What follows belongs to an exercise in optimizing a design on an open flow for small area, a short achievable clock period and few clock cycles; a production flow would make more cautious choices. Function was checked by simulation only, so behaviour that the tests miss may differ from the original. Some runs may be left out. An edit can pass the tests and still lose a function that they never use.

==> run_1/drive_strength.png <==
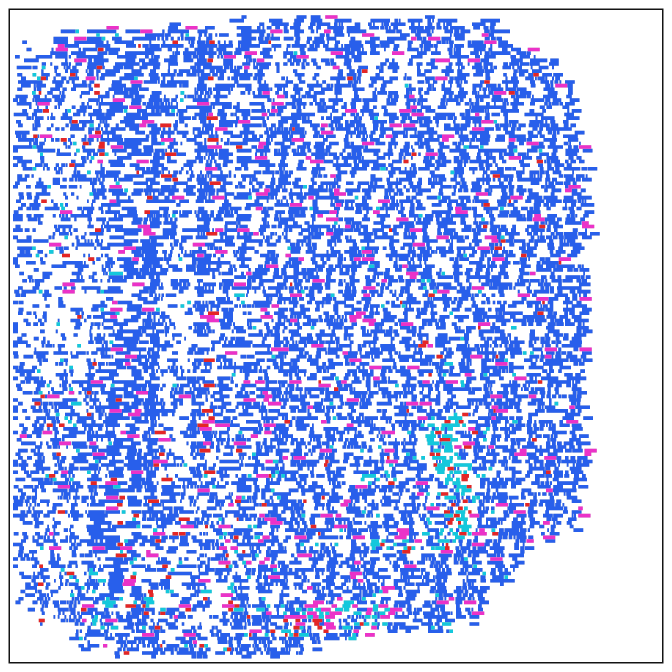
==> run_1/final_clocks.png <==
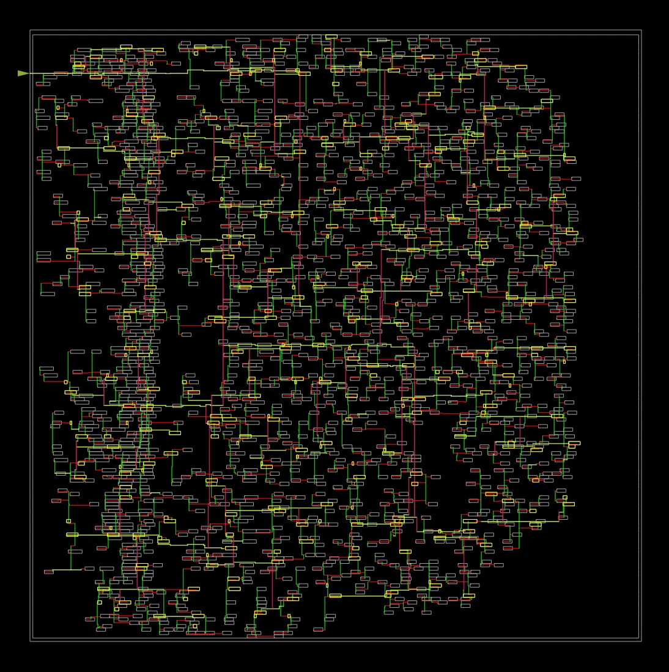
==> run_1/clock_map.png <==
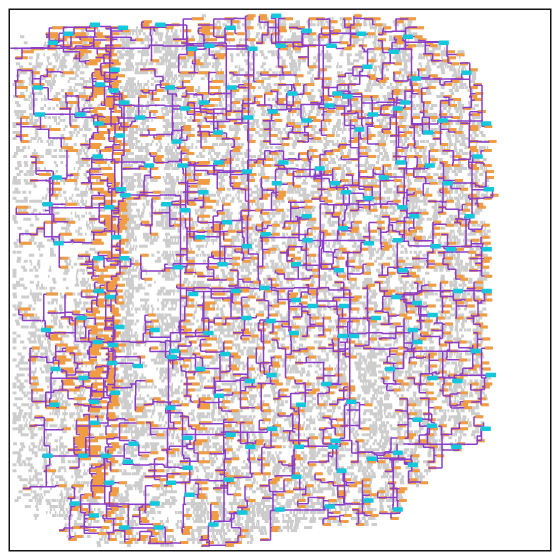
==> run_1/final_routing.png <==
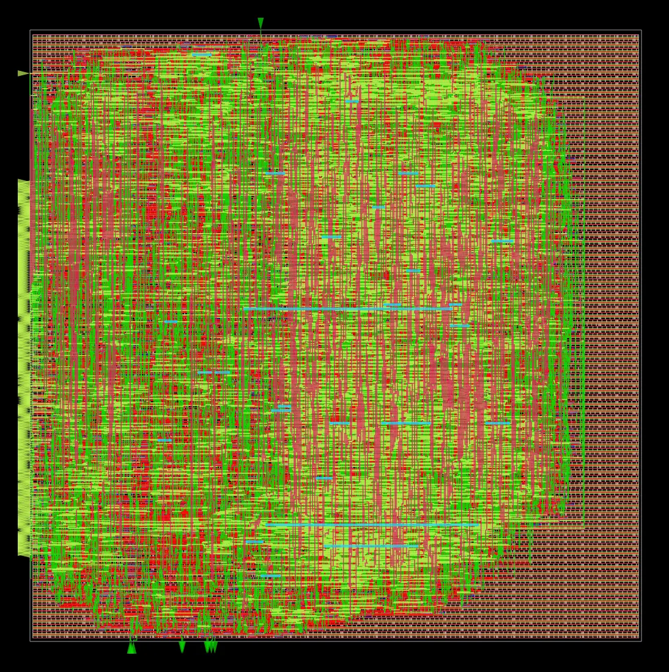
==> design.v <==
module processor (clk,rst,imem_addr,imem_data,dmem_addr,dmem_wdata,dmem_we,dmem_re,dmem_rdata,stat);
    input clk;
    input rst;                   
    output [7:0] imem_addr;      
    input [79:0] imem_data;      
    output [7:0] dmem_addr;
    output [63:0] dmem_wdata;
    output dmem_we;
    output dmem_re;
    input [63:0] dmem_rdata;
    output [3:0] stat;           
    reg [63:0] F_predPC;
    wire [63:0] f_predPC,f_pc;
    wire [0:3] D_stat,E_stat,M_stat,W_stat,m_stat;
    wire [3:0] D_icode,E_icode,M_icode,W_icode;
    wire [3:0] D_ifun,E_ifun;
    wire [3:0] D_rA,D_rB;
    wire [63:0] D_valC,D_valP;
    wire [3:0] d_srcA,d_srcB;
    wire [63:0] E_valC,E_valA,E_valB,e_valE;
    wire [63:0] M_valE,M_valA,m_valM;
    wire [63:0] W_valE,W_valM;
    wire [3:0] E_dstE,E_dstM,E_srcA,E_srcB,e_dstE;
    wire [3:0] M_dstE,M_dstM;
    wire [3:0] W_dstE,W_dstM;
    wire M_cnd;
    wire e_cnd;
    wire F_stall,D_stall,D_bubble,E_bubble,M_bubble,W_stall,set_cc;
    fetch fetch(clk,rst,F_predPC,M_icode,M_cnd,M_valA,W_icode,W_valM,imem_data,D_stall,D_bubble,
                f_pc,f_predPC,D_stat,D_icode,D_ifun,D_rA,D_rB,D_valC,D_valP);
    decode decode (clk,rst,D_icode,D_ifun,D_rA,D_rB,D_stat,D_valC,D_valP,E_bubble,W_stat,e_dstE,M_dstE,M_dstM,W_dstE,W_dstM,e_valE,M_valE,m_valM,W_valE,W_valM,E_stat,E_icode,E_ifun,E_valC,E_valA,E_valB,E_dstE,E_dstM,E_srcA,E_srcB,d_srcA,d_srcB);
    execute execute(clk,rst,E_icode,E_ifun,E_valC,E_valA,E_valB,E_dstE,E_dstM,E_stat,set_cc,M_bubble,M_stat,M_icode,M_cnd,M_valE,M_valA,M_dstE,M_dstM,e_dstE,e_valE,e_cnd);
    memory memory (clk,rst,M_stat,M_icode,M_valE,M_valA,M_dstE,M_dstM,W_stall,dmem_addr,dmem_wdata,dmem_we,dmem_re,dmem_rdata,W_stat,W_icode,W_valE,W_valM,W_dstE,W_dstM,m_valM,m_stat);
    pipe_control pipe_control (m_stat,W_stat,D_icode,E_icode,M_icode,d_srcA,d_srcB,E_dstM,e_cnd,F_stall,D_stall,D_bubble,E_bubble,M_bubble,W_stall,set_cc);
    assign imem_addr = f_pc[7:0];
    assign stat = W_stat;
    always @(posedge clk)
    begin
        if(rst)
            F_predPC <= 64'd0;
        else if(!F_stall)
            F_predPC <= f_predPC;
    end
endmodule
module fetch(clk,rst,F_predPC,M_icode,M_cnd,M_valA,W_icode,W_valM,imem_data,D_stall,D_bubble,
             f_pc,f_predPC,D_stat,D_icode,D_ifun,D_rA,D_rB,D_valC,D_valP);
input clk;
input rst;
input [63:0] F_predPC;  
input M_cnd;
input [3:0] M_icode,W_icode;
input [63:0] M_valA,W_valM;
input [79:0] imem_data;
input D_stall;  
input D_bubble;  
output reg [63:0] f_pc;
output reg [63:0] f_predPC;   
output reg [0:3] D_stat;  
output reg [3:0] D_icode,D_ifun;
output reg [3:0] D_rA,D_rB;
output reg [63:0] D_valC,D_valP;
reg [3:0] icode,ifun;
reg [3:0] rA,rB;
reg [63:0] valC,valP;
reg memory_error, instr_valid;
reg [0:3] stat;
reg [0:79] instr;
always @(*) begin
    if(M_icode==4'h7 && !M_cnd)  
        f_pc = M_valA;
    else if(W_icode==4'h9)  
        f_pc = W_valM;
    else  
        f_pc = F_predPC;
end
always @(*)
begin
    instr = imem_data;
    memory_error = (f_pc > 64'd255);
    instr_valid = 1'b1;
    icode = instr[0:3];
    ifun = instr[4:7];
    if(memory_error)
    begin
        icode = 4'h1;
        ifun = 4'h0;
    end
    rA = 4'hF;
    rB = 4'hF;
    valC = 64'd0;
    valP = f_pc + 64'd1;
    f_predPC = valP;
    case(icode)
    4'b0000:  
    begin
        valP = f_pc;
        f_predPC = valP;
    end
    4'b0001:  
    begin
        valP = f_pc + 64'd1;
        f_predPC = valP;
    end
    4'b0010:  
    begin
        rA = instr[8:11];
        rB = instr[12:15];
        valP = f_pc + 64'd2;
        f_predPC = valP;
    end
    4'b0011:  
    begin
        rA = instr[8:11];
        rB = instr[12:15];
        valC = instr[16:79];
        valP = f_pc + 64'd10;
        f_predPC = valP;
    end
    4'b0100:  
    begin
        rA = instr[8:11];
        rB = instr[12:15];
        valC = instr[16:79];
        valP = f_pc + 64'd10;
        f_predPC = valP;
    end
    4'b0101:  
    begin
        rA = instr[8:11];
        rB = instr[12:15];
        valC = instr[16:79];
        valP = f_pc + 64'd10;
        f_predPC = valP;
    end
    4'b0110:  
    begin
        rA = instr[8:11];
        rB = instr[12:15];
        valP = f_pc + 64'd2;
        f_predPC = valP;
    end
    4'b0111:  
    begin
        valC = instr[8:71];
        valP = f_pc + 64'd9;
        f_predPC = valC;  
    end
    4'b1000:  
    begin
        valC = instr[8:71];
        valP = f_pc + 64'd9;
        f_predPC = valC;
    end
    4'b1001:  
    begin
        valP = f_pc + 64'd1;
        f_predPC = valP;
    end
    4'hA:  
    begin
        rA = instr[8:11];
        rB = instr[12:15];
        valP = f_pc + 64'd2;
        f_predPC = valP;
    end
    4'hB:  
    begin
        rA = instr[8:11];
        rB = instr[12:15];
        valP = f_pc + 64'd2;
        f_predPC = valP;
    end
    default:
        instr_valid = 1'b0;
    endcase
    if(memory_error)  
        stat = 4'b0010;
    else if(instr_valid==1'b0)  
        stat = 4'b0001;
    else if(icode==4'b0000)  
        stat = 4'b0100;
    else             
        stat = 4'b1000;
end
always @(posedge clk)
begin
    if(rst || D_bubble)  
    begin
        D_icode <= 4'b0001;
        D_ifun <= 4'b0000;
        D_stat <= 4'b1000;  
    end
    else if(!D_stall)
    begin
        D_icode <= icode;
        D_ifun <= ifun;
        D_stat <= stat;
    end
end
always @(posedge clk)
begin
    if(!D_stall)
    begin
        D_rA <= rA;
        D_rB <= rB;
        D_valC <= valC;
        D_valP <= valP;
    end
end
endmodule
module decode (clk,rst,D_icode,D_ifun,D_rA,D_rB,D_stat,D_valC,D_valP,E_bubble,W_stat,e_dstE,M_dstE,M_dstM,W_dstE,W_dstM,e_valE,M_valE,m_valM,W_valE,W_valM,E_stat,E_icode,E_ifun,E_valC,E_valA,E_valB,E_dstE,E_dstM,E_srcA,E_srcB,d_srcA,d_srcB);
input clk;
input rst;
input [3:0] D_icode,D_ifun,D_rA,D_rB;
input [63:0] D_valC,D_valP;
input E_bubble;
input [0:3] D_stat;  
input [0:3] W_stat;
input [3:0] e_dstE,M_dstE,M_dstM,W_dstE,W_dstM;
input [63:0] e_valE,M_valE,m_valM,W_valE,W_valM;
output reg [0:3] E_stat;
output reg [3:0] E_icode,E_ifun;
output reg [63:0] E_valC,E_valA,E_valB;
output reg [3:0] E_dstE,E_dstM,E_srcA,E_srcB;
output reg [3:0] d_srcA,d_srcB;
reg [63:0] register_memory[0:14];
reg [3:0] d_dstE,d_dstM;
reg [63:0] d_rvalA,d_rvalB;
reg [63:0] d_valA,d_valB;
integer i;
always @(*)begin
    d_srcA = 4'hF;
    d_srcB = 4'hF;
    d_dstE = 4'hF;
    d_dstM = 4'hF;
    case(D_icode)
        4'h2: begin  
          d_srcA = D_rA;
          d_dstE = D_rB;
        end
        4'h3: begin  
          d_dstE = D_rB;
        end
        4'h4: begin  
          d_srcA = D_rA;
          d_srcB = D_rB;
        end
        4'h5: begin  
          d_srcB = D_rB;
          d_dstM = D_rA;
        end
        4'h6: begin  
          d_srcA = D_rA;
          d_srcB = D_rB;
          d_dstE = D_rB;
        end
        4'h8:begin  
          d_srcB = 4;
          d_dstE = 4;
        end
        4'h9:begin  
          d_srcA = 4;
          d_srcB = 4;
          d_dstE = 4;
        end
        4'hA: begin  
          d_srcA = D_rA;
          d_srcB = 4;
          d_dstE = 4;
        end
        4'hB: begin  
          d_srcA = 4;
          d_srcB = 4;
          d_dstE = 4;
          d_dstM = D_rA;
        end
        default: begin
        end
    endcase
    d_rvalA = (d_srcA==4'hF) ? 64'd0 : register_memory[d_srcA];
    d_rvalB = (d_srcB==4'hF) ? 64'd0 : register_memory[d_srcB];
    if(D_icode==4'h7 | D_icode == 4'h8)  
      d_valA = D_valP;
    else if(d_srcA==e_dstE & e_dstE!=4'hF)
      d_valA = e_valE;
    else if(d_srcA==M_dstM & M_dstM!=4'hF)
      d_valA = m_valM;
    else if(d_srcA==M_dstE & M_dstE!=4'hF)
      d_valA = M_valE;
    else if(d_srcA==W_dstM & W_dstM!=4'hF)
      d_valA = W_valM;
    else if(d_srcA==W_dstE & W_dstE!=4'hF)
      d_valA = W_valE;
    else
      d_valA = d_rvalA;
    if(d_srcB==e_dstE & e_dstE!=4'hF)
      d_valB = e_valE;
    else if(d_srcB==M_dstM & M_dstM!=4'hF)
      d_valB = m_valM;
    else if(d_srcB==M_dstE & M_dstE!=4'hF)
      d_valB = M_valE;
    else if(d_srcB==W_dstM & W_dstM!=4'hF)
      d_valB = W_valM;
    else if(d_srcB==W_dstE & W_dstE!=4'hF)
      d_valB = W_valE;
    else
      d_valB = d_rvalB;
end
always @(posedge clk)
begin
    if(rst || E_bubble)
    begin
      E_stat <= 4'b1000;
      E_icode <= 4'b0001;
      E_ifun <= 4'b0000;
      E_dstE <= 4'hF;
      E_dstM <= 4'hF;
      E_srcA <= 4'hF;
      E_srcB <= 4'hF;
    end
    else
    begin
      E_stat <= D_stat;
      E_icode <= D_icode;
      E_ifun <= D_ifun;
      E_srcA <= d_srcA;
      E_srcB <= d_srcB;
      E_dstE <= d_dstE;
      E_dstM <= d_dstM;
    end
end
always @(posedge clk)
begin
    E_valC <= D_valC;
    E_valA <= d_valA;
    E_valB <= d_valB;
end
always @(posedge clk)
begin
    if(rst)
    begin
        register_memory[0] <= 64'd0;
        register_memory[1] <= 64'd1;
        register_memory[2] <= 64'd2;
        register_memory[3] <= 64'd3;
        register_memory[4] <= 64'd14;
        register_memory[5] <= 64'd0;
        register_memory[6] <= 64'd0;
        register_memory[7] <= 64'd18;
        register_memory[8] <= 64'd30;
        register_memory[9] <= 64'd20;
        register_memory[10] <= 64'd22;
        register_memory[11] <= 64'd0;
        register_memory[12] <= 64'd0;
        register_memory[13] <= 64'd1;
        register_memory[14] <= 64'd10;
    end
    else if(W_stat == 4'b1000)
    begin
        for(i=0;i<15;i=i+1)
        begin
            if(W_dstM == i)
                register_memory[i] <= W_valM;
            else if(W_dstE == i)
                register_memory[i] <= W_valE;
        end
    end
end
endmodule
module execute(clk,rst,E_icode,E_ifun,E_valC,E_valA,E_valB,E_dstE,E_dstM,E_stat,set_cc,M_bubble,M_stat,M_icode,M_cnd,M_valE,M_valA,M_dstE,M_dstM,e_dstE,e_valE,e_cnd);
input clk;
input rst;
input [3:0] E_icode,E_ifun;
input [63:0] E_valA,E_valB,E_valC;
input [3:0] E_dstE,E_dstM;
input [0:3] E_stat;   
input set_cc;    
input M_bubble;  
output reg [0:3] M_stat;
output reg [3:0] M_icode;
output reg M_cnd;
output reg [63:0] M_valE,M_valA;
output reg [3:0] M_dstE,M_dstM;
output reg [3:0] e_dstE;  
output reg [63:0] e_valE;  
output reg e_cnd;
reg [2:0] CC;
wire ZF,SF,OF;
assign ZF=CC[0];
assign SF=CC[1];
assign OF=CC[2];
reg [1:0] control;  
reg signed [63:0] a;
reg signed [63:0] b;
wire signed [63:0] out;
wire overflow;
always @(*)
begin
    case (E_ifun)
        4'h0: e_cnd = 1;               
        4'h1: e_cnd = (OF^SF)|ZF;      
        4'h2: e_cnd = OF^SF;            
        4'h3: e_cnd = ZF;              
        4'h4: e_cnd = ~ZF;             
        4'h5: e_cnd = ~(SF^OF);         
        4'h6: e_cnd = ~(SF^OF)&~ZF;    
        default:
            e_cnd=0;
    endcase
    if(E_icode==2)
        e_dstE = e_cnd ? E_dstE : 4'hF;
    else
        e_dstE = E_dstE;
end
ALU alu(out,overflow,b,a,control);
always @(*)
begin
      if(E_icode == 4'b0011)  
      begin
           a=64'd0;
           b=E_valC;
           control=2'b00;
      end
      else if(E_icode==4'b0100)  
      begin
            a=E_valC;
            b=E_valB;
            control=2'b00;
      end
      else if(E_icode == 4'b0101)  
      begin
           a=E_valC;
           b=E_valB;
           control=2'b00;
      end
    else if(E_icode == 4'b0110)  
    begin
        a=E_valA;
        b=E_valB;
        control=E_ifun[1:0];  
    end
    else if(E_icode==4'b1000)  
    begin
        b=E_valB;
        a=64'd8;
        control=2'b01;
    end
    else if(E_icode==4'b1001) 
    begin
        a=64'd8;
        b=E_valB;
        control=2'b00;
    end
    else if(E_icode==4'hA) 
    begin
        b=E_valB;
        a=64'd8;
        control=2'b01;
    end
    else if(E_icode==4'hB) 
    begin
        a=64'd8;
        b=E_valB;
        control=2'b00;
    end
    else if(E_icode == 4'b0010)  
    begin
        a=E_valA;
        b=64'd0;
        control=2'b00;
    end
    else
    begin
        a=64'd0;
        b=64'd0;
        control=2'b00;
    end
    e_valE=out;
end
always @(posedge clk)
begin
    if(rst)
        CC <= 3'b000;
    else if(set_cc)
    begin
        CC[0] <= (e_valE==64'd0);  
        CC[1] <= e_valE[63];  
        CC[2] <= overflow;  
    end
end
always @(posedge clk)
begin
    if(rst || M_bubble)
    begin
        M_stat <= 4'b1000;
        M_icode <= 4'b0001;
        M_cnd <= 1'b1;
        M_dstE <= 4'hF;
        M_dstM <= 4'hF;
    end
    else
    begin
        M_stat <= E_stat;
        M_icode <= E_icode;
        M_cnd <= e_cnd;
        M_dstE <= e_dstE;
        M_dstM <= E_dstM;
    end
end
always @(posedge clk)
begin
    M_valE <= e_valE;
    M_valA <= E_valA;
end
endmodule
module memory (clk,rst,M_stat,M_icode,M_valE,M_valA,M_dstE,M_dstM,W_stall,dmem_addr,dmem_wdata,dmem_we,dmem_re,dmem_rdata,W_stat,W_icode,W_valE,W_valM,W_dstE,W_dstM,m_valM,m_stat);
input clk;
input rst;
input [0:3] M_stat;
input [3:0] M_icode;
input [63:0] M_valE,M_valA;
input [3:0] M_dstE,M_dstM;
input W_stall;
output [7:0] dmem_addr;
output [63:0] dmem_wdata;
output dmem_we;
output dmem_re;
input [63:0] dmem_rdata;
output reg [0:3] W_stat;
output reg [3:0] W_icode;
output reg [63:0] W_valE,W_valM;
output reg [3:0] W_dstE,W_dstM;
output reg [63:0] m_valM;
output reg [0:3] m_stat;
reg memory_error;  
reg check_valE,check_valA;
reg mem_read,mem_write;
reg [63:0] mem_addr;
always @(*)
begin
    check_valE = (M_icode==4'b0100 | M_icode==4'b0101 | M_icode==4'b1000 | M_icode==4'hA);
    check_valA = (M_icode==4'b1001 | M_icode==4'hB);
    mem_read = (M_icode==4'b0101 | M_icode==4'b1001 | M_icode==4'hB);
    mem_write = (M_icode==4'b0100 | M_icode==4'b1000 | M_icode==4'hA);
    mem_addr = check_valA ? M_valA : M_valE;
    memory_error = (check_valE | check_valA) & (mem_addr > 64'd255);
    if(memory_error)
        m_stat = 4'b0010;
    else
        m_stat = M_stat;
    m_valM = dmem_rdata;
end
assign dmem_addr = mem_addr[7:0];
assign dmem_wdata = M_valA;
assign dmem_we = mem_write & ~memory_error;
assign dmem_re = mem_read & ~memory_error;
always @(posedge clk)
begin
    if(rst)
    begin
        W_stat <= 4'b1000;
        W_icode <= 4'b0001;
        W_dstE <= 4'hF;
        W_dstM <= 4'hF;
    end
    else if(!W_stall)
    begin
        W_stat <= m_stat;
        W_icode <= M_icode;
        W_dstE <= M_dstE;
        W_dstM <= M_dstM;
    end
end
always @(posedge clk)
begin
    if(!W_stall)
    begin
        W_valE <= M_valE;
        W_valM <= m_valM;
    end
end
endmodule
module pipe_control (m_stat,W_stat,D_icode,E_icode,M_icode,d_srcA,d_srcB,E_dstM,e_cnd,F_stall,D_stall,D_bubble,E_bubble,M_bubble,W_stall,set_cc);
    input [0:3] m_stat,W_stat;
    input [3:0] D_icode,E_icode,M_icode;
    input [3:0] d_srcA,d_srcB,E_dstM;
    input e_cnd;
    output reg F_stall, D_stall, D_bubble, E_bubble, M_bubble, W_stall, set_cc;
    reg load_use, ret_in_pipe, mispredict, m_exc, W_exc;
    always @(*)
    begin
        load_use = (E_icode == 4'h5 | E_icode==4'hB) & (E_dstM==d_srcA | E_dstM==d_srcB);
        ret_in_pipe = (D_icode == 4'h9 | E_icode == 4'h9 | M_icode == 4'h9);
        mispredict = (E_icode == 4'h7) & ~e_cnd;
        m_exc = (m_stat != 4'b1000);
        W_exc = (W_stat != 4'b1000);
        F_stall = load_use | ret_in_pipe;
        D_stall = load_use;
        D_bubble = mispredict | (~load_use & ret_in_pipe);
        E_bubble = mispredict | load_use;
        M_bubble = m_exc | W_exc;
        W_stall = W_exc;
        set_cc = (E_icode == 4'h6) & ~m_exc & ~W_exc;
    end
endmodule
module ALU(out,overflow,a,b,control);
input signed [63:0]a;
input signed [63:0]b;
input [1:0] control;  
output reg signed [63:0]out;
output reg overflow;
wire signed [63:0] out1;
wire overflow1;
wire signed [63:0] out2;
wire overflow2;
wire signed [63:0] out3;
wire signed [63:0] out4;
add_64bit w1(out1,overflow1,a,b);
sub_64bit w2(out2,overflow2,a,b);
and_64bit w3(out3,a,b);
xor_64bit w4(out4,a,b);
always@(*)
	begin
		case(control)
			2'b00:begin  
				out = out1;
				overflow = overflow1;
			end
			2'b01:begin  
			out = out2;
			overflow = overflow2;
			end
			2'b10:begin  
			out = out3;
            overflow=0;
			end
			2'b11:begin  
			out = out4;
            overflow=0;
			end
		endcase
	end
endmodule
module add_64bit(sum,overflow,a,b);
input signed [63:0]a;
input signed [63:0]b;
output signed [63:0]sum;
output overflow;  
wire [64:0]carry;
assign carry[0]=1'b0;  
genvar count;
generate for(count=0 ;count<64;count=count+1)
begin
    add_1bit w1(sum[count],carry[count+1],a[count],b[count],carry[count]);
end
endgenerate
xor w2(overflow,carry[64],carry[63]);  
endmodule
module add_1bit(sum,carry_out,a,b,carry_in);
output sum,carry_out;
input a,b,carry_in;
wire x,y,z;
xor(sum,a,b,carry_in);
xor(x,a,b);
and(y,a,b);
and(z,x,carry_in);
or(carry_out,y,z);
endmodule
module sub_64bit(out,overflow,a,b);
input signed [63:0]a;
input signed [63:0]b;
output signed [63:0]out;
output overflow;
wire [63:0] NOT;
genvar i;
generate
    for(i=0;i<64;i=i+1)begin
        not(NOT[i],b[i]);
    end
endgenerate
wire [63:0]one =64'b1;
wire [63:0]addone;
wire temp;
add_64bit w2(addone,temp,one,NOT);
add_64bit w3(out,overflow,a,addone);
endmodule
module and_64bit(
	output signed [63:0] out, 
	input signed [63:0]a,
	input signed [63:0]b
);
genvar count;
generate for(count = 0; count<64;count=count+1)
begin
	and_1bit w1(out[count],a[count],b[count]);
end
endgenerate
endmodule
module and_1bit(out,a,b);
input a ,b ;
output reg out;
always @(a or b ) 
begin
	if (a == 1'b1) 
	begin
		if(b == 1'b1)
			out = 1'b1;
		else
			out = 1'b0;
	end
	else
		out = 1'b0;
end
endmodule
module xor_64bit(
    output signed [63:0] out,
	input signed [63:0]a,
	input signed [63:0]b
);
genvar count;
generate 
    for(count = 0; count<64;count=count+1)
	begin
		xor_1bit w1(out[count],a[count],b[count]);
	end
endgenerate
endmodule
module xor_1bit(out,a,b);
input a ,b ;
output reg out;
always @(a or b ) 
begin
    out=1'b0;
	if (a == 1'b1) 
	begin
		if(b == 1'b0)
			out = 1'b1;
		else
			out = 1'b0;
	end
	if (b == 1'b1) 
	begin
		if(a == 1'b0)
			out = 1'b1;
		else
			out = 1'b0;
	end
end
endmodule
==> run.sh <==
#!/bin/bash
# synth_recipe.tcl (not shown) runs the flow's synth.tcl, then flattens the netlist and writes it again
# the make line also repeats each setting of config.mk as NAME=value (left out here)
make -C /OpenROAD-flow-scripts/flow DESIGN_CONFIG=/design/flow/config.mk WORK_HOME=/design/flow/orfs CLKGATE_MAP_FILE= SYNTH_SCRIPT=/design/flow/synth_recipe.tcl finish
==> config.mk <==
export PLATFORM = sky130hd
export DESIGN_NAME = processor
export DESIGN_NICKNAME = processor
export VERILOG_FILES = /design/flow/design.v
export SDC_FILE = /design/flow/constraint.sdc
export NUM_CORES = 8
export LEC_CHECK = 0
export CAP_MARGIN = 40
export CORE_MARGIN = 2
export CORE_UTILIZATION = 40
export SLEW_MARGIN = 40
==> constraint.sdc <==
create_clock -name core_clock -period 32.0 [get_ports {clk}]
set_input_delay 6.4000 -clock core_clock [delete_from_list [all_inputs] [get_ports {clk}]]
set_output_delay 6.4000 -clock core_clock [all_outputs]
set_load 0.01 [all_outputs]
==> impl_metrics.ini, run 1 <==
[placement]
dp_hpwl_um = 348000

[grt]
overflow = 0
grt_pass1_vias = 90300
grt_max_degree = 129

[worst_setup_path]
worst_ep_arrival_time_ns = 30.33
max_stage_delay_ns = 0.63
startpoint_type = register

[cts]
cts_tree = done
cts_max_level = 4
post_cts_resize_count = 0
clk_latency_ns = 0.92
cts-root-buf = clkbuf_16

[worst_hold_path]
hold_path.class = reg2reg

[routing]
drc = 0
vias = 98700
ant_nets = 0
drt-initial-drc-count = 16900

[sta]
slew_headroom_pct = 25.9
slew_viol_final = 0
fin_crit_sh_pct = 92.3
final-hold-violation-count = 0
setup_tns_ns = 0
fmax_mhz = 33.9

[run_status]
status = timing/DRC/antenna clean

[yosys]
ys_types = 103
async_flop_share_pct = 0
netlist.area_leader.share_pct = 29.8
synth_edf_count = 264
synthCells = 10700

[final_layout]
area_growth_pct = 13.5

[floorplanning]
start_util_pct = 40.3
rows = 178
die_area_mm2 = 0.241
die_y_um = 491
Testbench counts for the RTL of run 1, summed over its fixed seeds: cycles 44,990.
Notes on drive_strength.png above:
drive 2 -> red  # cells 204, share 2.0%, most used mux2_2
drive 1 or less -> blue  # cells 9,443, share 91%, most used dfxtp_1
drive 6 and up -> magenta  # cells 378, share 3.6%, most used clkbuf_16
drive 3 to 4 -> cyan  # cells 384, share 3.7%, most used buf_4
Setup WS post-layout: 2.47 ns
design area: 0.108 mm2

Notes on final_clocks.png above:
Seq Cell Count: 1,676
clock sinks: 1,676
number of buffers created by CTS: 188
CLK BUF: 287

Notes on clock_map.png above:
cells driving clock nets -> cyan  # count 188
clock wires -> purple  # length 24.0 mm
flip-flops -> orange  # count 1,676
flops lie = all over the die

Notes on final_routing.png above:
mean routed wirelength per cell: 39.7 um
wl on met1: 195,000 um
wire length on met2: 211,000 um
GRT Util Overall: 42.7%
wirelength, routed: 540,000 um

[run 1: worst paths after layout]
kind / slack (ns) / cells past startpoint / startpoint / to
setup reg to reg: 2.47 / 73 / decode.E_icode[2]$_SDFF_PP0_ / execute.CC[0]$_SDFFE_PP0P_
setup / recovery: 2.47 / 73 / decode.E_icode[2]$_SDFF_PP0_ / execute.CC[0]$_SDFFE_PP0P_
hold reg to reg: 0.34 / 0 / fetch.D_valC[4]$_DFFE_PN_ / decode.E_valC[4]$_DFF_P_
hold / removal: 0.34 / 0 / fetch.D_valC[4]$_DFFE_PN_ / decode.E_valC[4]$_DFF_P_
[run 1: per-stage QoR]
stage               util, %  std cells  cell area (um2)  hold WS (ns)
CTS                    45.5      13500           107000         0.342
floorplan                 -      10700            94800         0.323
detailed placement     42.8      13200           101000         0.328
finish                 45.7      13600           108000         0.341
global route           45.7      13600           108000         0.346
global placement       42.3      13100            99700         0.325
[run 1: cells by family after synthesis]
group | after synthesis | share of synthesized area [%]
adder cells (fa/ha/maj) | 254 | 4.33
multiplexers | 1131 | 12.2
AND/OR/NAND/NOR | 2594 | 12.1
AO/OA/AOI/OAI | 3375 | 25.9
XOR/XNOR | 107 | 0.989
flip-flops | 1676 | 38.2
buffers and inverters | 1536 | 6.29
[run 1: critical path: cells and delay by family (launching register included)]
family | cells | cell delay [ns]
buffers and inverters | 1 | 0.09
DFF | 1 | 0.51
adders and majority gates | 62 | 25.45
muxes | 1 | 0.53
AOI/OAI and AO/OA | 3 | 0.70
and+or+nand+nor | 6 | 2.13
[run 1: cells in the mapped netlist (all sizes together), types with 99 or more instances]
cell and n:
a221oi 112, buf 326, o21ai 332, nor2 1191
edfxtp 264, inv 296, mux2i 1073, fa 124
o211ai 114, nand2 650, clkbuf 910, a22oi 479
a211oi 1014, a222oi 100, dfxtp 1412, nand4 99
nand3 150, a21oi 405, nor3 148, a31oi 118
ha 129, a22o 224
[run 1: metal layers]
metal	vias up	GRT usage [%]	routed length [um]
li1	39200	-	-
met1	47500	53.3	195000
met2	9173	59.1	211000
met3	2730	16.5	82100
met4	55	31.5	50900
met5	-	0.813	717
[run 1: registers in the layout, summed over array words and instances (netlist names), 64 cells and up]
signal,cells
F_predPC,64
decode.E_valA,64
decode.E_valB,64
decode.E_valC,64
decode.register_memory,960
execute.M_valA,64
execute.M_valE,64
fetch.D_valC,64
fetch.D_valP,64
memory.W_valE,64
memory.W_valM,64
[run 1: cell type report]
type | count | area (um2)
fill | 22400 | 128000
multi-input combinational | 7461 | 53800
sequential | 1676 | 36200
timing repair buffer | 626 | 6090
clock buffer | 287 | 5720
tap | 3150 | 3940
inverter | 300 | 1140
clock inverter | 59 | 611
antenna | 42 | 105
==> run_1/registers.png <==
Bar = 100 um. Other sequential cells in the stronger grey, the rest of the logic in the fainter grey.
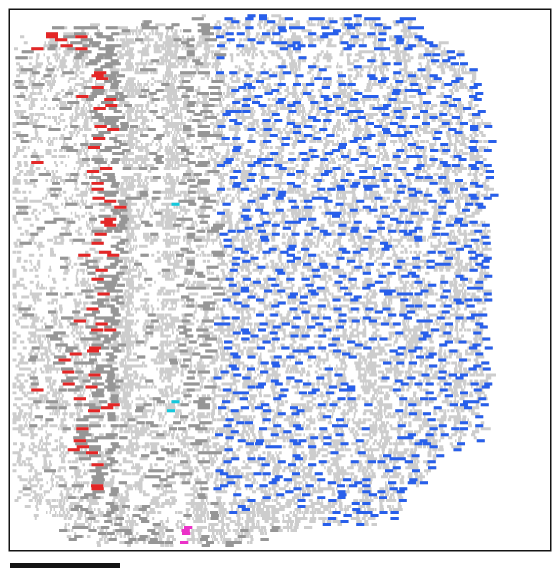

==> run 2: a larger rewrite; changed files in full <==
==> design.v <==
module processor (clk,rst,imem_addr,imem_data,dmem_addr,dmem_wdata,dmem_we,dmem_re,dmem_rdata,stat);
    input clk;
    input rst;                   
    output [7:0] imem_addr;
    input [79:0] imem_data;
    output [7:0] dmem_addr;
    output [63:0] dmem_wdata;
    output dmem_we;
    output dmem_re;
    input [63:0] dmem_rdata;
    output [3:0] stat;           
    localparam [3:0] S_AOK = 4'b1000, S_HLT = 4'b0100, S_ADR = 4'b0010, S_INS = 4'b0001;
    integer i;
    reg [7:0]  pc;
    reg        pc_bad;
    reg        x_live;           
    reg [3:0]  x_stat;           
    reg        x_cmov, x_irmov, x_rm, x_mr, x_opq, x_call, x_ret, x_push, x_pop;
    reg [3:0]  x_fn;
    reg [3:0]  x_srcA, x_srcB, x_dst;
    reg        x_wmem;           
    reg [63:0] x_valC;           
    reg [8:0]  x_valP;           
    reg [2:0]  cc;               
    reg        stopped;
    reg [3:0]  stop_stat;
    reg [63:0] rf [0:14];
    reg [14:0] rf_wr;            
    function [63:0] rf_init(input integer k);
        case (k)
            1: rf_init = 64'd1;   2: rf_init = 64'd2;   3: rf_init = 64'd3;
            4: rf_init = 64'd14;  7: rf_init = 64'd18;  8: rf_init = 64'd30;
            9: rf_init = 64'd20;  10: rf_init = 64'd22; 13: rf_init = 64'd1;
            14: rf_init = 64'd10;
            default: rf_init = 64'd0;
        endcase
    endfunction
    reg [63:0] valA, valB;
    always @(*) begin
        valA = 64'd0;
        valB = 64'd0;
        for (i = 0; i < 15; i = i + 1) begin
            valA = valA | ({64{x_srcA == i}} & (rf_wr[i] ? rf[i] : rf_init(i)));
            valB = valB | ({64{x_srcB == i}} & (rf_wr[i] ? rf[i] : rf_init(i)));
        end
    end
    function cond(input [3:0] fn, input zf, input sf, input of);
        case (fn)
            4'h0: cond = 1'b1;
            4'h1: cond = (sf ^ of) | zf;
            4'h2: cond = sf ^ of;
            4'h3: cond = zf;
            4'h4: cond = ~zf;
            4'h5: cond = ~(sf ^ of);
            4'h6: cond = ~(sf ^ of) & ~zf;
            default: cond = 1'b0;
        endcase
    endfunction
    wire        x_sub = x_opq & (x_fn[1:0] == 2'd1);
    wire [63:0] aluY = x_opq ? (valA ^ {64{x_sub}}) : x_valC;
    wire [63:0] sum = valB + aluY + {63'd0, x_sub};
    reg [63:0] valE;
    always @(*) begin
        if (x_opq)
            case (x_fn[1:0])
                2'd2: valE = valB & valA;
                2'd3: valE = valB ^ valA;
                default: valE = sum;
            endcase
        else if (x_irmov)
            valE = x_valC;
        else if (x_cmov)
            valE = valA;
        else
            valE = sum;
    end
    wire n63 = x_sub ? (~valA[63] ^ (valA[62:0] == 63'd0)) : valA[63];
    wire e_zf = (valE == 64'd0);
    wire e_sf = valE[63];
    wire e_of = (x_fn[1] == 1'b0) & (n63 == valB[63]) & (sum[63] != valB[63]);
    wire [8:0]  lo_sum = {1'b0, valB[7:0]} + {1'b0, aluY[7:0]};
    wire [63:0] pr = valB ^ aluY;
    wire [63:0] gp = valB | aluY;
    wire        sum_ok = (pr[8] == lo_sum[8]) & ((pr[63:9] ^ gp[62:8]) == 55'd0);
    wire        x_addr_rsp = x_pop | x_ret;
    wire        x_memop = x_rm | x_mr | x_call | x_ret | x_push | x_pop;
    wire        addr_ok = x_addr_rsp ? (valB[63:8] == 56'd0) : sum_ok;
    wire        mem_bad = x_memop & ~addr_ok;
    wire x_go = x_live & ~stopped & (x_stat == S_AOK);
    assign dmem_addr  = x_addr_rsp ? valB[7:0] : lo_sum[7:0];
    assign dmem_wdata = x_call ? {55'd0, x_valP} : valA;
    assign dmem_we    = x_go & (x_rm | x_push | x_call) & addr_ok;
    assign dmem_re    = x_mr | x_pop | x_ret;
    wire [63:0] wval = x_wmem ? dmem_rdata : valE;
    wire        we1 = x_go & ~mem_bad & (x_dst != 4'hF) &
                      (~x_cmov | cond(x_fn, cc[2], cc[1], cc[0]));
    wire        we2 = x_go & x_pop & ~mem_bad;       
    always @(posedge clk) begin
        for (i = 0; i < 15; i = i + 1) begin
            if (we1 && x_dst == i)
                rf[i] <= wval;
            else if (i == 4 && we2)
                rf[i] <= valE;
        end
    end
    always @(posedge clk) begin
        if (rst)
            rf_wr <= 15'd0;
        else
            for (i = 0; i < 15; i = i + 1)
                if ((we1 && x_dst == i) || (i == 4 && we2))
                    rf_wr[i] <= 1'b1;
    end
    always @(posedge clk) begin
        if (rst)
            cc <= 3'b000;
        else if (x_go & x_opq)
            cc <= {e_zf, e_sf, e_of};
    end
    always @(posedge clk) begin
        if (rst) begin
            stopped <= 1'b0;
            stop_stat <= S_AOK;
        end else if (x_live & ~stopped & ((x_stat != S_AOK) | mem_bad)) begin
            stopped <= 1'b1;
            stop_stat <= (x_stat != S_AOK) ? x_stat : S_ADR;
        end
    end
    assign stat = stopped ? stop_stat : (x_live ? x_stat : S_AOK);
    assign imem_addr = pc;
    wire [3:0]  f_icode = imem_data[79:76];
    wire [3:0]  f_ifun  = imem_data[75:72];
    wire [3:0]  f_rA    = imem_data[71:68];
    wire [3:0]  f_rB    = imem_data[67:64];
    wire [63:0] f_valC  = imem_data[63:0];
    wire [63:0] f_dest  = imem_data[71:8];
    wire f_ok = ~pc_bad & (f_icode != 4'h0) & (f_icode < 4'hC);
    wire [3:0] f_stat = pc_bad ? S_ADR : (f_icode >= 4'hC) ? S_INS :
                        (f_icode == 4'h0) ? S_HLT : S_AOK;
    wire [2:0] cc_next = (x_live & x_opq) ? {e_zf, e_sf, e_of} : cc;
    wire f_taken = (f_icode == 4'h8) |
                   ((f_icode == 4'h7) & cond(f_ifun, cc_next[2], cc_next[1], cc_next[0]));
    reg [3:0] f_len;
    always @(*) begin
        case (f_icode)
            4'h2, 4'h6, 4'hA, 4'hB: f_len = 4'd2;
            4'h3, 4'h4, 4'h5: f_len = 4'd10;
            4'h7, 4'h8: f_len = 4'd9;
            default: f_len = 4'd1;
        endcase
    end
    wire [8:0] f_valP = {1'b0, pc} + {5'd0, f_len};
    always @(posedge clk) begin
        if (rst) begin
            pc <= 8'd0;
            pc_bad <= 1'b0;
        end else if (x_live & x_ret) begin
            pc <= dmem_rdata[7:0];
            pc_bad <= (dmem_rdata[63:8] != 56'd0);
        end else if (f_taken) begin
            pc <= f_dest[7:0];
            pc_bad <= (f_dest[63:8] != 56'd0);
        end else begin
            pc <= f_valP[7:0];
            pc_bad <= f_valP[8];
        end
    end
    always @(posedge clk) begin
        if (rst)
            x_live <= 1'b0;
        else
            x_live <= ~(x_live & x_ret);
    end
    always @(posedge clk) begin
        x_stat  <= f_stat;
        x_cmov  <= f_ok & (f_icode == 4'h2);
        x_irmov <= f_ok & (f_icode == 4'h3);
        x_rm    <= f_ok & (f_icode == 4'h4);
        x_mr    <= f_ok & (f_icode == 4'h5);
        x_opq   <= f_ok & (f_icode == 4'h6);
        x_call  <= f_ok & (f_icode == 4'h8);
        x_ret   <= f_ok & (f_icode == 4'h9);
        x_push  <= f_ok & (f_icode == 4'hA);
        x_pop   <= f_ok & (f_icode == 4'hB);
        x_fn    <= f_ifun;
        x_valP  <= f_valP;
        case (f_icode)
            4'h2, 4'h6: begin x_srcA <= f_rA; x_srcB <= f_rB; end
            4'h4:       begin x_srcA <= f_rA; x_srcB <= f_rB; end
            4'h5:       begin x_srcA <= 4'hF; x_srcB <= f_rB; end
            4'h8, 4'h9, 4'hB: begin x_srcA <= 4'hF; x_srcB <= 4'd4; end
            4'hA:       begin x_srcA <= f_rA; x_srcB <= 4'd4; end
            default:    begin x_srcA <= 4'hF; x_srcB <= 4'hF; end
        endcase
        case (f_icode)
            4'h2, 4'h3, 4'h6: x_dst <= f_rB;
            4'h5, 4'hB:       x_dst <= f_rA;
            4'h8, 4'h9, 4'hA: x_dst <= 4'd4;
            default:          x_dst <= 4'hF;
        endcase
        x_wmem <= (f_icode == 4'h5) | (f_icode == 4'hB);
        case (f_icode)
            4'h8, 4'hA: x_valC <= 64'hFFFF_FFFF_FFFF_FFF8;    
            4'h9, 4'hB: x_valC <= 64'd8;
            default:    x_valC <= f_valC;
        endcase
    end
endmodule
==> run_2/registers.png <==
Bar = 100 um. Other sequential cells in the stronger grey, the rest of the logic in the fainter grey.
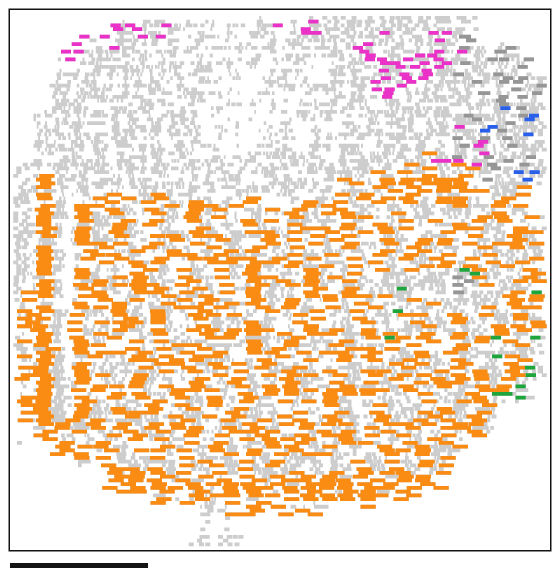
x_valP -> blue  # sequential cells 9, where top right
rf -> orange  # sequential cells 960
rf_wr -> green  # sequential cells 15, where right middle
x_valC -> magenta  # sequential cells 64, where a band across the top

==> run_2/drive_strength.png <==
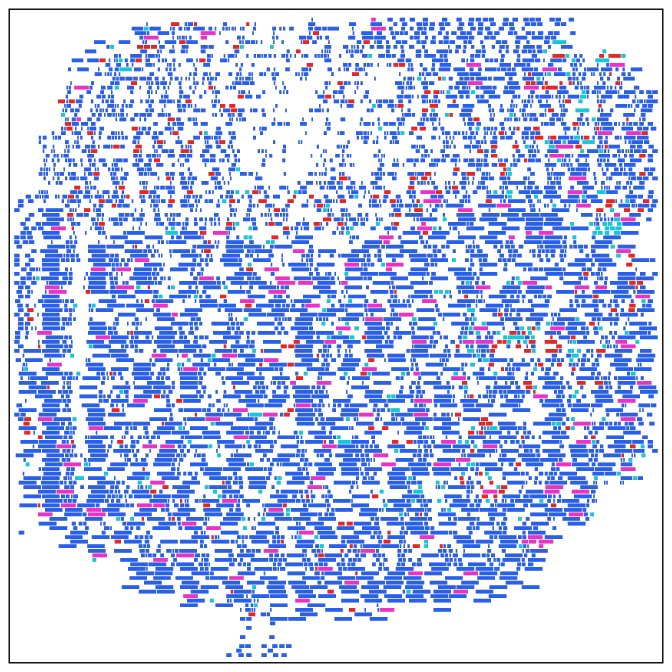
drive 3 to 4 -> cyan  # cells 269, share 4.7%, most used buf_4
drive 6 and up -> magenta  # cells 158, share 2.7%, most used clkbuf_16
drive 1 or less -> blue  # cells 5,035, share 87%, most used edfxtp_1
drive 2 -> red  # cells 297, share 5.2%, most used mux2_2
Setup WS post-layout: 16.65 ns
design area: 0.0693 mm2
Non-clk bufs: 466

==> run_2/met1.png <==
Bar = 100 um. Supply wires on this layer in grey. Cells faint in the background.
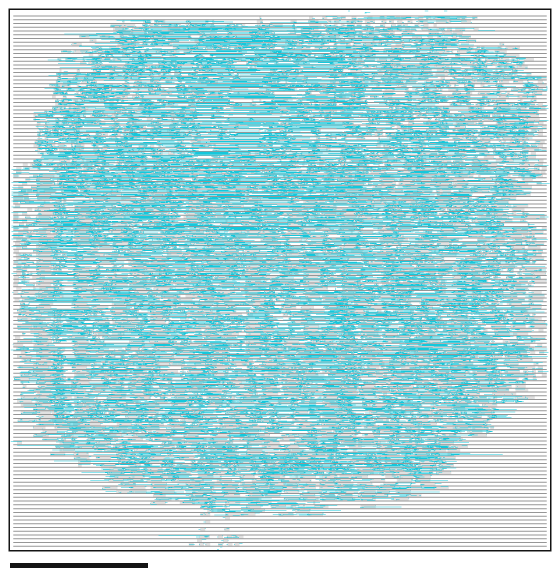
nets with wire on the layer = 5,628
longest straight run = 97.6 um
share of all routed wire = 35%
GR Layer Usage met1: 53.0%
wirelength, routed: 329,000 um
via count: 56,400

==> run 2 against run 1 <==
Still clean on timing, DRC and antenna. Worst hold slack better by 0.13 ns. Sequential cell count is 580 lower. Die area is 37% lower. Critical path depth is 53 lower. Wire length is 39% lower. Register-to-register slack better by 18 ns. Clock-buffer cell count is 155 lower. Via count is 43% lower. Critical endpoint is now dmem_we. Largest cell class is now registers. Highest routed layer unchanged.
==> impl_metrics.ini, run 2 <==
[sta]
slew_viol_final = 0
final.setup_skew_ns = 0.0650
fmax_mhz = 65.1
final-hold-violation-count = 0
slew_headroom_pct = 29.2
setup_tns_ns = 0
fin_crit_sh_pct = 48.0

[floorplanning]
die_y_um = 391
start_util_pct = 40.4
die_w_um = 391
ioPinCount = 232
rows = 141
die_area_mm2 = 0.153

[run_status]
status = timing/DRC/antenna clean

[final_layout]
largest-register = rf
final_cells = 7702
largest_registers = rf (960), x_valC (64), rf_wr (15)
largest_register_ffs = 960
area_growth_pct = 15.9
final_util_pct = 46.8

[yosys]
synthCells = 5509
synth_mux_area_share_pct = 3.30
synth_flop_cell = edfxtp_1
ys_types = 88
synthXorXnorAreaFrac_pct = 2.27
netlist.area_leader.share_pct = 48.2
synth-simple-area-share_pct = 14.2
avgSynthCellArea_um2 = 10.9
synth_top_family_by_area = compound AO/OA/AOI/OAI gates
synth_compound_area_share_pct = 19.6
yosys-top-cells-count = edfxtp_1, a22oi_1, nand2_1, clkbuf_1, nor2_1
yosys.area_share.adder_pct = 4.01
synth_edf_count = 960
synth_most_common_cell = edfxtp_1
async_flop_share_pct = 0

[cts]
cts_sinks = 1096
cts-root-buf = clkbuf_16
cts_max_level = 3
cts_tree = done
clk_latency_ns = 0.80
cts-buffers-inserted = 114
post_cts_resize_count = 0

[grt]
grt_pass1_vias = 51700
grt_use_total_pct = 41.7
grt_max_degree = 81
overflow = 0

[placement]
dp_hpwl_um = 221000
place_inst = 7472

[routing]
ant_nets = 0
drc = 0
drt-initial-drc-count = 12700
viasPerCell = 7.32
wl_per_cell_um = 42.7

[worst_setup_path]
max_stage_delay_ns = 0.88
startpoint_type = register

[worst_hold_path]
hold_path.class = reg2reg
Testbench counts for the RTL of run 2, summed over its fixed seeds: cycles 36,695.
==> run 2: cell types whose count changed after synthesis, moves of 128 or more <==
cell      previous run  this run
buf_1              200        72
edfxtp_1           264       960
and3_1              35       178
a211oi_1          1010        36
clkbuf_1           910       348
dfxtp_1           1412       136
a22o_1             224        47
mux2i_1           1073        54
nor2_1            1189       280
a21oi_1            401       223
nand2_1            650       423
==> run 2: path summary, 6_finish.rpt <==
path	start	end	slack, ns	cells past startpoint
worst max-delay path	x_srcA[0]$_SDFF_PN1_	dmem_we	16.65	20
worst max register to register	x_srcA[0]$_SDFF_PN1_	pc[1]$_SDFF_PP0_	20.24	29
worst min-delay path	stop_stat[3]$_SDFFE_PP1P_	stop_stat[3]$_SDFFE_PP1P_	0.47	2
worst min register to register	stop_stat[3]$_SDFFE_PP1P_	stop_stat[3]$_SDFFE_PP1P_	0.47	2
==> run 2: layer usage <==
metal | share of wire, % | vias up | GRT usage [%]
li1 | - | 21800 | -
met1 | 35 | 27400 | 53.0
met2 | 38 | 5842 | 55.6
met3 | 18 | 1222 | 19.9
met4 | 8.5 | 24 | 27.8
met5 | 0.11 | - | 0.861
==> run 2: final cells by class <==
| type | instances | area [um2] |
|---|---|---|
| flip-flops and latches | 1096 | 31600 |
| repair buffers | 466 | 4180 |
| diodes | 13 | 32.5 |
| clock inverters | 81 | 943 |
| well taps | 1930 | 2410 |
| multi-input cells | 3798 | 26500 |
| clock buffers | 132 | 2930 |
| fillers | 13500 | 78700 |
| inverters | 186 | 698 |
==> run 2: cell families after synthesis <==
family,count (synthesis)
buffers and inverters,615
adder cells (fa/ha/maj),189
AO/OA/AOI/OAI,1644
multiplexers,181
flip-flops,1096
XOR/XNOR,155
AND/OR/NAND/NOR,1629
==> run 2: critical path, delay by kind of cell (launching register included) <==
kind                       cells  cell delay [ns]
adders and majority gates      1             0.47
buffers and inverters          4             1.98
DFF                            1             0.55
and+or+nand+nor                8             3.62
muxes                          1             0.31
AOI/OAI and AO/OA              5             1.08
xor gates and xnor gates       1             0.12
==> run 2: per-stage QoR <==
step | cell area, um2 | setup WS [ns] | hold slack, ns
3_5_place_dp | 65300 | 17.62 | 0.456
6_report | 69300 | 16.65 | 0.468
4_1_cts | 69100 | 16.79 | 0.466
2_1_floorplan | 59800 | 18.14 | 0.329
3_3_place_gp | 64900 | 17.46 | 0.434
5_1_grt | 69200 | 16.62 | 0.502
==> run_2/final_routing.png <==
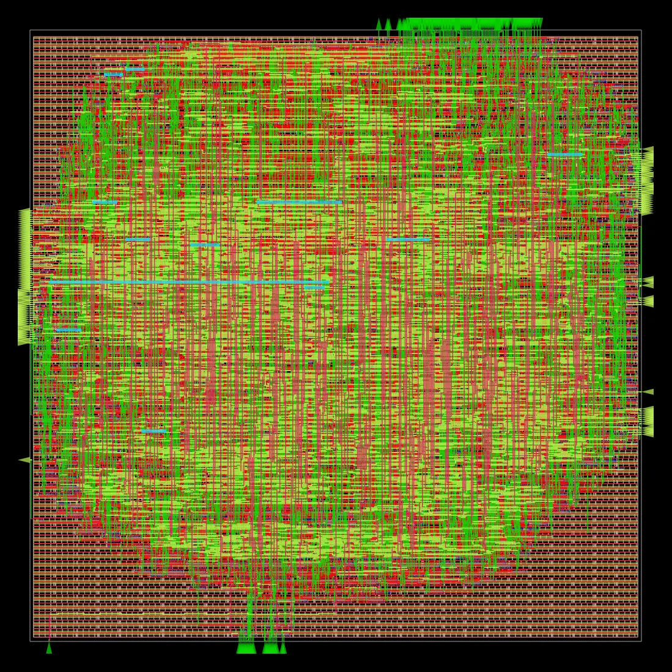

--- run 3 (changed files replaced; the others as in run 2) ---
==> design.v <==
module processor (clk,rst,imem_addr,imem_data,dmem_addr,dmem_wdata,dmem_we,dmem_re,dmem_rdata,stat);
    input clk;
    input rst;                   
    output [7:0] imem_addr;
    input [79:0] imem_data;
    output [7:0] dmem_addr;
    output [63:0] dmem_wdata;
    output dmem_we;
    output dmem_re;
    input [63:0] dmem_rdata;
    output [3:0] stat;           
    localparam [3:0] S_AOK = 4'b1000, S_HLT = 4'b0100, S_ADR = 4'b0010, S_INS = 4'b0001;
    integer i;
    reg [7:0]  pc;
    reg        pc_bad;
    reg        x_live;           
    reg [3:0]  x_stat;           
    reg        x_cmov, x_rm, x_mr, x_opq, x_call, x_ret, x_push, x_pop;
    reg [3:0]  x_fn;
    reg [3:0]  x_dst;
    reg        x_wmem;           
    reg [63:0] x_valA;           
    reg [63:0] x_valB;           
    reg [63:0] x_valC;           
    reg [2:0]  cc;               
    reg        stopped;
    reg [3:0]  stop_stat;
    reg [63:0] rf [0:14];
    reg [14:0] rf_wr;            
    function cond(input [3:0] fn, input zf, input sf, input of);
        case (fn)
            4'h0: cond = 1'b1;
            4'h1: cond = (sf ^ of) | zf;
            4'h2: cond = sf ^ of;
            4'h3: cond = zf;
            4'h4: cond = ~zf;
            4'h5: cond = ~(sf ^ of);
            4'h6: cond = ~(sf ^ of) & ~zf;
            default: cond = 1'b0;
        endcase
    endfunction
    wire        x_sub = x_opq & (x_fn[1:0] == 2'd1);
    wire        x_usea = x_opq | x_cmov;
    wire [63:0] aluY = x_usea ? (x_valA ^ {64{x_sub}}) : x_valC;
    wire [63:0] sum = x_valB + aluY + {63'd0, x_sub};
    wire [63:0] valE = (x_opq & x_fn[1]) ? (x_fn[0] ? (x_valB ^ x_valA) : (x_valB & x_valA)) : sum;
    wire n63 = x_sub ? (~x_valA[63] ^ (x_valA[62:0] == 63'd0)) : x_valA[63];
    wire e_zf = (valE == 64'd0);
    wire e_sf = valE[63];
    wire e_of = (x_fn[1] == 1'b0) & (n63 == x_valB[63]) & (sum[63] != x_valB[63]);
    wire [8:0]  lo_sum = {1'b0, x_valB[7:0]} + {1'b0, x_valC[7:0]};
    wire [63:0] pr = x_valB ^ x_valC;
    wire [63:0] gp = x_valB | x_valC;
    wire        sum_ok = (pr[8] == lo_sum[8]) & ((pr[63:9] ^ gp[62:8]) == 55'd0);
    wire        x_addr_rsp = x_pop | x_ret;
    wire        x_memop = x_rm | x_mr | x_call | x_ret | x_push | x_pop;
    wire        addr_ok = x_addr_rsp ? (x_valB[63:8] == 56'd0) : sum_ok;
    wire        mem_bad = x_memop & ~addr_ok;
    wire x_go = x_live & ~stopped & (x_stat == S_AOK);
    assign dmem_addr  = x_addr_rsp ? x_valB[7:0] : lo_sum[7:0];
    assign dmem_wdata = x_valA;
    assign dmem_we    = x_go & (x_rm | x_push | x_call) & addr_ok;
    assign dmem_re    = x_mr | x_pop | x_ret;
    wire [63:0] wval = x_wmem ? dmem_rdata : valE;
    wire        w1 = x_go & (x_dst != 4'hF) & (~x_cmov | cond(x_fn, cc[2], cc[1], cc[0]));
    wire        w2 = x_go & x_pop;                   
    wire        we1 = w1 & ~mem_bad;
    wire        we2 = w2 & ~mem_bad;
    always @(posedge clk) begin
        for (i = 0; i < 15; i = i + 1) begin
            if (we1 && x_dst == i)
                rf[i] <= wval;
            else if (i == 4 && we2)
                rf[i] <= valE;
        end
    end
    always @(posedge clk) begin
        if (rst)
            rf_wr <= 15'd0;
        else
            for (i = 0; i < 15; i = i + 1)
                if ((we1 && x_dst == i) || (i == 4 && we2))
                    rf_wr[i] <= 1'b1;
    end
    always @(posedge clk) begin
        if (rst)
            cc <= 3'b000;
        else if (x_go & x_opq)
            cc <= {e_zf, e_sf, e_of};
    end
    always @(posedge clk) begin
        if (rst) begin
            stopped <= 1'b0;
            stop_stat <= S_AOK;
        end else if (x_live & ~stopped & ((x_stat != S_AOK) | mem_bad)) begin
            stopped <= 1'b1;
            stop_stat <= (x_stat != S_AOK) ? x_stat : S_ADR;
        end
    end
    assign stat = stopped ? stop_stat : (x_live ? x_stat : S_AOK);
    assign imem_addr = pc;
    wire [3:0]  f_icode = imem_data[79:76];
    wire [3:0]  f_ifun  = imem_data[75:72];
    wire [3:0]  f_rA    = imem_data[71:68];
    wire [3:0]  f_rB    = imem_data[67:64];
    wire [63:0] f_valC  = imem_data[63:0];
    wire [63:0] f_dest  = imem_data[71:8];
    wire f_ok = ~pc_bad & (f_icode != 4'h0) & (f_icode < 4'hC);
    wire [3:0] f_stat = pc_bad ? S_ADR : (f_icode >= 4'hC) ? S_INS :
                        (f_icode == 4'h0) ? S_HLT : S_AOK;
    wire f_stack = (f_icode == 4'h8) | (f_icode == 4'h9) | (f_icode == 4'hA) | (f_icode == 4'hB);
    wire f_usesA = (f_icode == 4'h2) | (f_icode == 4'h4) | (f_icode == 4'h6) | (f_icode == 4'hA);
    wire f_usesB = (f_icode == 4'h4) | (f_icode == 4'h5) | (f_icode == 4'h6);
    wire [3:0] f_srcA = f_usesA ? f_rA : 4'hF;
    wire [3:0] f_srcB = f_stack ? 4'd4 : f_usesB ? f_rB : 4'hF;
    function [63:0] rf_init(input integer k);
        case (k)
            1: rf_init = 64'd1;   2: rf_init = 64'd2;   3: rf_init = 64'd3;
            4: rf_init = 64'd14;  7: rf_init = 64'd18;  8: rf_init = 64'd30;
            9: rf_init = 64'd20;  10: rf_init = 64'd22; 13: rf_init = 64'd1;
            14: rf_init = 64'd10;
            default: rf_init = 64'd0;
        endcase
    endfunction
    reg [63:0] rdA, rdB;
    always @(*) begin
        rdA = 64'd0;
        rdB = 64'd0;
        for (i = 0; i < 15; i = i + 1) begin
            rdA = rdA | ({64{f_srcA == i}} & (rf_wr[i] ? rf[i] : rf_init(i)));
            rdB = rdB | ({64{f_srcB == i}} & (rf_wr[i] ? rf[i] : rf_init(i)));
        end
    end
    wire [63:0] fwdA = (w1 & (f_srcA == x_dst)) ? wval : (w2 & (f_srcA == 4'd4)) ? valE : rdA;
    wire [63:0] fwdB = (w1 & (f_srcB == x_dst)) ? wval : (w2 & (f_srcB == 4'd4)) ? valE : rdB;
    wire [2:0] cc_next = (x_live & x_opq) ? {e_zf, e_sf, e_of} : cc;
    wire f_taken = (f_icode == 4'h8) |
                   ((f_icode == 4'h7) & cond(f_ifun, cc_next[2], cc_next[1], cc_next[0]));
    reg [3:0] f_len;
    always @(*) begin
        case (f_icode)
            4'h2, 4'h6, 4'hA, 4'hB: f_len = 4'd2;
            4'h3, 4'h4, 4'h5: f_len = 4'd10;
            4'h7, 4'h8: f_len = 4'd9;
            default: f_len = 4'd1;
        endcase
    end
    wire [8:0] f_valP = {1'b0, pc} + {5'd0, f_len};
    always @(posedge clk) begin
        if (rst) begin
            pc <= 8'd0;
            pc_bad <= 1'b0;
        end else if (x_live & x_ret) begin
            pc <= dmem_rdata[7:0];
            pc_bad <= (dmem_rdata[63:8] != 56'd0);
        end else if (f_taken) begin
            pc <= f_dest[7:0];
            pc_bad <= (f_dest[63:8] != 56'd0);
        end else begin
            pc <= f_valP[7:0];
            pc_bad <= f_valP[8];
        end
    end
    always @(posedge clk) begin
        if (rst)
            x_live <= 1'b0;
        else
            x_live <= ~(x_live & x_ret);
    end
    always @(posedge clk) begin
        x_stat  <= f_stat;
        x_cmov  <= f_ok & (f_icode == 4'h2);
        x_rm    <= f_ok & (f_icode == 4'h4);
        x_mr    <= f_ok & (f_icode == 4'h5);
        x_opq   <= f_ok & (f_icode == 4'h6);
        x_call  <= f_ok & (f_icode == 4'h8);
        x_ret   <= f_ok & (f_icode == 4'h9);
        x_push  <= f_ok & (f_icode == 4'hA);
        x_pop   <= f_ok & (f_icode == 4'hB);
        x_fn    <= f_ifun;
        case (f_icode)
            4'h2, 4'h3, 4'h6: x_dst <= f_rB;
            4'h5, 4'hB:       x_dst <= f_rA;
            4'h8, 4'h9, 4'hA: x_dst <= 4'd4;
            default:          x_dst <= 4'hF;
        endcase
        x_wmem <= (f_icode == 4'h5) | (f_icode == 4'hB);
        x_valA <= (f_icode == 4'h8) ? {55'd0, f_valP} : fwdA;
        x_valB <= fwdB;
        case (f_icode)
            4'h8, 4'hA: x_valC <= 64'hFFFF_FFFF_FFFF_FFF8;    
            4'h9, 4'hB: x_valC <= 64'd8;
            default:    x_valC <= f_valC;
        endcase
    end
endmodule
==> run_3/final_routing.png <==
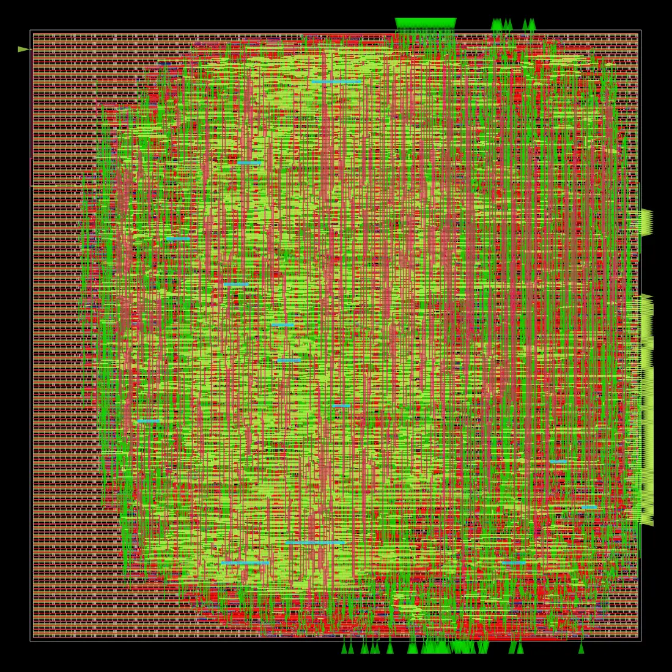
wirelength, routed: 377,000 um
wire length on met2: 152,000 um
routed wl met3: 60,300 um
mean routed wirelength per cell: 41.3 um
wl on met1: 126,000 um

==> run_3/registers.png <==
Bar = 100 um. Other sequential cells in the stronger grey, the rest of the logic in the fainter grey.
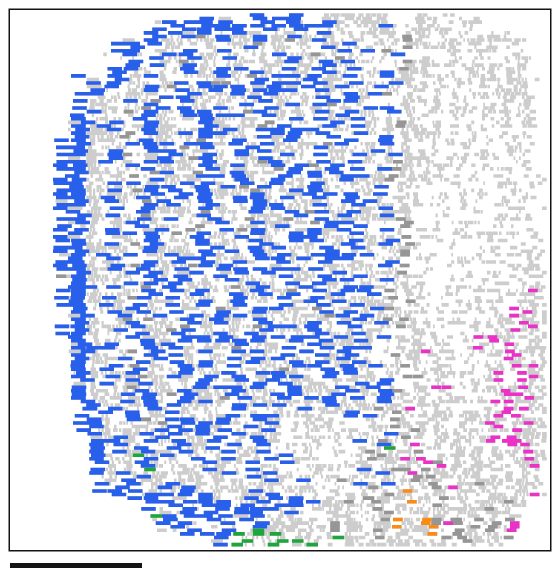
rf_wr -> green  # sequential cells 15, where bottom middle
x_valC -> magenta  # sequential cells 64, where bottom right
pc -> orange  # sequential cells 8, where bottom right
rf -> blue  # sequential cells 960

==> run 3 against run 2 <==
Area after synthesis grew 11%. Global-route usage grew 1.6 points. Cell count grew 19%. Synthesized cell count grew 24%. Die area grew 10%. Final area grew 9.5%. Non-clock buffer count shrank 13. Via count grew 18%. Sequential share of layout area shrank 0.96 points. Worst setup slack gained 4.4 ns.
==> impl_metrics.ini, run 3 <==
[run_status]
status = timing/DRC/antenna clean

[worst_setup_path]
reg2reg_depth = 21
rr_startpoint = x_fn[0]$_DFF_P_
max_stage_delay_ns = 0.92
r2r-end = pc[2]$_SDFF_PP0_
path_buf_inv = 2

[floorplanning]
rows = 149
die_y_um = 410
die_w_um = 410
ioPinCount = 232
die_area_mm2 = 0.168

[routing]
vias = 66500
viasPerCell = 7.28

[grt]
grt_max_degree = 122

[sta]
setup_tns_ns = 0
final-hold-violation-count = 0

[yosys]
synth_edf_count = 960
avgSynthCellArea_um2 = 9.70

[worst_hold_path]
hold_path.class = reg2reg

[cts]
cts-root-buf = clkbuf_16
post_cts_resize_count = 0
cts_tree = done

[final_layout]
final_util_pct = 46.1
Testbench counts for the RTL of run 3, summed over its fixed seeds: cycles 36,695.
==> run_3/final_clocks.png <==
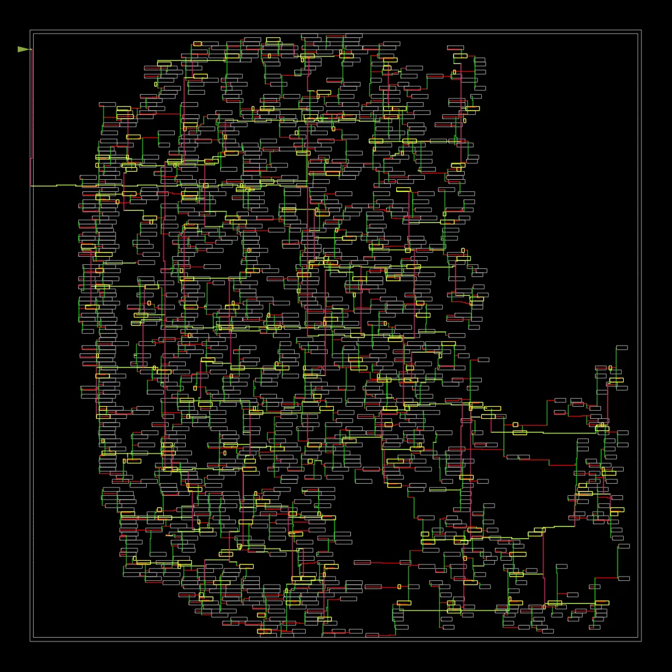
Clock Skew: 0.0422 ns
clock sinks: 1,206
number of buffers created by CTS: 131
clock latency (worst-skew pair): 0.83 ns

run 3: cell count changes in the layout (fill, tap and decap cells not counted), moves of 71 or more:
cell,before,now
a31oi_1,22,231
dfxtp_1,128,223
a21oi_1,223,315
nand4_1,163,324
a311oi_1,2,118
nand3_1,117,1201
xnor2_1,110,39
mux2_2,127,20
o21ai_0,203,320
a22oi_1,606,13
run 3: worst max path at each step:
stage / startpoint / endpoint / slack, ns
after floorplan: imem_data[77] / pc[6]$_SDFF_PP0_ / 23.00
after global placement: imem_data[76] / x_valB[7]$_DFF_P_ / 20.93
after detailed placement: imem_data[76] / x_valB[6]$_DFF_P_ / 20.81
after CTS: x_valB[45]$_DFF_P_ / dmem_we / 21.17
after global routing: x_valB[45]$_DFF_P_ / dmem_we / 20.92
final: x_valB[45]$_DFF_P_ / dmem_we / 21.08
run 3: logic make-up after synthesis:
logic type / count (synthesis) / synth area share, %
multiplexers: 140 / 2.16
AO/OA/AOI/OAI: 1574 / 15.9
adder cells (fa/ha/maj): 196 / 3.76
buffers and inverters: 789 / 4.53
AND/OR/NAND/NOR: 2812 / 21.4
XOR/XNOR: 94 / 1.25
flip-flops: 1206 / 51.1
run 3: tightest hold or removal path, cell delays in order, from the launching register on:
cell and delay, ns:
dfxtp_1 0.31, nand2_1 0.05, nand2_1 0.04
run 3: stage by stage:
| stage | hold slack [ns] | setup slack (ns) |
|---|---|---|
| after floorplan | 0.329 | 23.00 |
| after global placement | 0.431 | 20.93 |
| after detailed placement | 0.436 | 20.81 |
| after CTS | 0.444 | 21.17 |
| after global routing | 0.475 | 20.92 |
| final | 0.447 | 21.08 |
run 3: layout make-up:
type                            count  area, um2
Timing Repair Buffer              453       4220
Fill cell                       15400      88600
Inverter                          206        773
Clock buffer                      173       3580
Tap cell                         2189       2740
Antenna cell                       24       60.1
Clock inverter                     68        682
Multi-Input combinational cell   4816      29900
Sequential cell                  1206      33800
run 3: layer usage:
metal  part of all wire, %  global-route usage (%)  routed length (um)  vias up
li1                      -                       -                   -    26300
met1                    33                    50.2              126000    31600
met2                    40                    61.4              152000     6604
met3                    16                    20.2               60300     1960
met4                    10                    34.3               38000       26
met5                 0.059                       0                 222        -
==> run_3/drive_strength.png <==
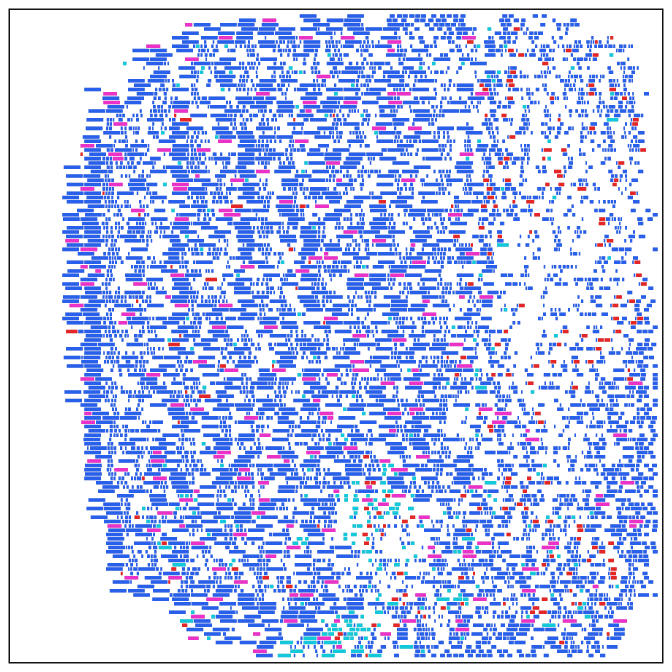

==> run 4: changes to the inputs <==
--- a/design.v
+++ b/design.v
@@ -26,7 +26,6 @@
     reg        stopped;
     reg [3:0]  stop_stat;
     reg [63:0] rf [0:14];
-    reg [14:0] rf_wr;            
     function cond(input [3:0] fn, input zf, input sf, input of);
         case (fn)
             4'h0: cond = 1'b1;
@@ -66,21 +65,25 @@
     wire        w2 = x_go & x_pop;                   
     wire        we1 = w1 & ~mem_bad;
     wire        we2 = w2 & ~mem_bad;
+    function [63:0] rf_init(input integer k);
+        case (k)
+            1: rf_init = 64'd1;   2: rf_init = 64'd2;   3: rf_init = 64'd3;
+            4: rf_init = 64'd14;  7: rf_init = 64'd18;  8: rf_init = 64'd30;
+            9: rf_init = 64'd20;  10: rf_init = 64'd22; 13: rf_init = 64'd1;
+            14: rf_init = 64'd10;
+            default: rf_init = 64'd0;
+        endcase
+    endfunction
+    wire [63:0] wd0 = wval & {64{~rst}};
+    wire [63:0] wd1 = wval | {64{rst}};
+    wire [63:0] wr4 = valE & {64{~rst}};
     always @(posedge clk) begin
         for (i = 0; i < 15; i = i + 1) begin
-            if (we1 && x_dst == i)
-                rf[i] <= wval;
+            if (rst || (we1 && x_dst == i))
+                rf[i] <= (rf_init(i) & wd1) | (~rf_init(i) & wd0);
             else if (i == 4 && we2)
-                rf[i] <= valE;
+                rf[i] <= wr4;
         end
-    end
-    always @(posedge clk) begin
-        if (rst)
-            rf_wr <= 15'd0;
-        else
-            for (i = 0; i < 15; i = i + 1)
-                if ((we1 && x_dst == i) || (i == 4 && we2))
-                    rf_wr[i] <= 1'b1;
     end
     always @(posedge clk) begin
         if (rst)
@@ -113,22 +116,13 @@
     wire f_usesB = (f_icode == 4'h4) | (f_icode == 4'h5) | (f_icode == 4'h6);
     wire [3:0] f_srcA = f_usesA ? f_rA : 4'hF;
     wire [3:0] f_srcB = f_stack ? 4'd4 : f_usesB ? f_rB : 4'hF;
-    function [63:0] rf_init(input integer k);
-        case (k)
-            1: rf_init = 64'd1;   2: rf_init = 64'd2;   3: rf_init = 64'd3;
-            4: rf_init = 64'd14;  7: rf_init = 64'd18;  8: rf_init = 64'd30;
-            9: rf_init = 64'd20;  10: rf_init = 64'd22; 13: rf_init = 64'd1;
-            14: rf_init = 64'd10;
-            default: rf_init = 64'd0;
-        endcase
-    endfunction
     reg [63:0] rdA, rdB;
     always @(*) begin
         rdA = 64'd0;
         rdB = 64'd0;
         for (i = 0; i < 15; i = i + 1) begin
-            rdA = rdA | ({64{f_srcA == i}} & (rf_wr[i] ? rf[i] : rf_init(i)));
-            rdB = rdB | ({64{f_srcB == i}} & (rf_wr[i] ? rf[i] : rf_init(i)));
+            rdA = rdA | ({64{f_srcA == i}} & rf[i]);
+            rdB = rdB | ({64{f_srcB == i}} & rf[i]);
         end
     end
     wire [63:0] fwdA = (w1 & (f_srcA == x_dst)) ? wval : (w2 & (f_srcA == 4'd4)) ? valE : rdA;
==> run_4/drive_strength.png <==
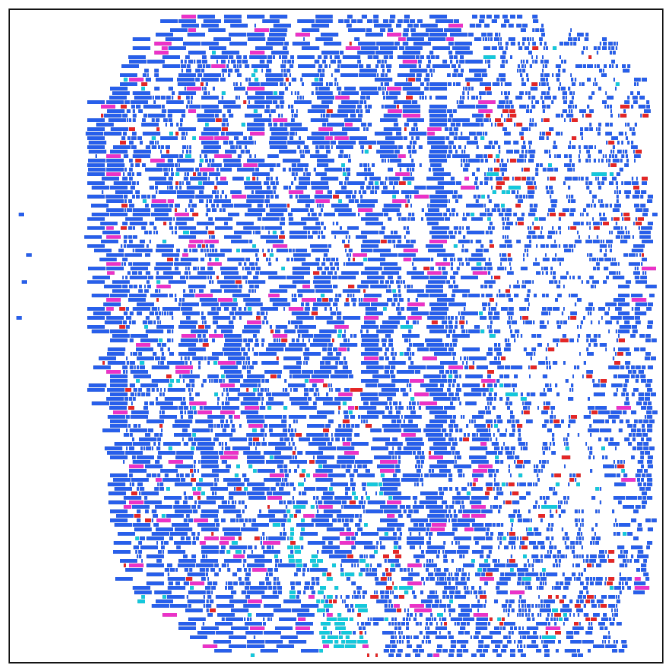
drive 1 or less -> blue  # cells 4,998, share 88%, most used edfxtp_1
drive 3 to 4 -> cyan  # cells 239, share 4.2%, most used buf_4
drive 2 -> red  # cells 242, share 4.3%, most used o221a_2
drive 6 and up -> magenta  # cells 186, share 3.3%, most used clkbuf_16
Non-clk bufs: 403
design area: 0.0708 mm2
Setup WS post-layout: 20.65 ns

==> run_4/met1.png <==
Bar = 100 um. Supply wires on this layer in grey. Cells faint in the background.
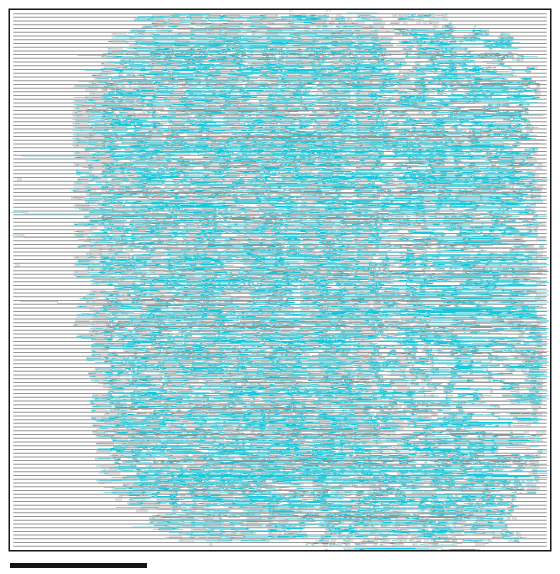
wire length on this layer = 110 mm
nets with wire on the layer = 5,605
longest straight run = 138 um

==> run 4 against run 3 <==
Sequential share of layout area up 2.7 points. Non-clock buffer count decreased by 50. Final area down 6.7%. Wire length shrank 13%. Utilization increased by 0.58 points. Worst setup slack worse by 0.43 ns. Fmax down 3.8%. Die area down 7.7%. Clock skew is 0.020 ns higher. Via count fell by 15%. Critical path type unchanged.
==> impl_metrics.ini, run 4 <==
[cts]
clk_latency_ns = 0.80
post_cts_resize_count = 0
cts_tree = done
cts-root-buf = clkbuf_16
cts_sinks = 1191

[worst_setup_path]
r2r-end = pc[4]$_SDFF_PP0_
reg2reg_depth = 22
startpoint_type = register
rr_startpoint = x_opq$_DFF_P_

[floorplanning]
start_util_pct = 40.2
rows = 143
die_area_mm2 = 0.156

[grt]
overflow = 0
grt_use_total_pct = 40.4
grt_pass1_vias = 52800
grt_max_degree = 75

[placement]
placed_area_mm2 = 0.0662
place_inst = 7463
dp_hpwl_um = 211000
dp_slack_ns = 20.84

[run_status]
status = timing/DRC/antenna clean

[sta]
setup_tns_ns = 0
fin_crit_sh_pct = 35.5
fmax_mhz = 88.1
final.setup_skew_ns = 0.0619
slew_headroom_pct = 29.4
final-hold-violation-count = 0

[yosys]
synth_edf_count = 960
netlist.area_leader.share_pct = 47.3
ys_types = 90
synth_flop_cell = edfxtp_1
synthCells = 5449
async_flop_share_pct = 0
synth_most_common_cell = edfxtp_1

[final_layout]
area_growth_pct = 16.1
final_cells = 7713
largest-register = rf
final_util_pct = 46.7

[routing]
drt-total-wl_um = 327000
drt-initial-drc-count = 12400
viasPerCell = 7.37
ant_nets = 0
vias = 56800
drc = 0
wl_per_cell_um = 42.4

[worst_hold_path]
holdPathStages = 0
hp-start = pc_bad$_SDFF_PP0_
holdPathEnd = x_stat[1]$_SDFF_PP1_
Testbench counts for the RTL of run 4, summed over its fixed seeds: cycles 36,695.
==> run_4/final_clocks.png <==
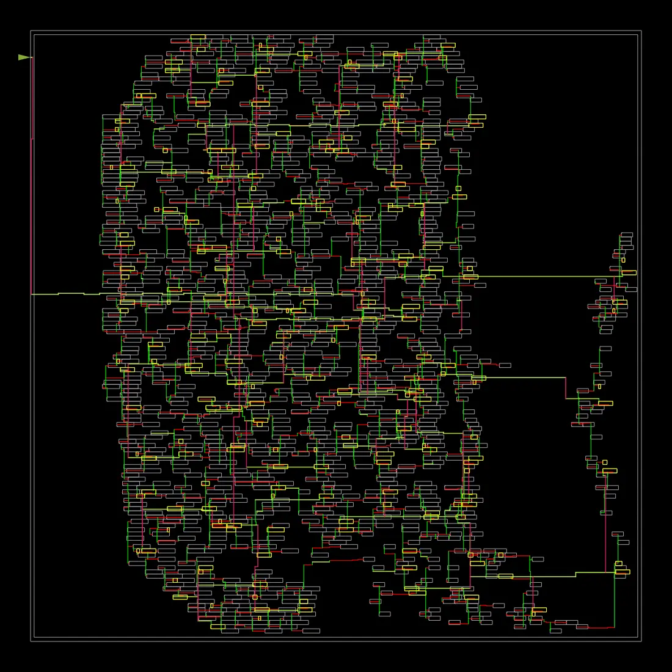
number of buffers created by CTS: 120
CLK BUF: 157
Seq Cell Count: 1,191

-- run 4: logic make-up (layout without fill, tap and decap cells) --
kind of cell | after synthesis | in the layout | share of synthesized area, %
compound gates | 1892 | 1892 | 22.9
simple gates | 1357 | 1357 | 10.6
flops | 1191 | 1191 | 54.9
buf+inv | 561 | 777 | 3.51
fa+ha+maj | 196 | 196 | 4.07
mux | 160 | 160 | 2.72
xor+xnor | 92 | 92 | 1.34
other cells | 0 | 18 | 0
-- run 4: layer usage --
layer | global-route usage (%) | up-vias | part of all wire (%)
met2 | 58.4 | 5686 | 41
li1 | - | 22100 | -
met4 | 30.3 | 30 | 9.4
met1 | 47.6 | 27300 | 34
met3 | 17.2 | 1664 | 16
met5 | 0.893 | - | 0.089
-- run 4: worst max-delay path: stages, from the launching register on --
cell and delay [ns]:
dfxtp_1 0.65, ha_1 0.36, nor2b_1 0.14, o21ai_0 0.20, a21boi_0 0.16, o21ai_0 0.19, nand2b_1 0.12, a21o_1 0.19
a21oi_1 0.36, xnor2_1 0.33, o21ai_2 0.65, and3_1 0.24, clkdlybuf4s50_1 0.54
-- run 4: cell type report --
type	instances	area, um2
antenna	18	45.0
sequential	1191	33500
tap	2030	2540
fill	13800	80800
clock inverter	72	862
multi-input combinational	3697	26200
timing repair buffer	403	3680
clock buffer	157	3460
inverter	145	544
-- run 4: how the worst max path moves through the flow --
stage	start	endpoint	slack, ns	cells after the start
3_5_place_dp	imem_data[79]	x_valB[13]$_DFF_P_	20.84	15
4_1_cts	x_valB[1]$_DFF_P_	dmem_we	20.72	13
6_report	x_valB[2]$_DFF_P_	dmem_we	20.65	12
3_3_place_gp	imem_data[79]	x_valB[1]$_DFF_P_	20.83	15
5_1_grt	x_valB[1]$_DFF_P_	dmem_we	20.49	13
2_1_floorplan	rst	rf[14][0]$_DFFE_PP_	22.75	4
==> run_4/final_routing.png <==
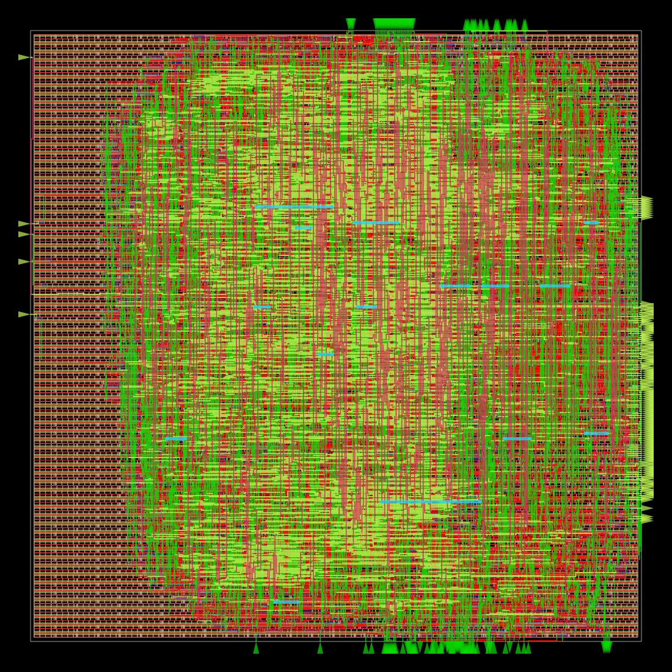

--- run 5 (changed files replaced; the others as in run 4) ---
==> design.v <==
module processor (clk,rst,imem_addr,imem_data,dmem_addr,dmem_wdata,dmem_we,dmem_re,dmem_rdata,stat);
    input clk;
    input rst;                   
    output [7:0] imem_addr;
    input [79:0] imem_data;
    output [7:0] dmem_addr;
    output [63:0] dmem_wdata;
    output dmem_we;
    output dmem_re;
    input [63:0] dmem_rdata;
    output [3:0] stat;           
    localparam [3:0] S_AOK = 4'b1000, S_HLT = 4'b0100, S_ADR = 4'b0010, S_INS = 4'b0001;
    integer i;
    reg [7:0]  pc;
    reg        pc_bad;
    reg        x_live;           
    reg [3:0]  x_stat;           
    reg        x_cmov, x_rm, x_mr, x_opq, x_call, x_ret, x_push, x_pop;
    reg        x_sub, x_and, x_xor;
    reg [3:0]  x_fn;
    reg [3:0]  x_dst;
    reg        x_wmem;           
    reg [63:0] x_valA;           
    reg [63:0] x_valB;           
    reg [63:0] x_valY;           
    reg        cc_zf, cc_lt;     
    reg        stopped;
    reg [3:0]  stop_stat;
    reg [63:0] rf [0:14];
    function cond(input [3:0] fn, input zf, input lt);
        case (fn)
            4'h0: cond = 1'b1;
            4'h1: cond = lt | zf;
            4'h2: cond = lt;
            4'h3: cond = zf;
            4'h4: cond = ~zf;
            4'h5: cond = ~lt;
            4'h6: cond = ~lt & ~zf;
            default: cond = 1'b0;
        endcase
    endfunction
    wire [63:0] sum = x_valB + x_valY + {63'd0, x_sub};
    wire [63:0] pp = x_valB ^ x_valY;
    wire [63:0] gg = x_valB & x_valY;
    wire [63:0] oo = x_valB | x_valY;
    wire [63:0] valE = x_and ? gg : x_xor ? pp : sum;
    wire zf_sum = (pp == {oo[62:0], x_sub});
    wire e_zf = x_and ? (gg == 64'd0) : x_xor ? (pp == 64'd0) : zf_sum;
    wire n63 = x_sub ? (x_valY[63] ^ (&x_valY[62:0])) : x_valY[63];
    wire e_lt = x_and ? gg[63] : x_xor ? pp[63] : ((n63 == x_valB[63]) ? x_valB[63] : sum[63]);
    wire [8:0]  lo_sum = {1'b0, x_valB[7:0]} + {1'b0, x_valY[7:0]};
    wire        sum_ok = (pp[8] == lo_sum[8]) & (pp[63:9] == oo[62:8]);
    wire        x_addr_rsp = x_pop | x_ret;
    wire        x_memop = x_rm | x_mr | x_call | x_ret | x_push | x_pop;
    wire        addr_ok = x_addr_rsp ? (x_valB[63:8] == 56'd0) : sum_ok;
    wire        mem_bad = x_memop & ~addr_ok;
    wire x_go = x_live & ~stopped & (x_stat == S_AOK);
    assign dmem_addr  = x_addr_rsp ? x_valB[7:0] : lo_sum[7:0];
    assign dmem_wdata = x_valA;
    assign dmem_we    = x_go & (x_rm | x_push | x_call) & addr_ok;
    assign dmem_re    = x_mr | x_pop | x_ret;
    wire [63:0] wval = x_wmem ? dmem_rdata : valE;
    wire        w1 = x_go & (x_dst != 4'hF) & (~x_cmov | cond(x_fn, cc_zf, cc_lt));
    wire        w2 = x_go & x_pop;                   
    wire        we1 = w1 & ~mem_bad;
    wire        we2 = w2 & ~mem_bad;
    function [63:0] rf_init(input integer k);
        case (k)
            1: rf_init = 64'd1;   2: rf_init = 64'd2;   3: rf_init = 64'd3;
            4: rf_init = 64'd14;  7: rf_init = 64'd18;  8: rf_init = 64'd30;
            9: rf_init = 64'd20;  10: rf_init = 64'd22; 13: rf_init = 64'd1;
            14: rf_init = 64'd10;
            default: rf_init = 64'd0;
        endcase
    endfunction
    wire [63:0] wd0 = wval & {64{~rst}};
    wire [63:0] wd1 = wval | {64{rst}};
    wire [63:0] wr4 = valE & {64{~rst}};
    always @(posedge clk) begin
        for (i = 0; i < 15; i = i + 1) begin
            if (rst || (we1 && x_dst == i))
                rf[i] <= (rf_init(i) & wd1) | (~rf_init(i) & wd0);
            else if (i == 4 && we2)
                rf[i] <= wr4;
        end
    end
    always @(posedge clk) begin
        if (rst) begin
            cc_zf <= 1'b0;
            cc_lt <= 1'b0;
        end else if (x_go & x_opq) begin
            cc_zf <= e_zf;
            cc_lt <= e_lt;
        end
    end
    always @(posedge clk) begin
        if (rst) begin
            stopped <= 1'b0;
            stop_stat <= S_AOK;
        end else if (x_live & ~stopped & ((x_stat != S_AOK) | mem_bad)) begin
            stopped <= 1'b1;
            stop_stat <= (x_stat != S_AOK) ? x_stat : S_ADR;
        end
    end
    assign stat = stopped ? stop_stat : (x_live ? x_stat : S_AOK);
    assign imem_addr = pc;
    wire [3:0]  f_icode = imem_data[79:76];
    wire [3:0]  f_ifun  = imem_data[75:72];
    wire [3:0]  f_rA    = imem_data[71:68];
    wire [3:0]  f_rB    = imem_data[67:64];
    wire [63:0] f_valC  = imem_data[63:0];
    wire [63:0] f_dest  = imem_data[71:8];
    wire f_ok = ~pc_bad & (f_icode != 4'h0) & (f_icode < 4'hC);
    wire [3:0] f_stat = pc_bad ? S_ADR : (f_icode >= 4'hC) ? S_INS :
                        (f_icode == 4'h0) ? S_HLT : S_AOK;
    wire f_cmov = f_icode == 4'h2;
    wire f_opq  = f_icode == 4'h6;
    wire f_call = f_icode == 4'h8;
    wire f_usesB = (f_icode == 4'h4) | (f_icode == 4'h5) | f_opq;
    wire f_stack = f_call | (f_icode == 4'h9) | (f_icode == 4'hA) | (f_icode == 4'hB);
    wire f_down  = f_call | (f_icode == 4'hA);
    wire f_sub   = f_opq & (f_ifun[1:0] == 2'd1);
    reg [63:0] rdA, rdB;
    always @(*) begin
        rdA = 64'd0;
        rdB = 64'd0;
        for (i = 0; i < 15; i = i + 1) begin
            rdA = rdA | ({64{f_rA == i}} & rf[i]);
            rdB = rdB | ({64{f_rB == i}} & rf[i]);
        end
    end
    wire [63:0] fwdA = (w1 & (f_rA == x_dst)) ? wval : (w2 & (f_rA == 4'd4)) ? valE : rdA;
    wire [63:0] fwdB = (w1 & (f_rB == x_dst)) ? wval : (w2 & (f_rB == 4'd4)) ? valE : rdB;
    wire [63:0] fwdS = (w1 & (x_dst == 4'd4)) ? wval : w2 ? valE : rf[4];
    wire nz = (x_live & x_opq) ? e_zf : cc_zf;
    wire nl = (x_live & x_opq) ? e_lt : cc_lt;
    wire f_taken = f_call | ((f_icode == 4'h7) & cond(f_ifun, nz, nl));
    wire [8:0] pc1  = {1'b0, pc} + 9'd1;
    wire [8:0] pc2  = {1'b0, pc} + 9'd2;
    wire [8:0] pc9  = {1'b0, pc} + 9'd9;
    wire [8:0] pc10 = {1'b0, pc} + 9'd10;
    reg  [8:0] f_valP;
    always @(*) begin
        case (f_icode)
            4'h2, 4'h6, 4'hA, 4'hB: f_valP = pc2;
            4'h3, 4'h4, 4'h5: f_valP = pc10;
            4'h7, 4'h8: f_valP = pc9;
            default: f_valP = pc1;
        endcase
    end
    always @(posedge clk) begin
        if (rst) begin
            pc <= 8'd0;
            pc_bad <= 1'b0;
        end else if (x_live & x_ret) begin
            pc <= dmem_rdata[7:0];
            pc_bad <= (dmem_rdata[63:8] != 56'd0);
        end else if (f_taken) begin
            pc <= f_dest[7:0];
            pc_bad <= (f_dest[63:8] != 56'd0);
        end else begin
            pc <= f_valP[7:0];
            pc_bad <= f_valP[8];
        end
    end
    always @(posedge clk) begin
        if (rst)
            x_live <= 1'b0;
        else
            x_live <= ~(x_live & x_ret);
    end
    always @(posedge clk) begin
        x_stat  <= f_stat;
        x_cmov  <= f_ok & f_cmov;
        x_rm    <= f_ok & (f_icode == 4'h4);
        x_mr    <= f_ok & (f_icode == 4'h5);
        x_opq   <= f_ok & f_opq;
        x_call  <= f_ok & f_call;
        x_ret   <= f_ok & (f_icode == 4'h9);
        x_push  <= f_ok & (f_icode == 4'hA);
        x_pop   <= f_ok & (f_icode == 4'hB);
        x_sub   <= f_sub;
        x_and   <= f_opq & (f_ifun[1:0] == 2'd2);
        x_xor   <= f_opq & (f_ifun[1:0] == 2'd3);
        x_fn    <= f_ifun;
        case (f_icode)
            4'h2, 4'h3, 4'h6: x_dst <= f_rB;
            4'h5, 4'hB:       x_dst <= f_rA;
            4'h8, 4'h9, 4'hA: x_dst <= 4'd4;
            default:          x_dst <= 4'hF;
        endcase
        x_wmem <= (f_icode == 4'h5) | (f_icode == 4'hB);
        x_valA <= f_call ? {55'd0, f_valP} : fwdA;
        x_valB <= f_stack ? fwdS : f_usesB ? fwdB : 64'd0;
        x_valY <= (f_opq | f_cmov) ? (fwdA ^ {64{f_sub}}) :
                  f_down ? 64'hFFFF_FFFF_FFFF_FFF8 :
                  f_stack ? 64'd8 : f_valC;
    end
endmodule
==> run_5/final_routing.png <==
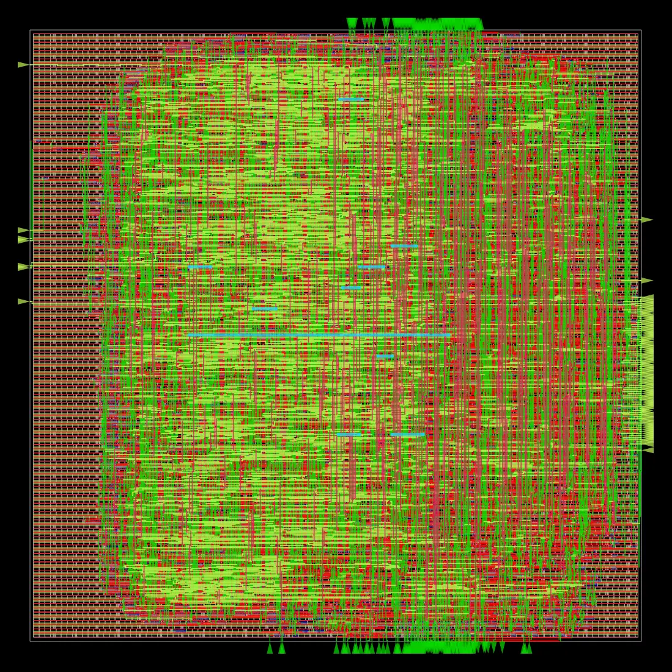
mean routed wirelength per cell: 40.9 um
highest routing layer actually used: met5

==> run_5/met1.png <==
Bar = 100 um. Supply wires on this layer in grey. Cells faint in the background.
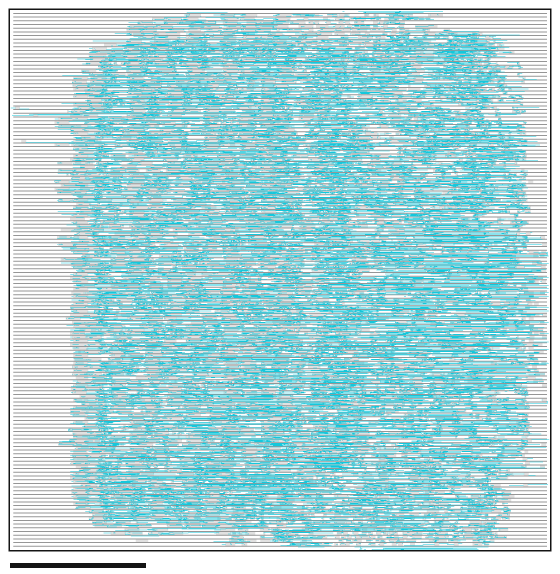
nets with wire on the layer = 5,673
longest straight run = 141 um

==> run 5 against run 4 <==
Critical path depth increased by 2. Fmax decreased by 4.3%. Register-to-register slack improved by 2.1 ns. Worst setup slack got worse by 0.51 ns. Clock-buffer cell count fell by 5. First-iteration DRC count decreased by 6.8%. Sequential share of layout area shrank 0.29 points. Via count down 0.40%.
==> impl_metrics.ini, run 5 <==
[run_status]
status = timing/DRC/antenna clean

[yosys]
syn_area_mm2 = 0.0617
synth_flop_cell = edfxtp_1
async_flop_share_pct = 0
avgSynthCellArea_um2 = 10.8
yosys-top-cells-count = edfxtp_1, a22oi_1, nor2_1, clkbuf_1, a21oi_1
ys_types = 92
synth_most_common_cell = edfxtp_1

[worst_setup_path]
max_stage_delay_ns = 0.74
path_max_fanout = 4
reg2reg_slack_ns = 25.23
crit_chain = ha_1 -> inv_1 -> fa_1 -> nor2b_1 -> o21ai_0 -> a21boi_0 -> o21ai_0 -> a21boi_0 -> o21ai_0 -> a21boi_0 -> nor2_1 -> o31ai_1 -> and3_1 -> clkdlybuf4s50_1
endpoint = dmem_we
worst_ep_arrival_time_ns = 5.45
r2r-end = rf[7][45]$_DFFE_PP_
crit_slowest_cell = dfxtp_1
setup.worst_path.class = reg2out
crit_start = x_valY[0]$_DFF_P_
rr_startpoint = x_valY[2]$_DFF_P_

[grt]
grtUsageMet2_pct = 57.6
grt_use_total_pct = 39.6
use_met1_pct = 50.4
top_usage_layer = met2
overflow = 0
grt_max_degree = 66
globalRouteMet3Util_pct = 14.0
grt_pass1_vias = 51900

[cts]
cts_tree = done
cts-root-buf = clkbuf_16
cts_max_level = 3
clk_latency_ns = 0.77
cts-buffers-inserted = 121
cts_sinks = 1193
post_cts_resize_count = 0

[floorplanning]
start_util_pct = 40.2
die_w_um = 397
ioPinCount = 232
core-area_mm2 = 0.154

[sta]
fin_crit_sh_pct = 37.0
fmax_mhz = 84.4
slew_viol_final = 0
setup_tns_ns = 0
final.setup_skew_ns = 0.0300
final-hold-violation-count = 0
slew_headroom_pct = 30.8
whs_ns = 0.478

[routing]
viasPerCell = 7.15
vias = 56600
drt-total-wl_um = 323000

[final_layout]
largest_register_ffs = 960
largest-register = rf
area_growth_pct = 15.4

[worst_hold_path]
hold_path.class = reg2reg

[power_and_ir_drop]
Testbench counts for the RTL of run 5, summed over its fixed seeds: cycles 36,695.
==> run_5/drive_strength.png <==
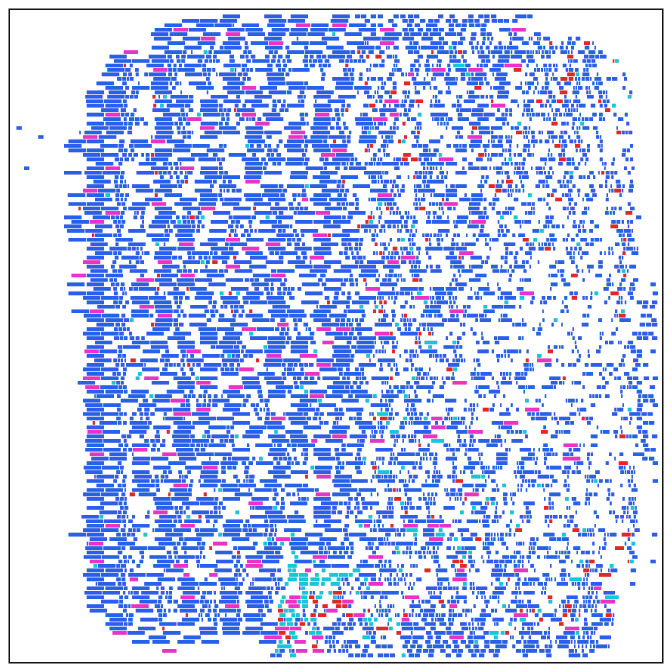
drive 6 and up -> magenta  # cells 167, share 2.8%, most used clkbuf_16
drive 3 to 4 -> cyan  # cells 223, share 3.8%, most used buf_4
drive 1 or less -> blue  # cells 5,284, share 90%, most used edfxtp_1
drive 2 -> red  # cells 196, share 3.3%, most used nor2_2

[run 5: how the worst min path moves through the flow]
stage	start	end	slack, ns	depth (start not counted)
detailed placement	stop_stat[0]$_SDFFE_PP0P_	stop_stat[0]$_SDFFE_PP0P_	0.47	2
floorplan	pc_bad$_SDFF_PP0_	x_stat[1]$_SDFF_PP1_	0.33	0
global route	x_stat[2]$_SDFF_PP0_	stop_stat[2]$_SDFFE_PP0P_	0.51	2
finish	stop_stat[3]$_SDFFE_PP1P_	stop_stat[3]$_SDFFE_PP1P_	0.48	2
global placement	stop_stat[0]$_SDFFE_PP0P_	stop_stat[0]$_SDFFE_PP0P_	0.46	2
CTS	stop_stat[0]$_SDFFE_PP0P_	stop_stat[0]$_SDFFE_PP0P_	0.48	2
[run 5: layout make-up]
class                   count  area [um2]
multi-input cells        3869       26700
diodes                      3        7.51
fillers                 14100       82400
clock buffers             152        3290
clock inverters            67         683
well taps                2044        2560
flip-flops and latches   1193       33500
repair buffers            417        3900
inverters                 172         647
[run 5: per-stage QoR]
step	worst slack, ns	instances	util [%]	area (um2)
after floorplan	22.16	5694	-	61700
after CTS	20.20	7910	46.2	71000
after global routing	20.03	7914	46.4	71300
after global placement	20.99	7688	43.5	66800
final	20.15	7917	46.4	71300
after detailed placement	20.93	7691	43.6	67100
[run 5: cells by family (layout without fill, tap and decap cells)]
| family | count (synthesis) | in the layout | share of synthesized area, % |
|---|---|---|---|
| buffers and inverters | 632 | 808 | 3.90 |
| adders and majority gates | 134 | 134 | 2.75 |
| muxes | 125 | 125 | 2.07 |
| other | 0 | 3 | 0 |
| xor gates and xnor gates | 153 | 153 | 2.17 |
| and+or+nand+nor | 1484 | 1484 | 11.8 |
| AOI/OAI and AO/OA | 1973 | 1973 | 23.1 |
| DFF | 1193 | 1193 | 54.2 |
[run 5: routing by layer]
metal | share of wire, % | up-vias
met5 | 0.092 | -
met4 | 7.4 | 20
met3 | 15 | 957
met2 | 42 | 5203
met1 | 36 | 27700
li1 | - | 22700
[run 5: critical path, delay by kind of cell (launching register included)]
family / cells / cell delay [ns]
flip-flops: 1 / 0.74
AO/OA/AOI/OAI: 7 / 1.80
adder cells (fa/ha/maj): 2 / 0.98
buffers and inverters: 2 / 0.65
AND/OR/NAND/NOR: 3 / 0.51

==> notes/layouts.md <==
Pictures saved along the way, in no particular order.

Routed clock nets over the placement.
(a)
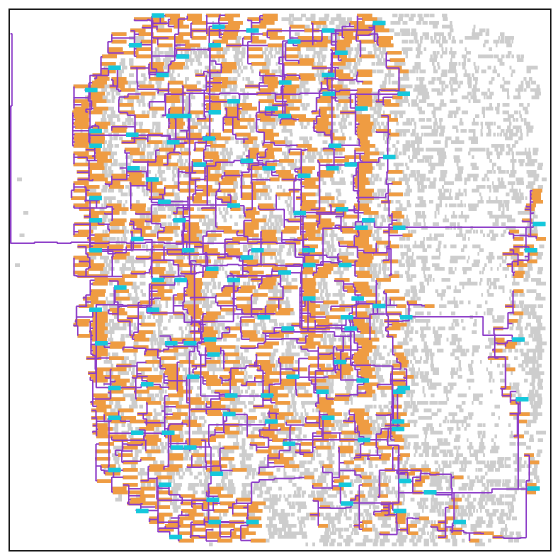
(b)
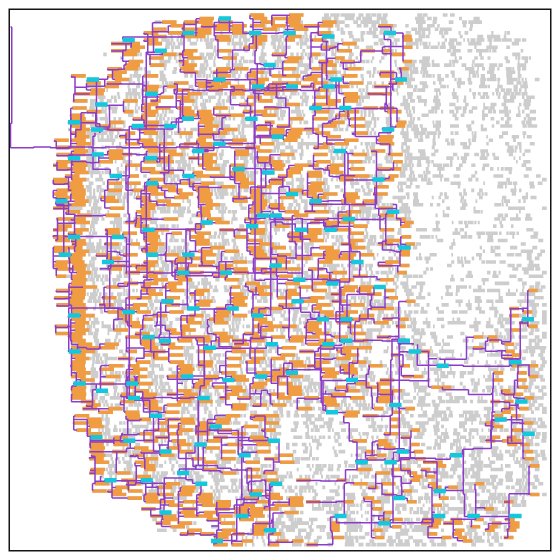
(c)
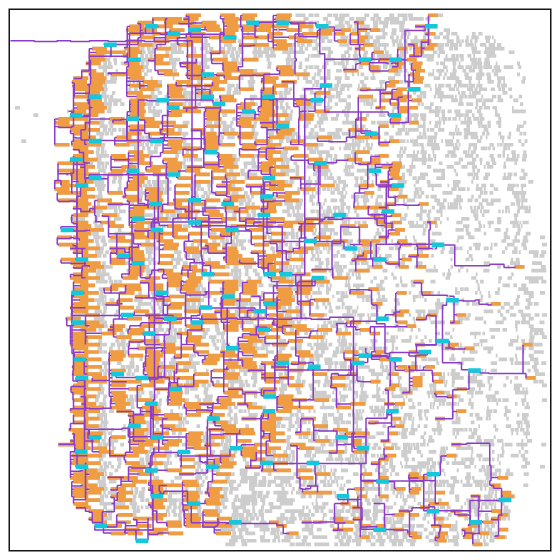
(d)
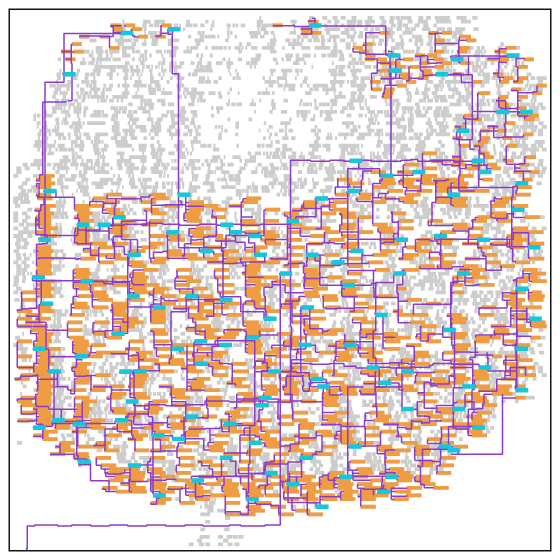
- run 5 = (c)
- run 3 = (b)
- run 2 = (d)
- run 4 = (a)

Key to (a):
cells driving clock nets -> cyan  # count 120
flip-flops -> orange  # count 1,191
clock wires -> purple  # length 14,400 um
routed clock nets = 121

-- port drivers added, routing unchanged --
Ports are ideal in the flow. The routed layouts listed here were re-timed in OpenROAD. Step 1 sets driving cells, clkbuf_16 on the clock port and buf_2 on the other inputs (assumed; they add their load-dependent delay and slew). Step 2 also shifts input and output timing later by t, the mid clock arrival at the registers, as if the neighbouring blocks saw the same clock. Three values: ideal, step 1, step 2; two values: the first two.
run | t (ns) | slack for setup (ns) | worst slew at a driven data input, ns
run 1 | 0.990 | 2.472 / 2.472 / 2.472 | 0.18
run 2 | 0.853 | 16.647 / 16.564 / 17.417 | 0.09
run 3 | 0.897 | 21.081 / 20.990 / 20.395 | 0.09
run 4 | 0.850 | 20.652 / 20.572 / 20.573 | 0.26
run 5 | 0.844 | 20.146 / 20.059 / 20.664 | 0.24
After both steps every run listed still meets setup and hold. The setup slack of run 3, which loses most, moves by -0.091 ns with the drivers and by -0.686 ns with both steps.
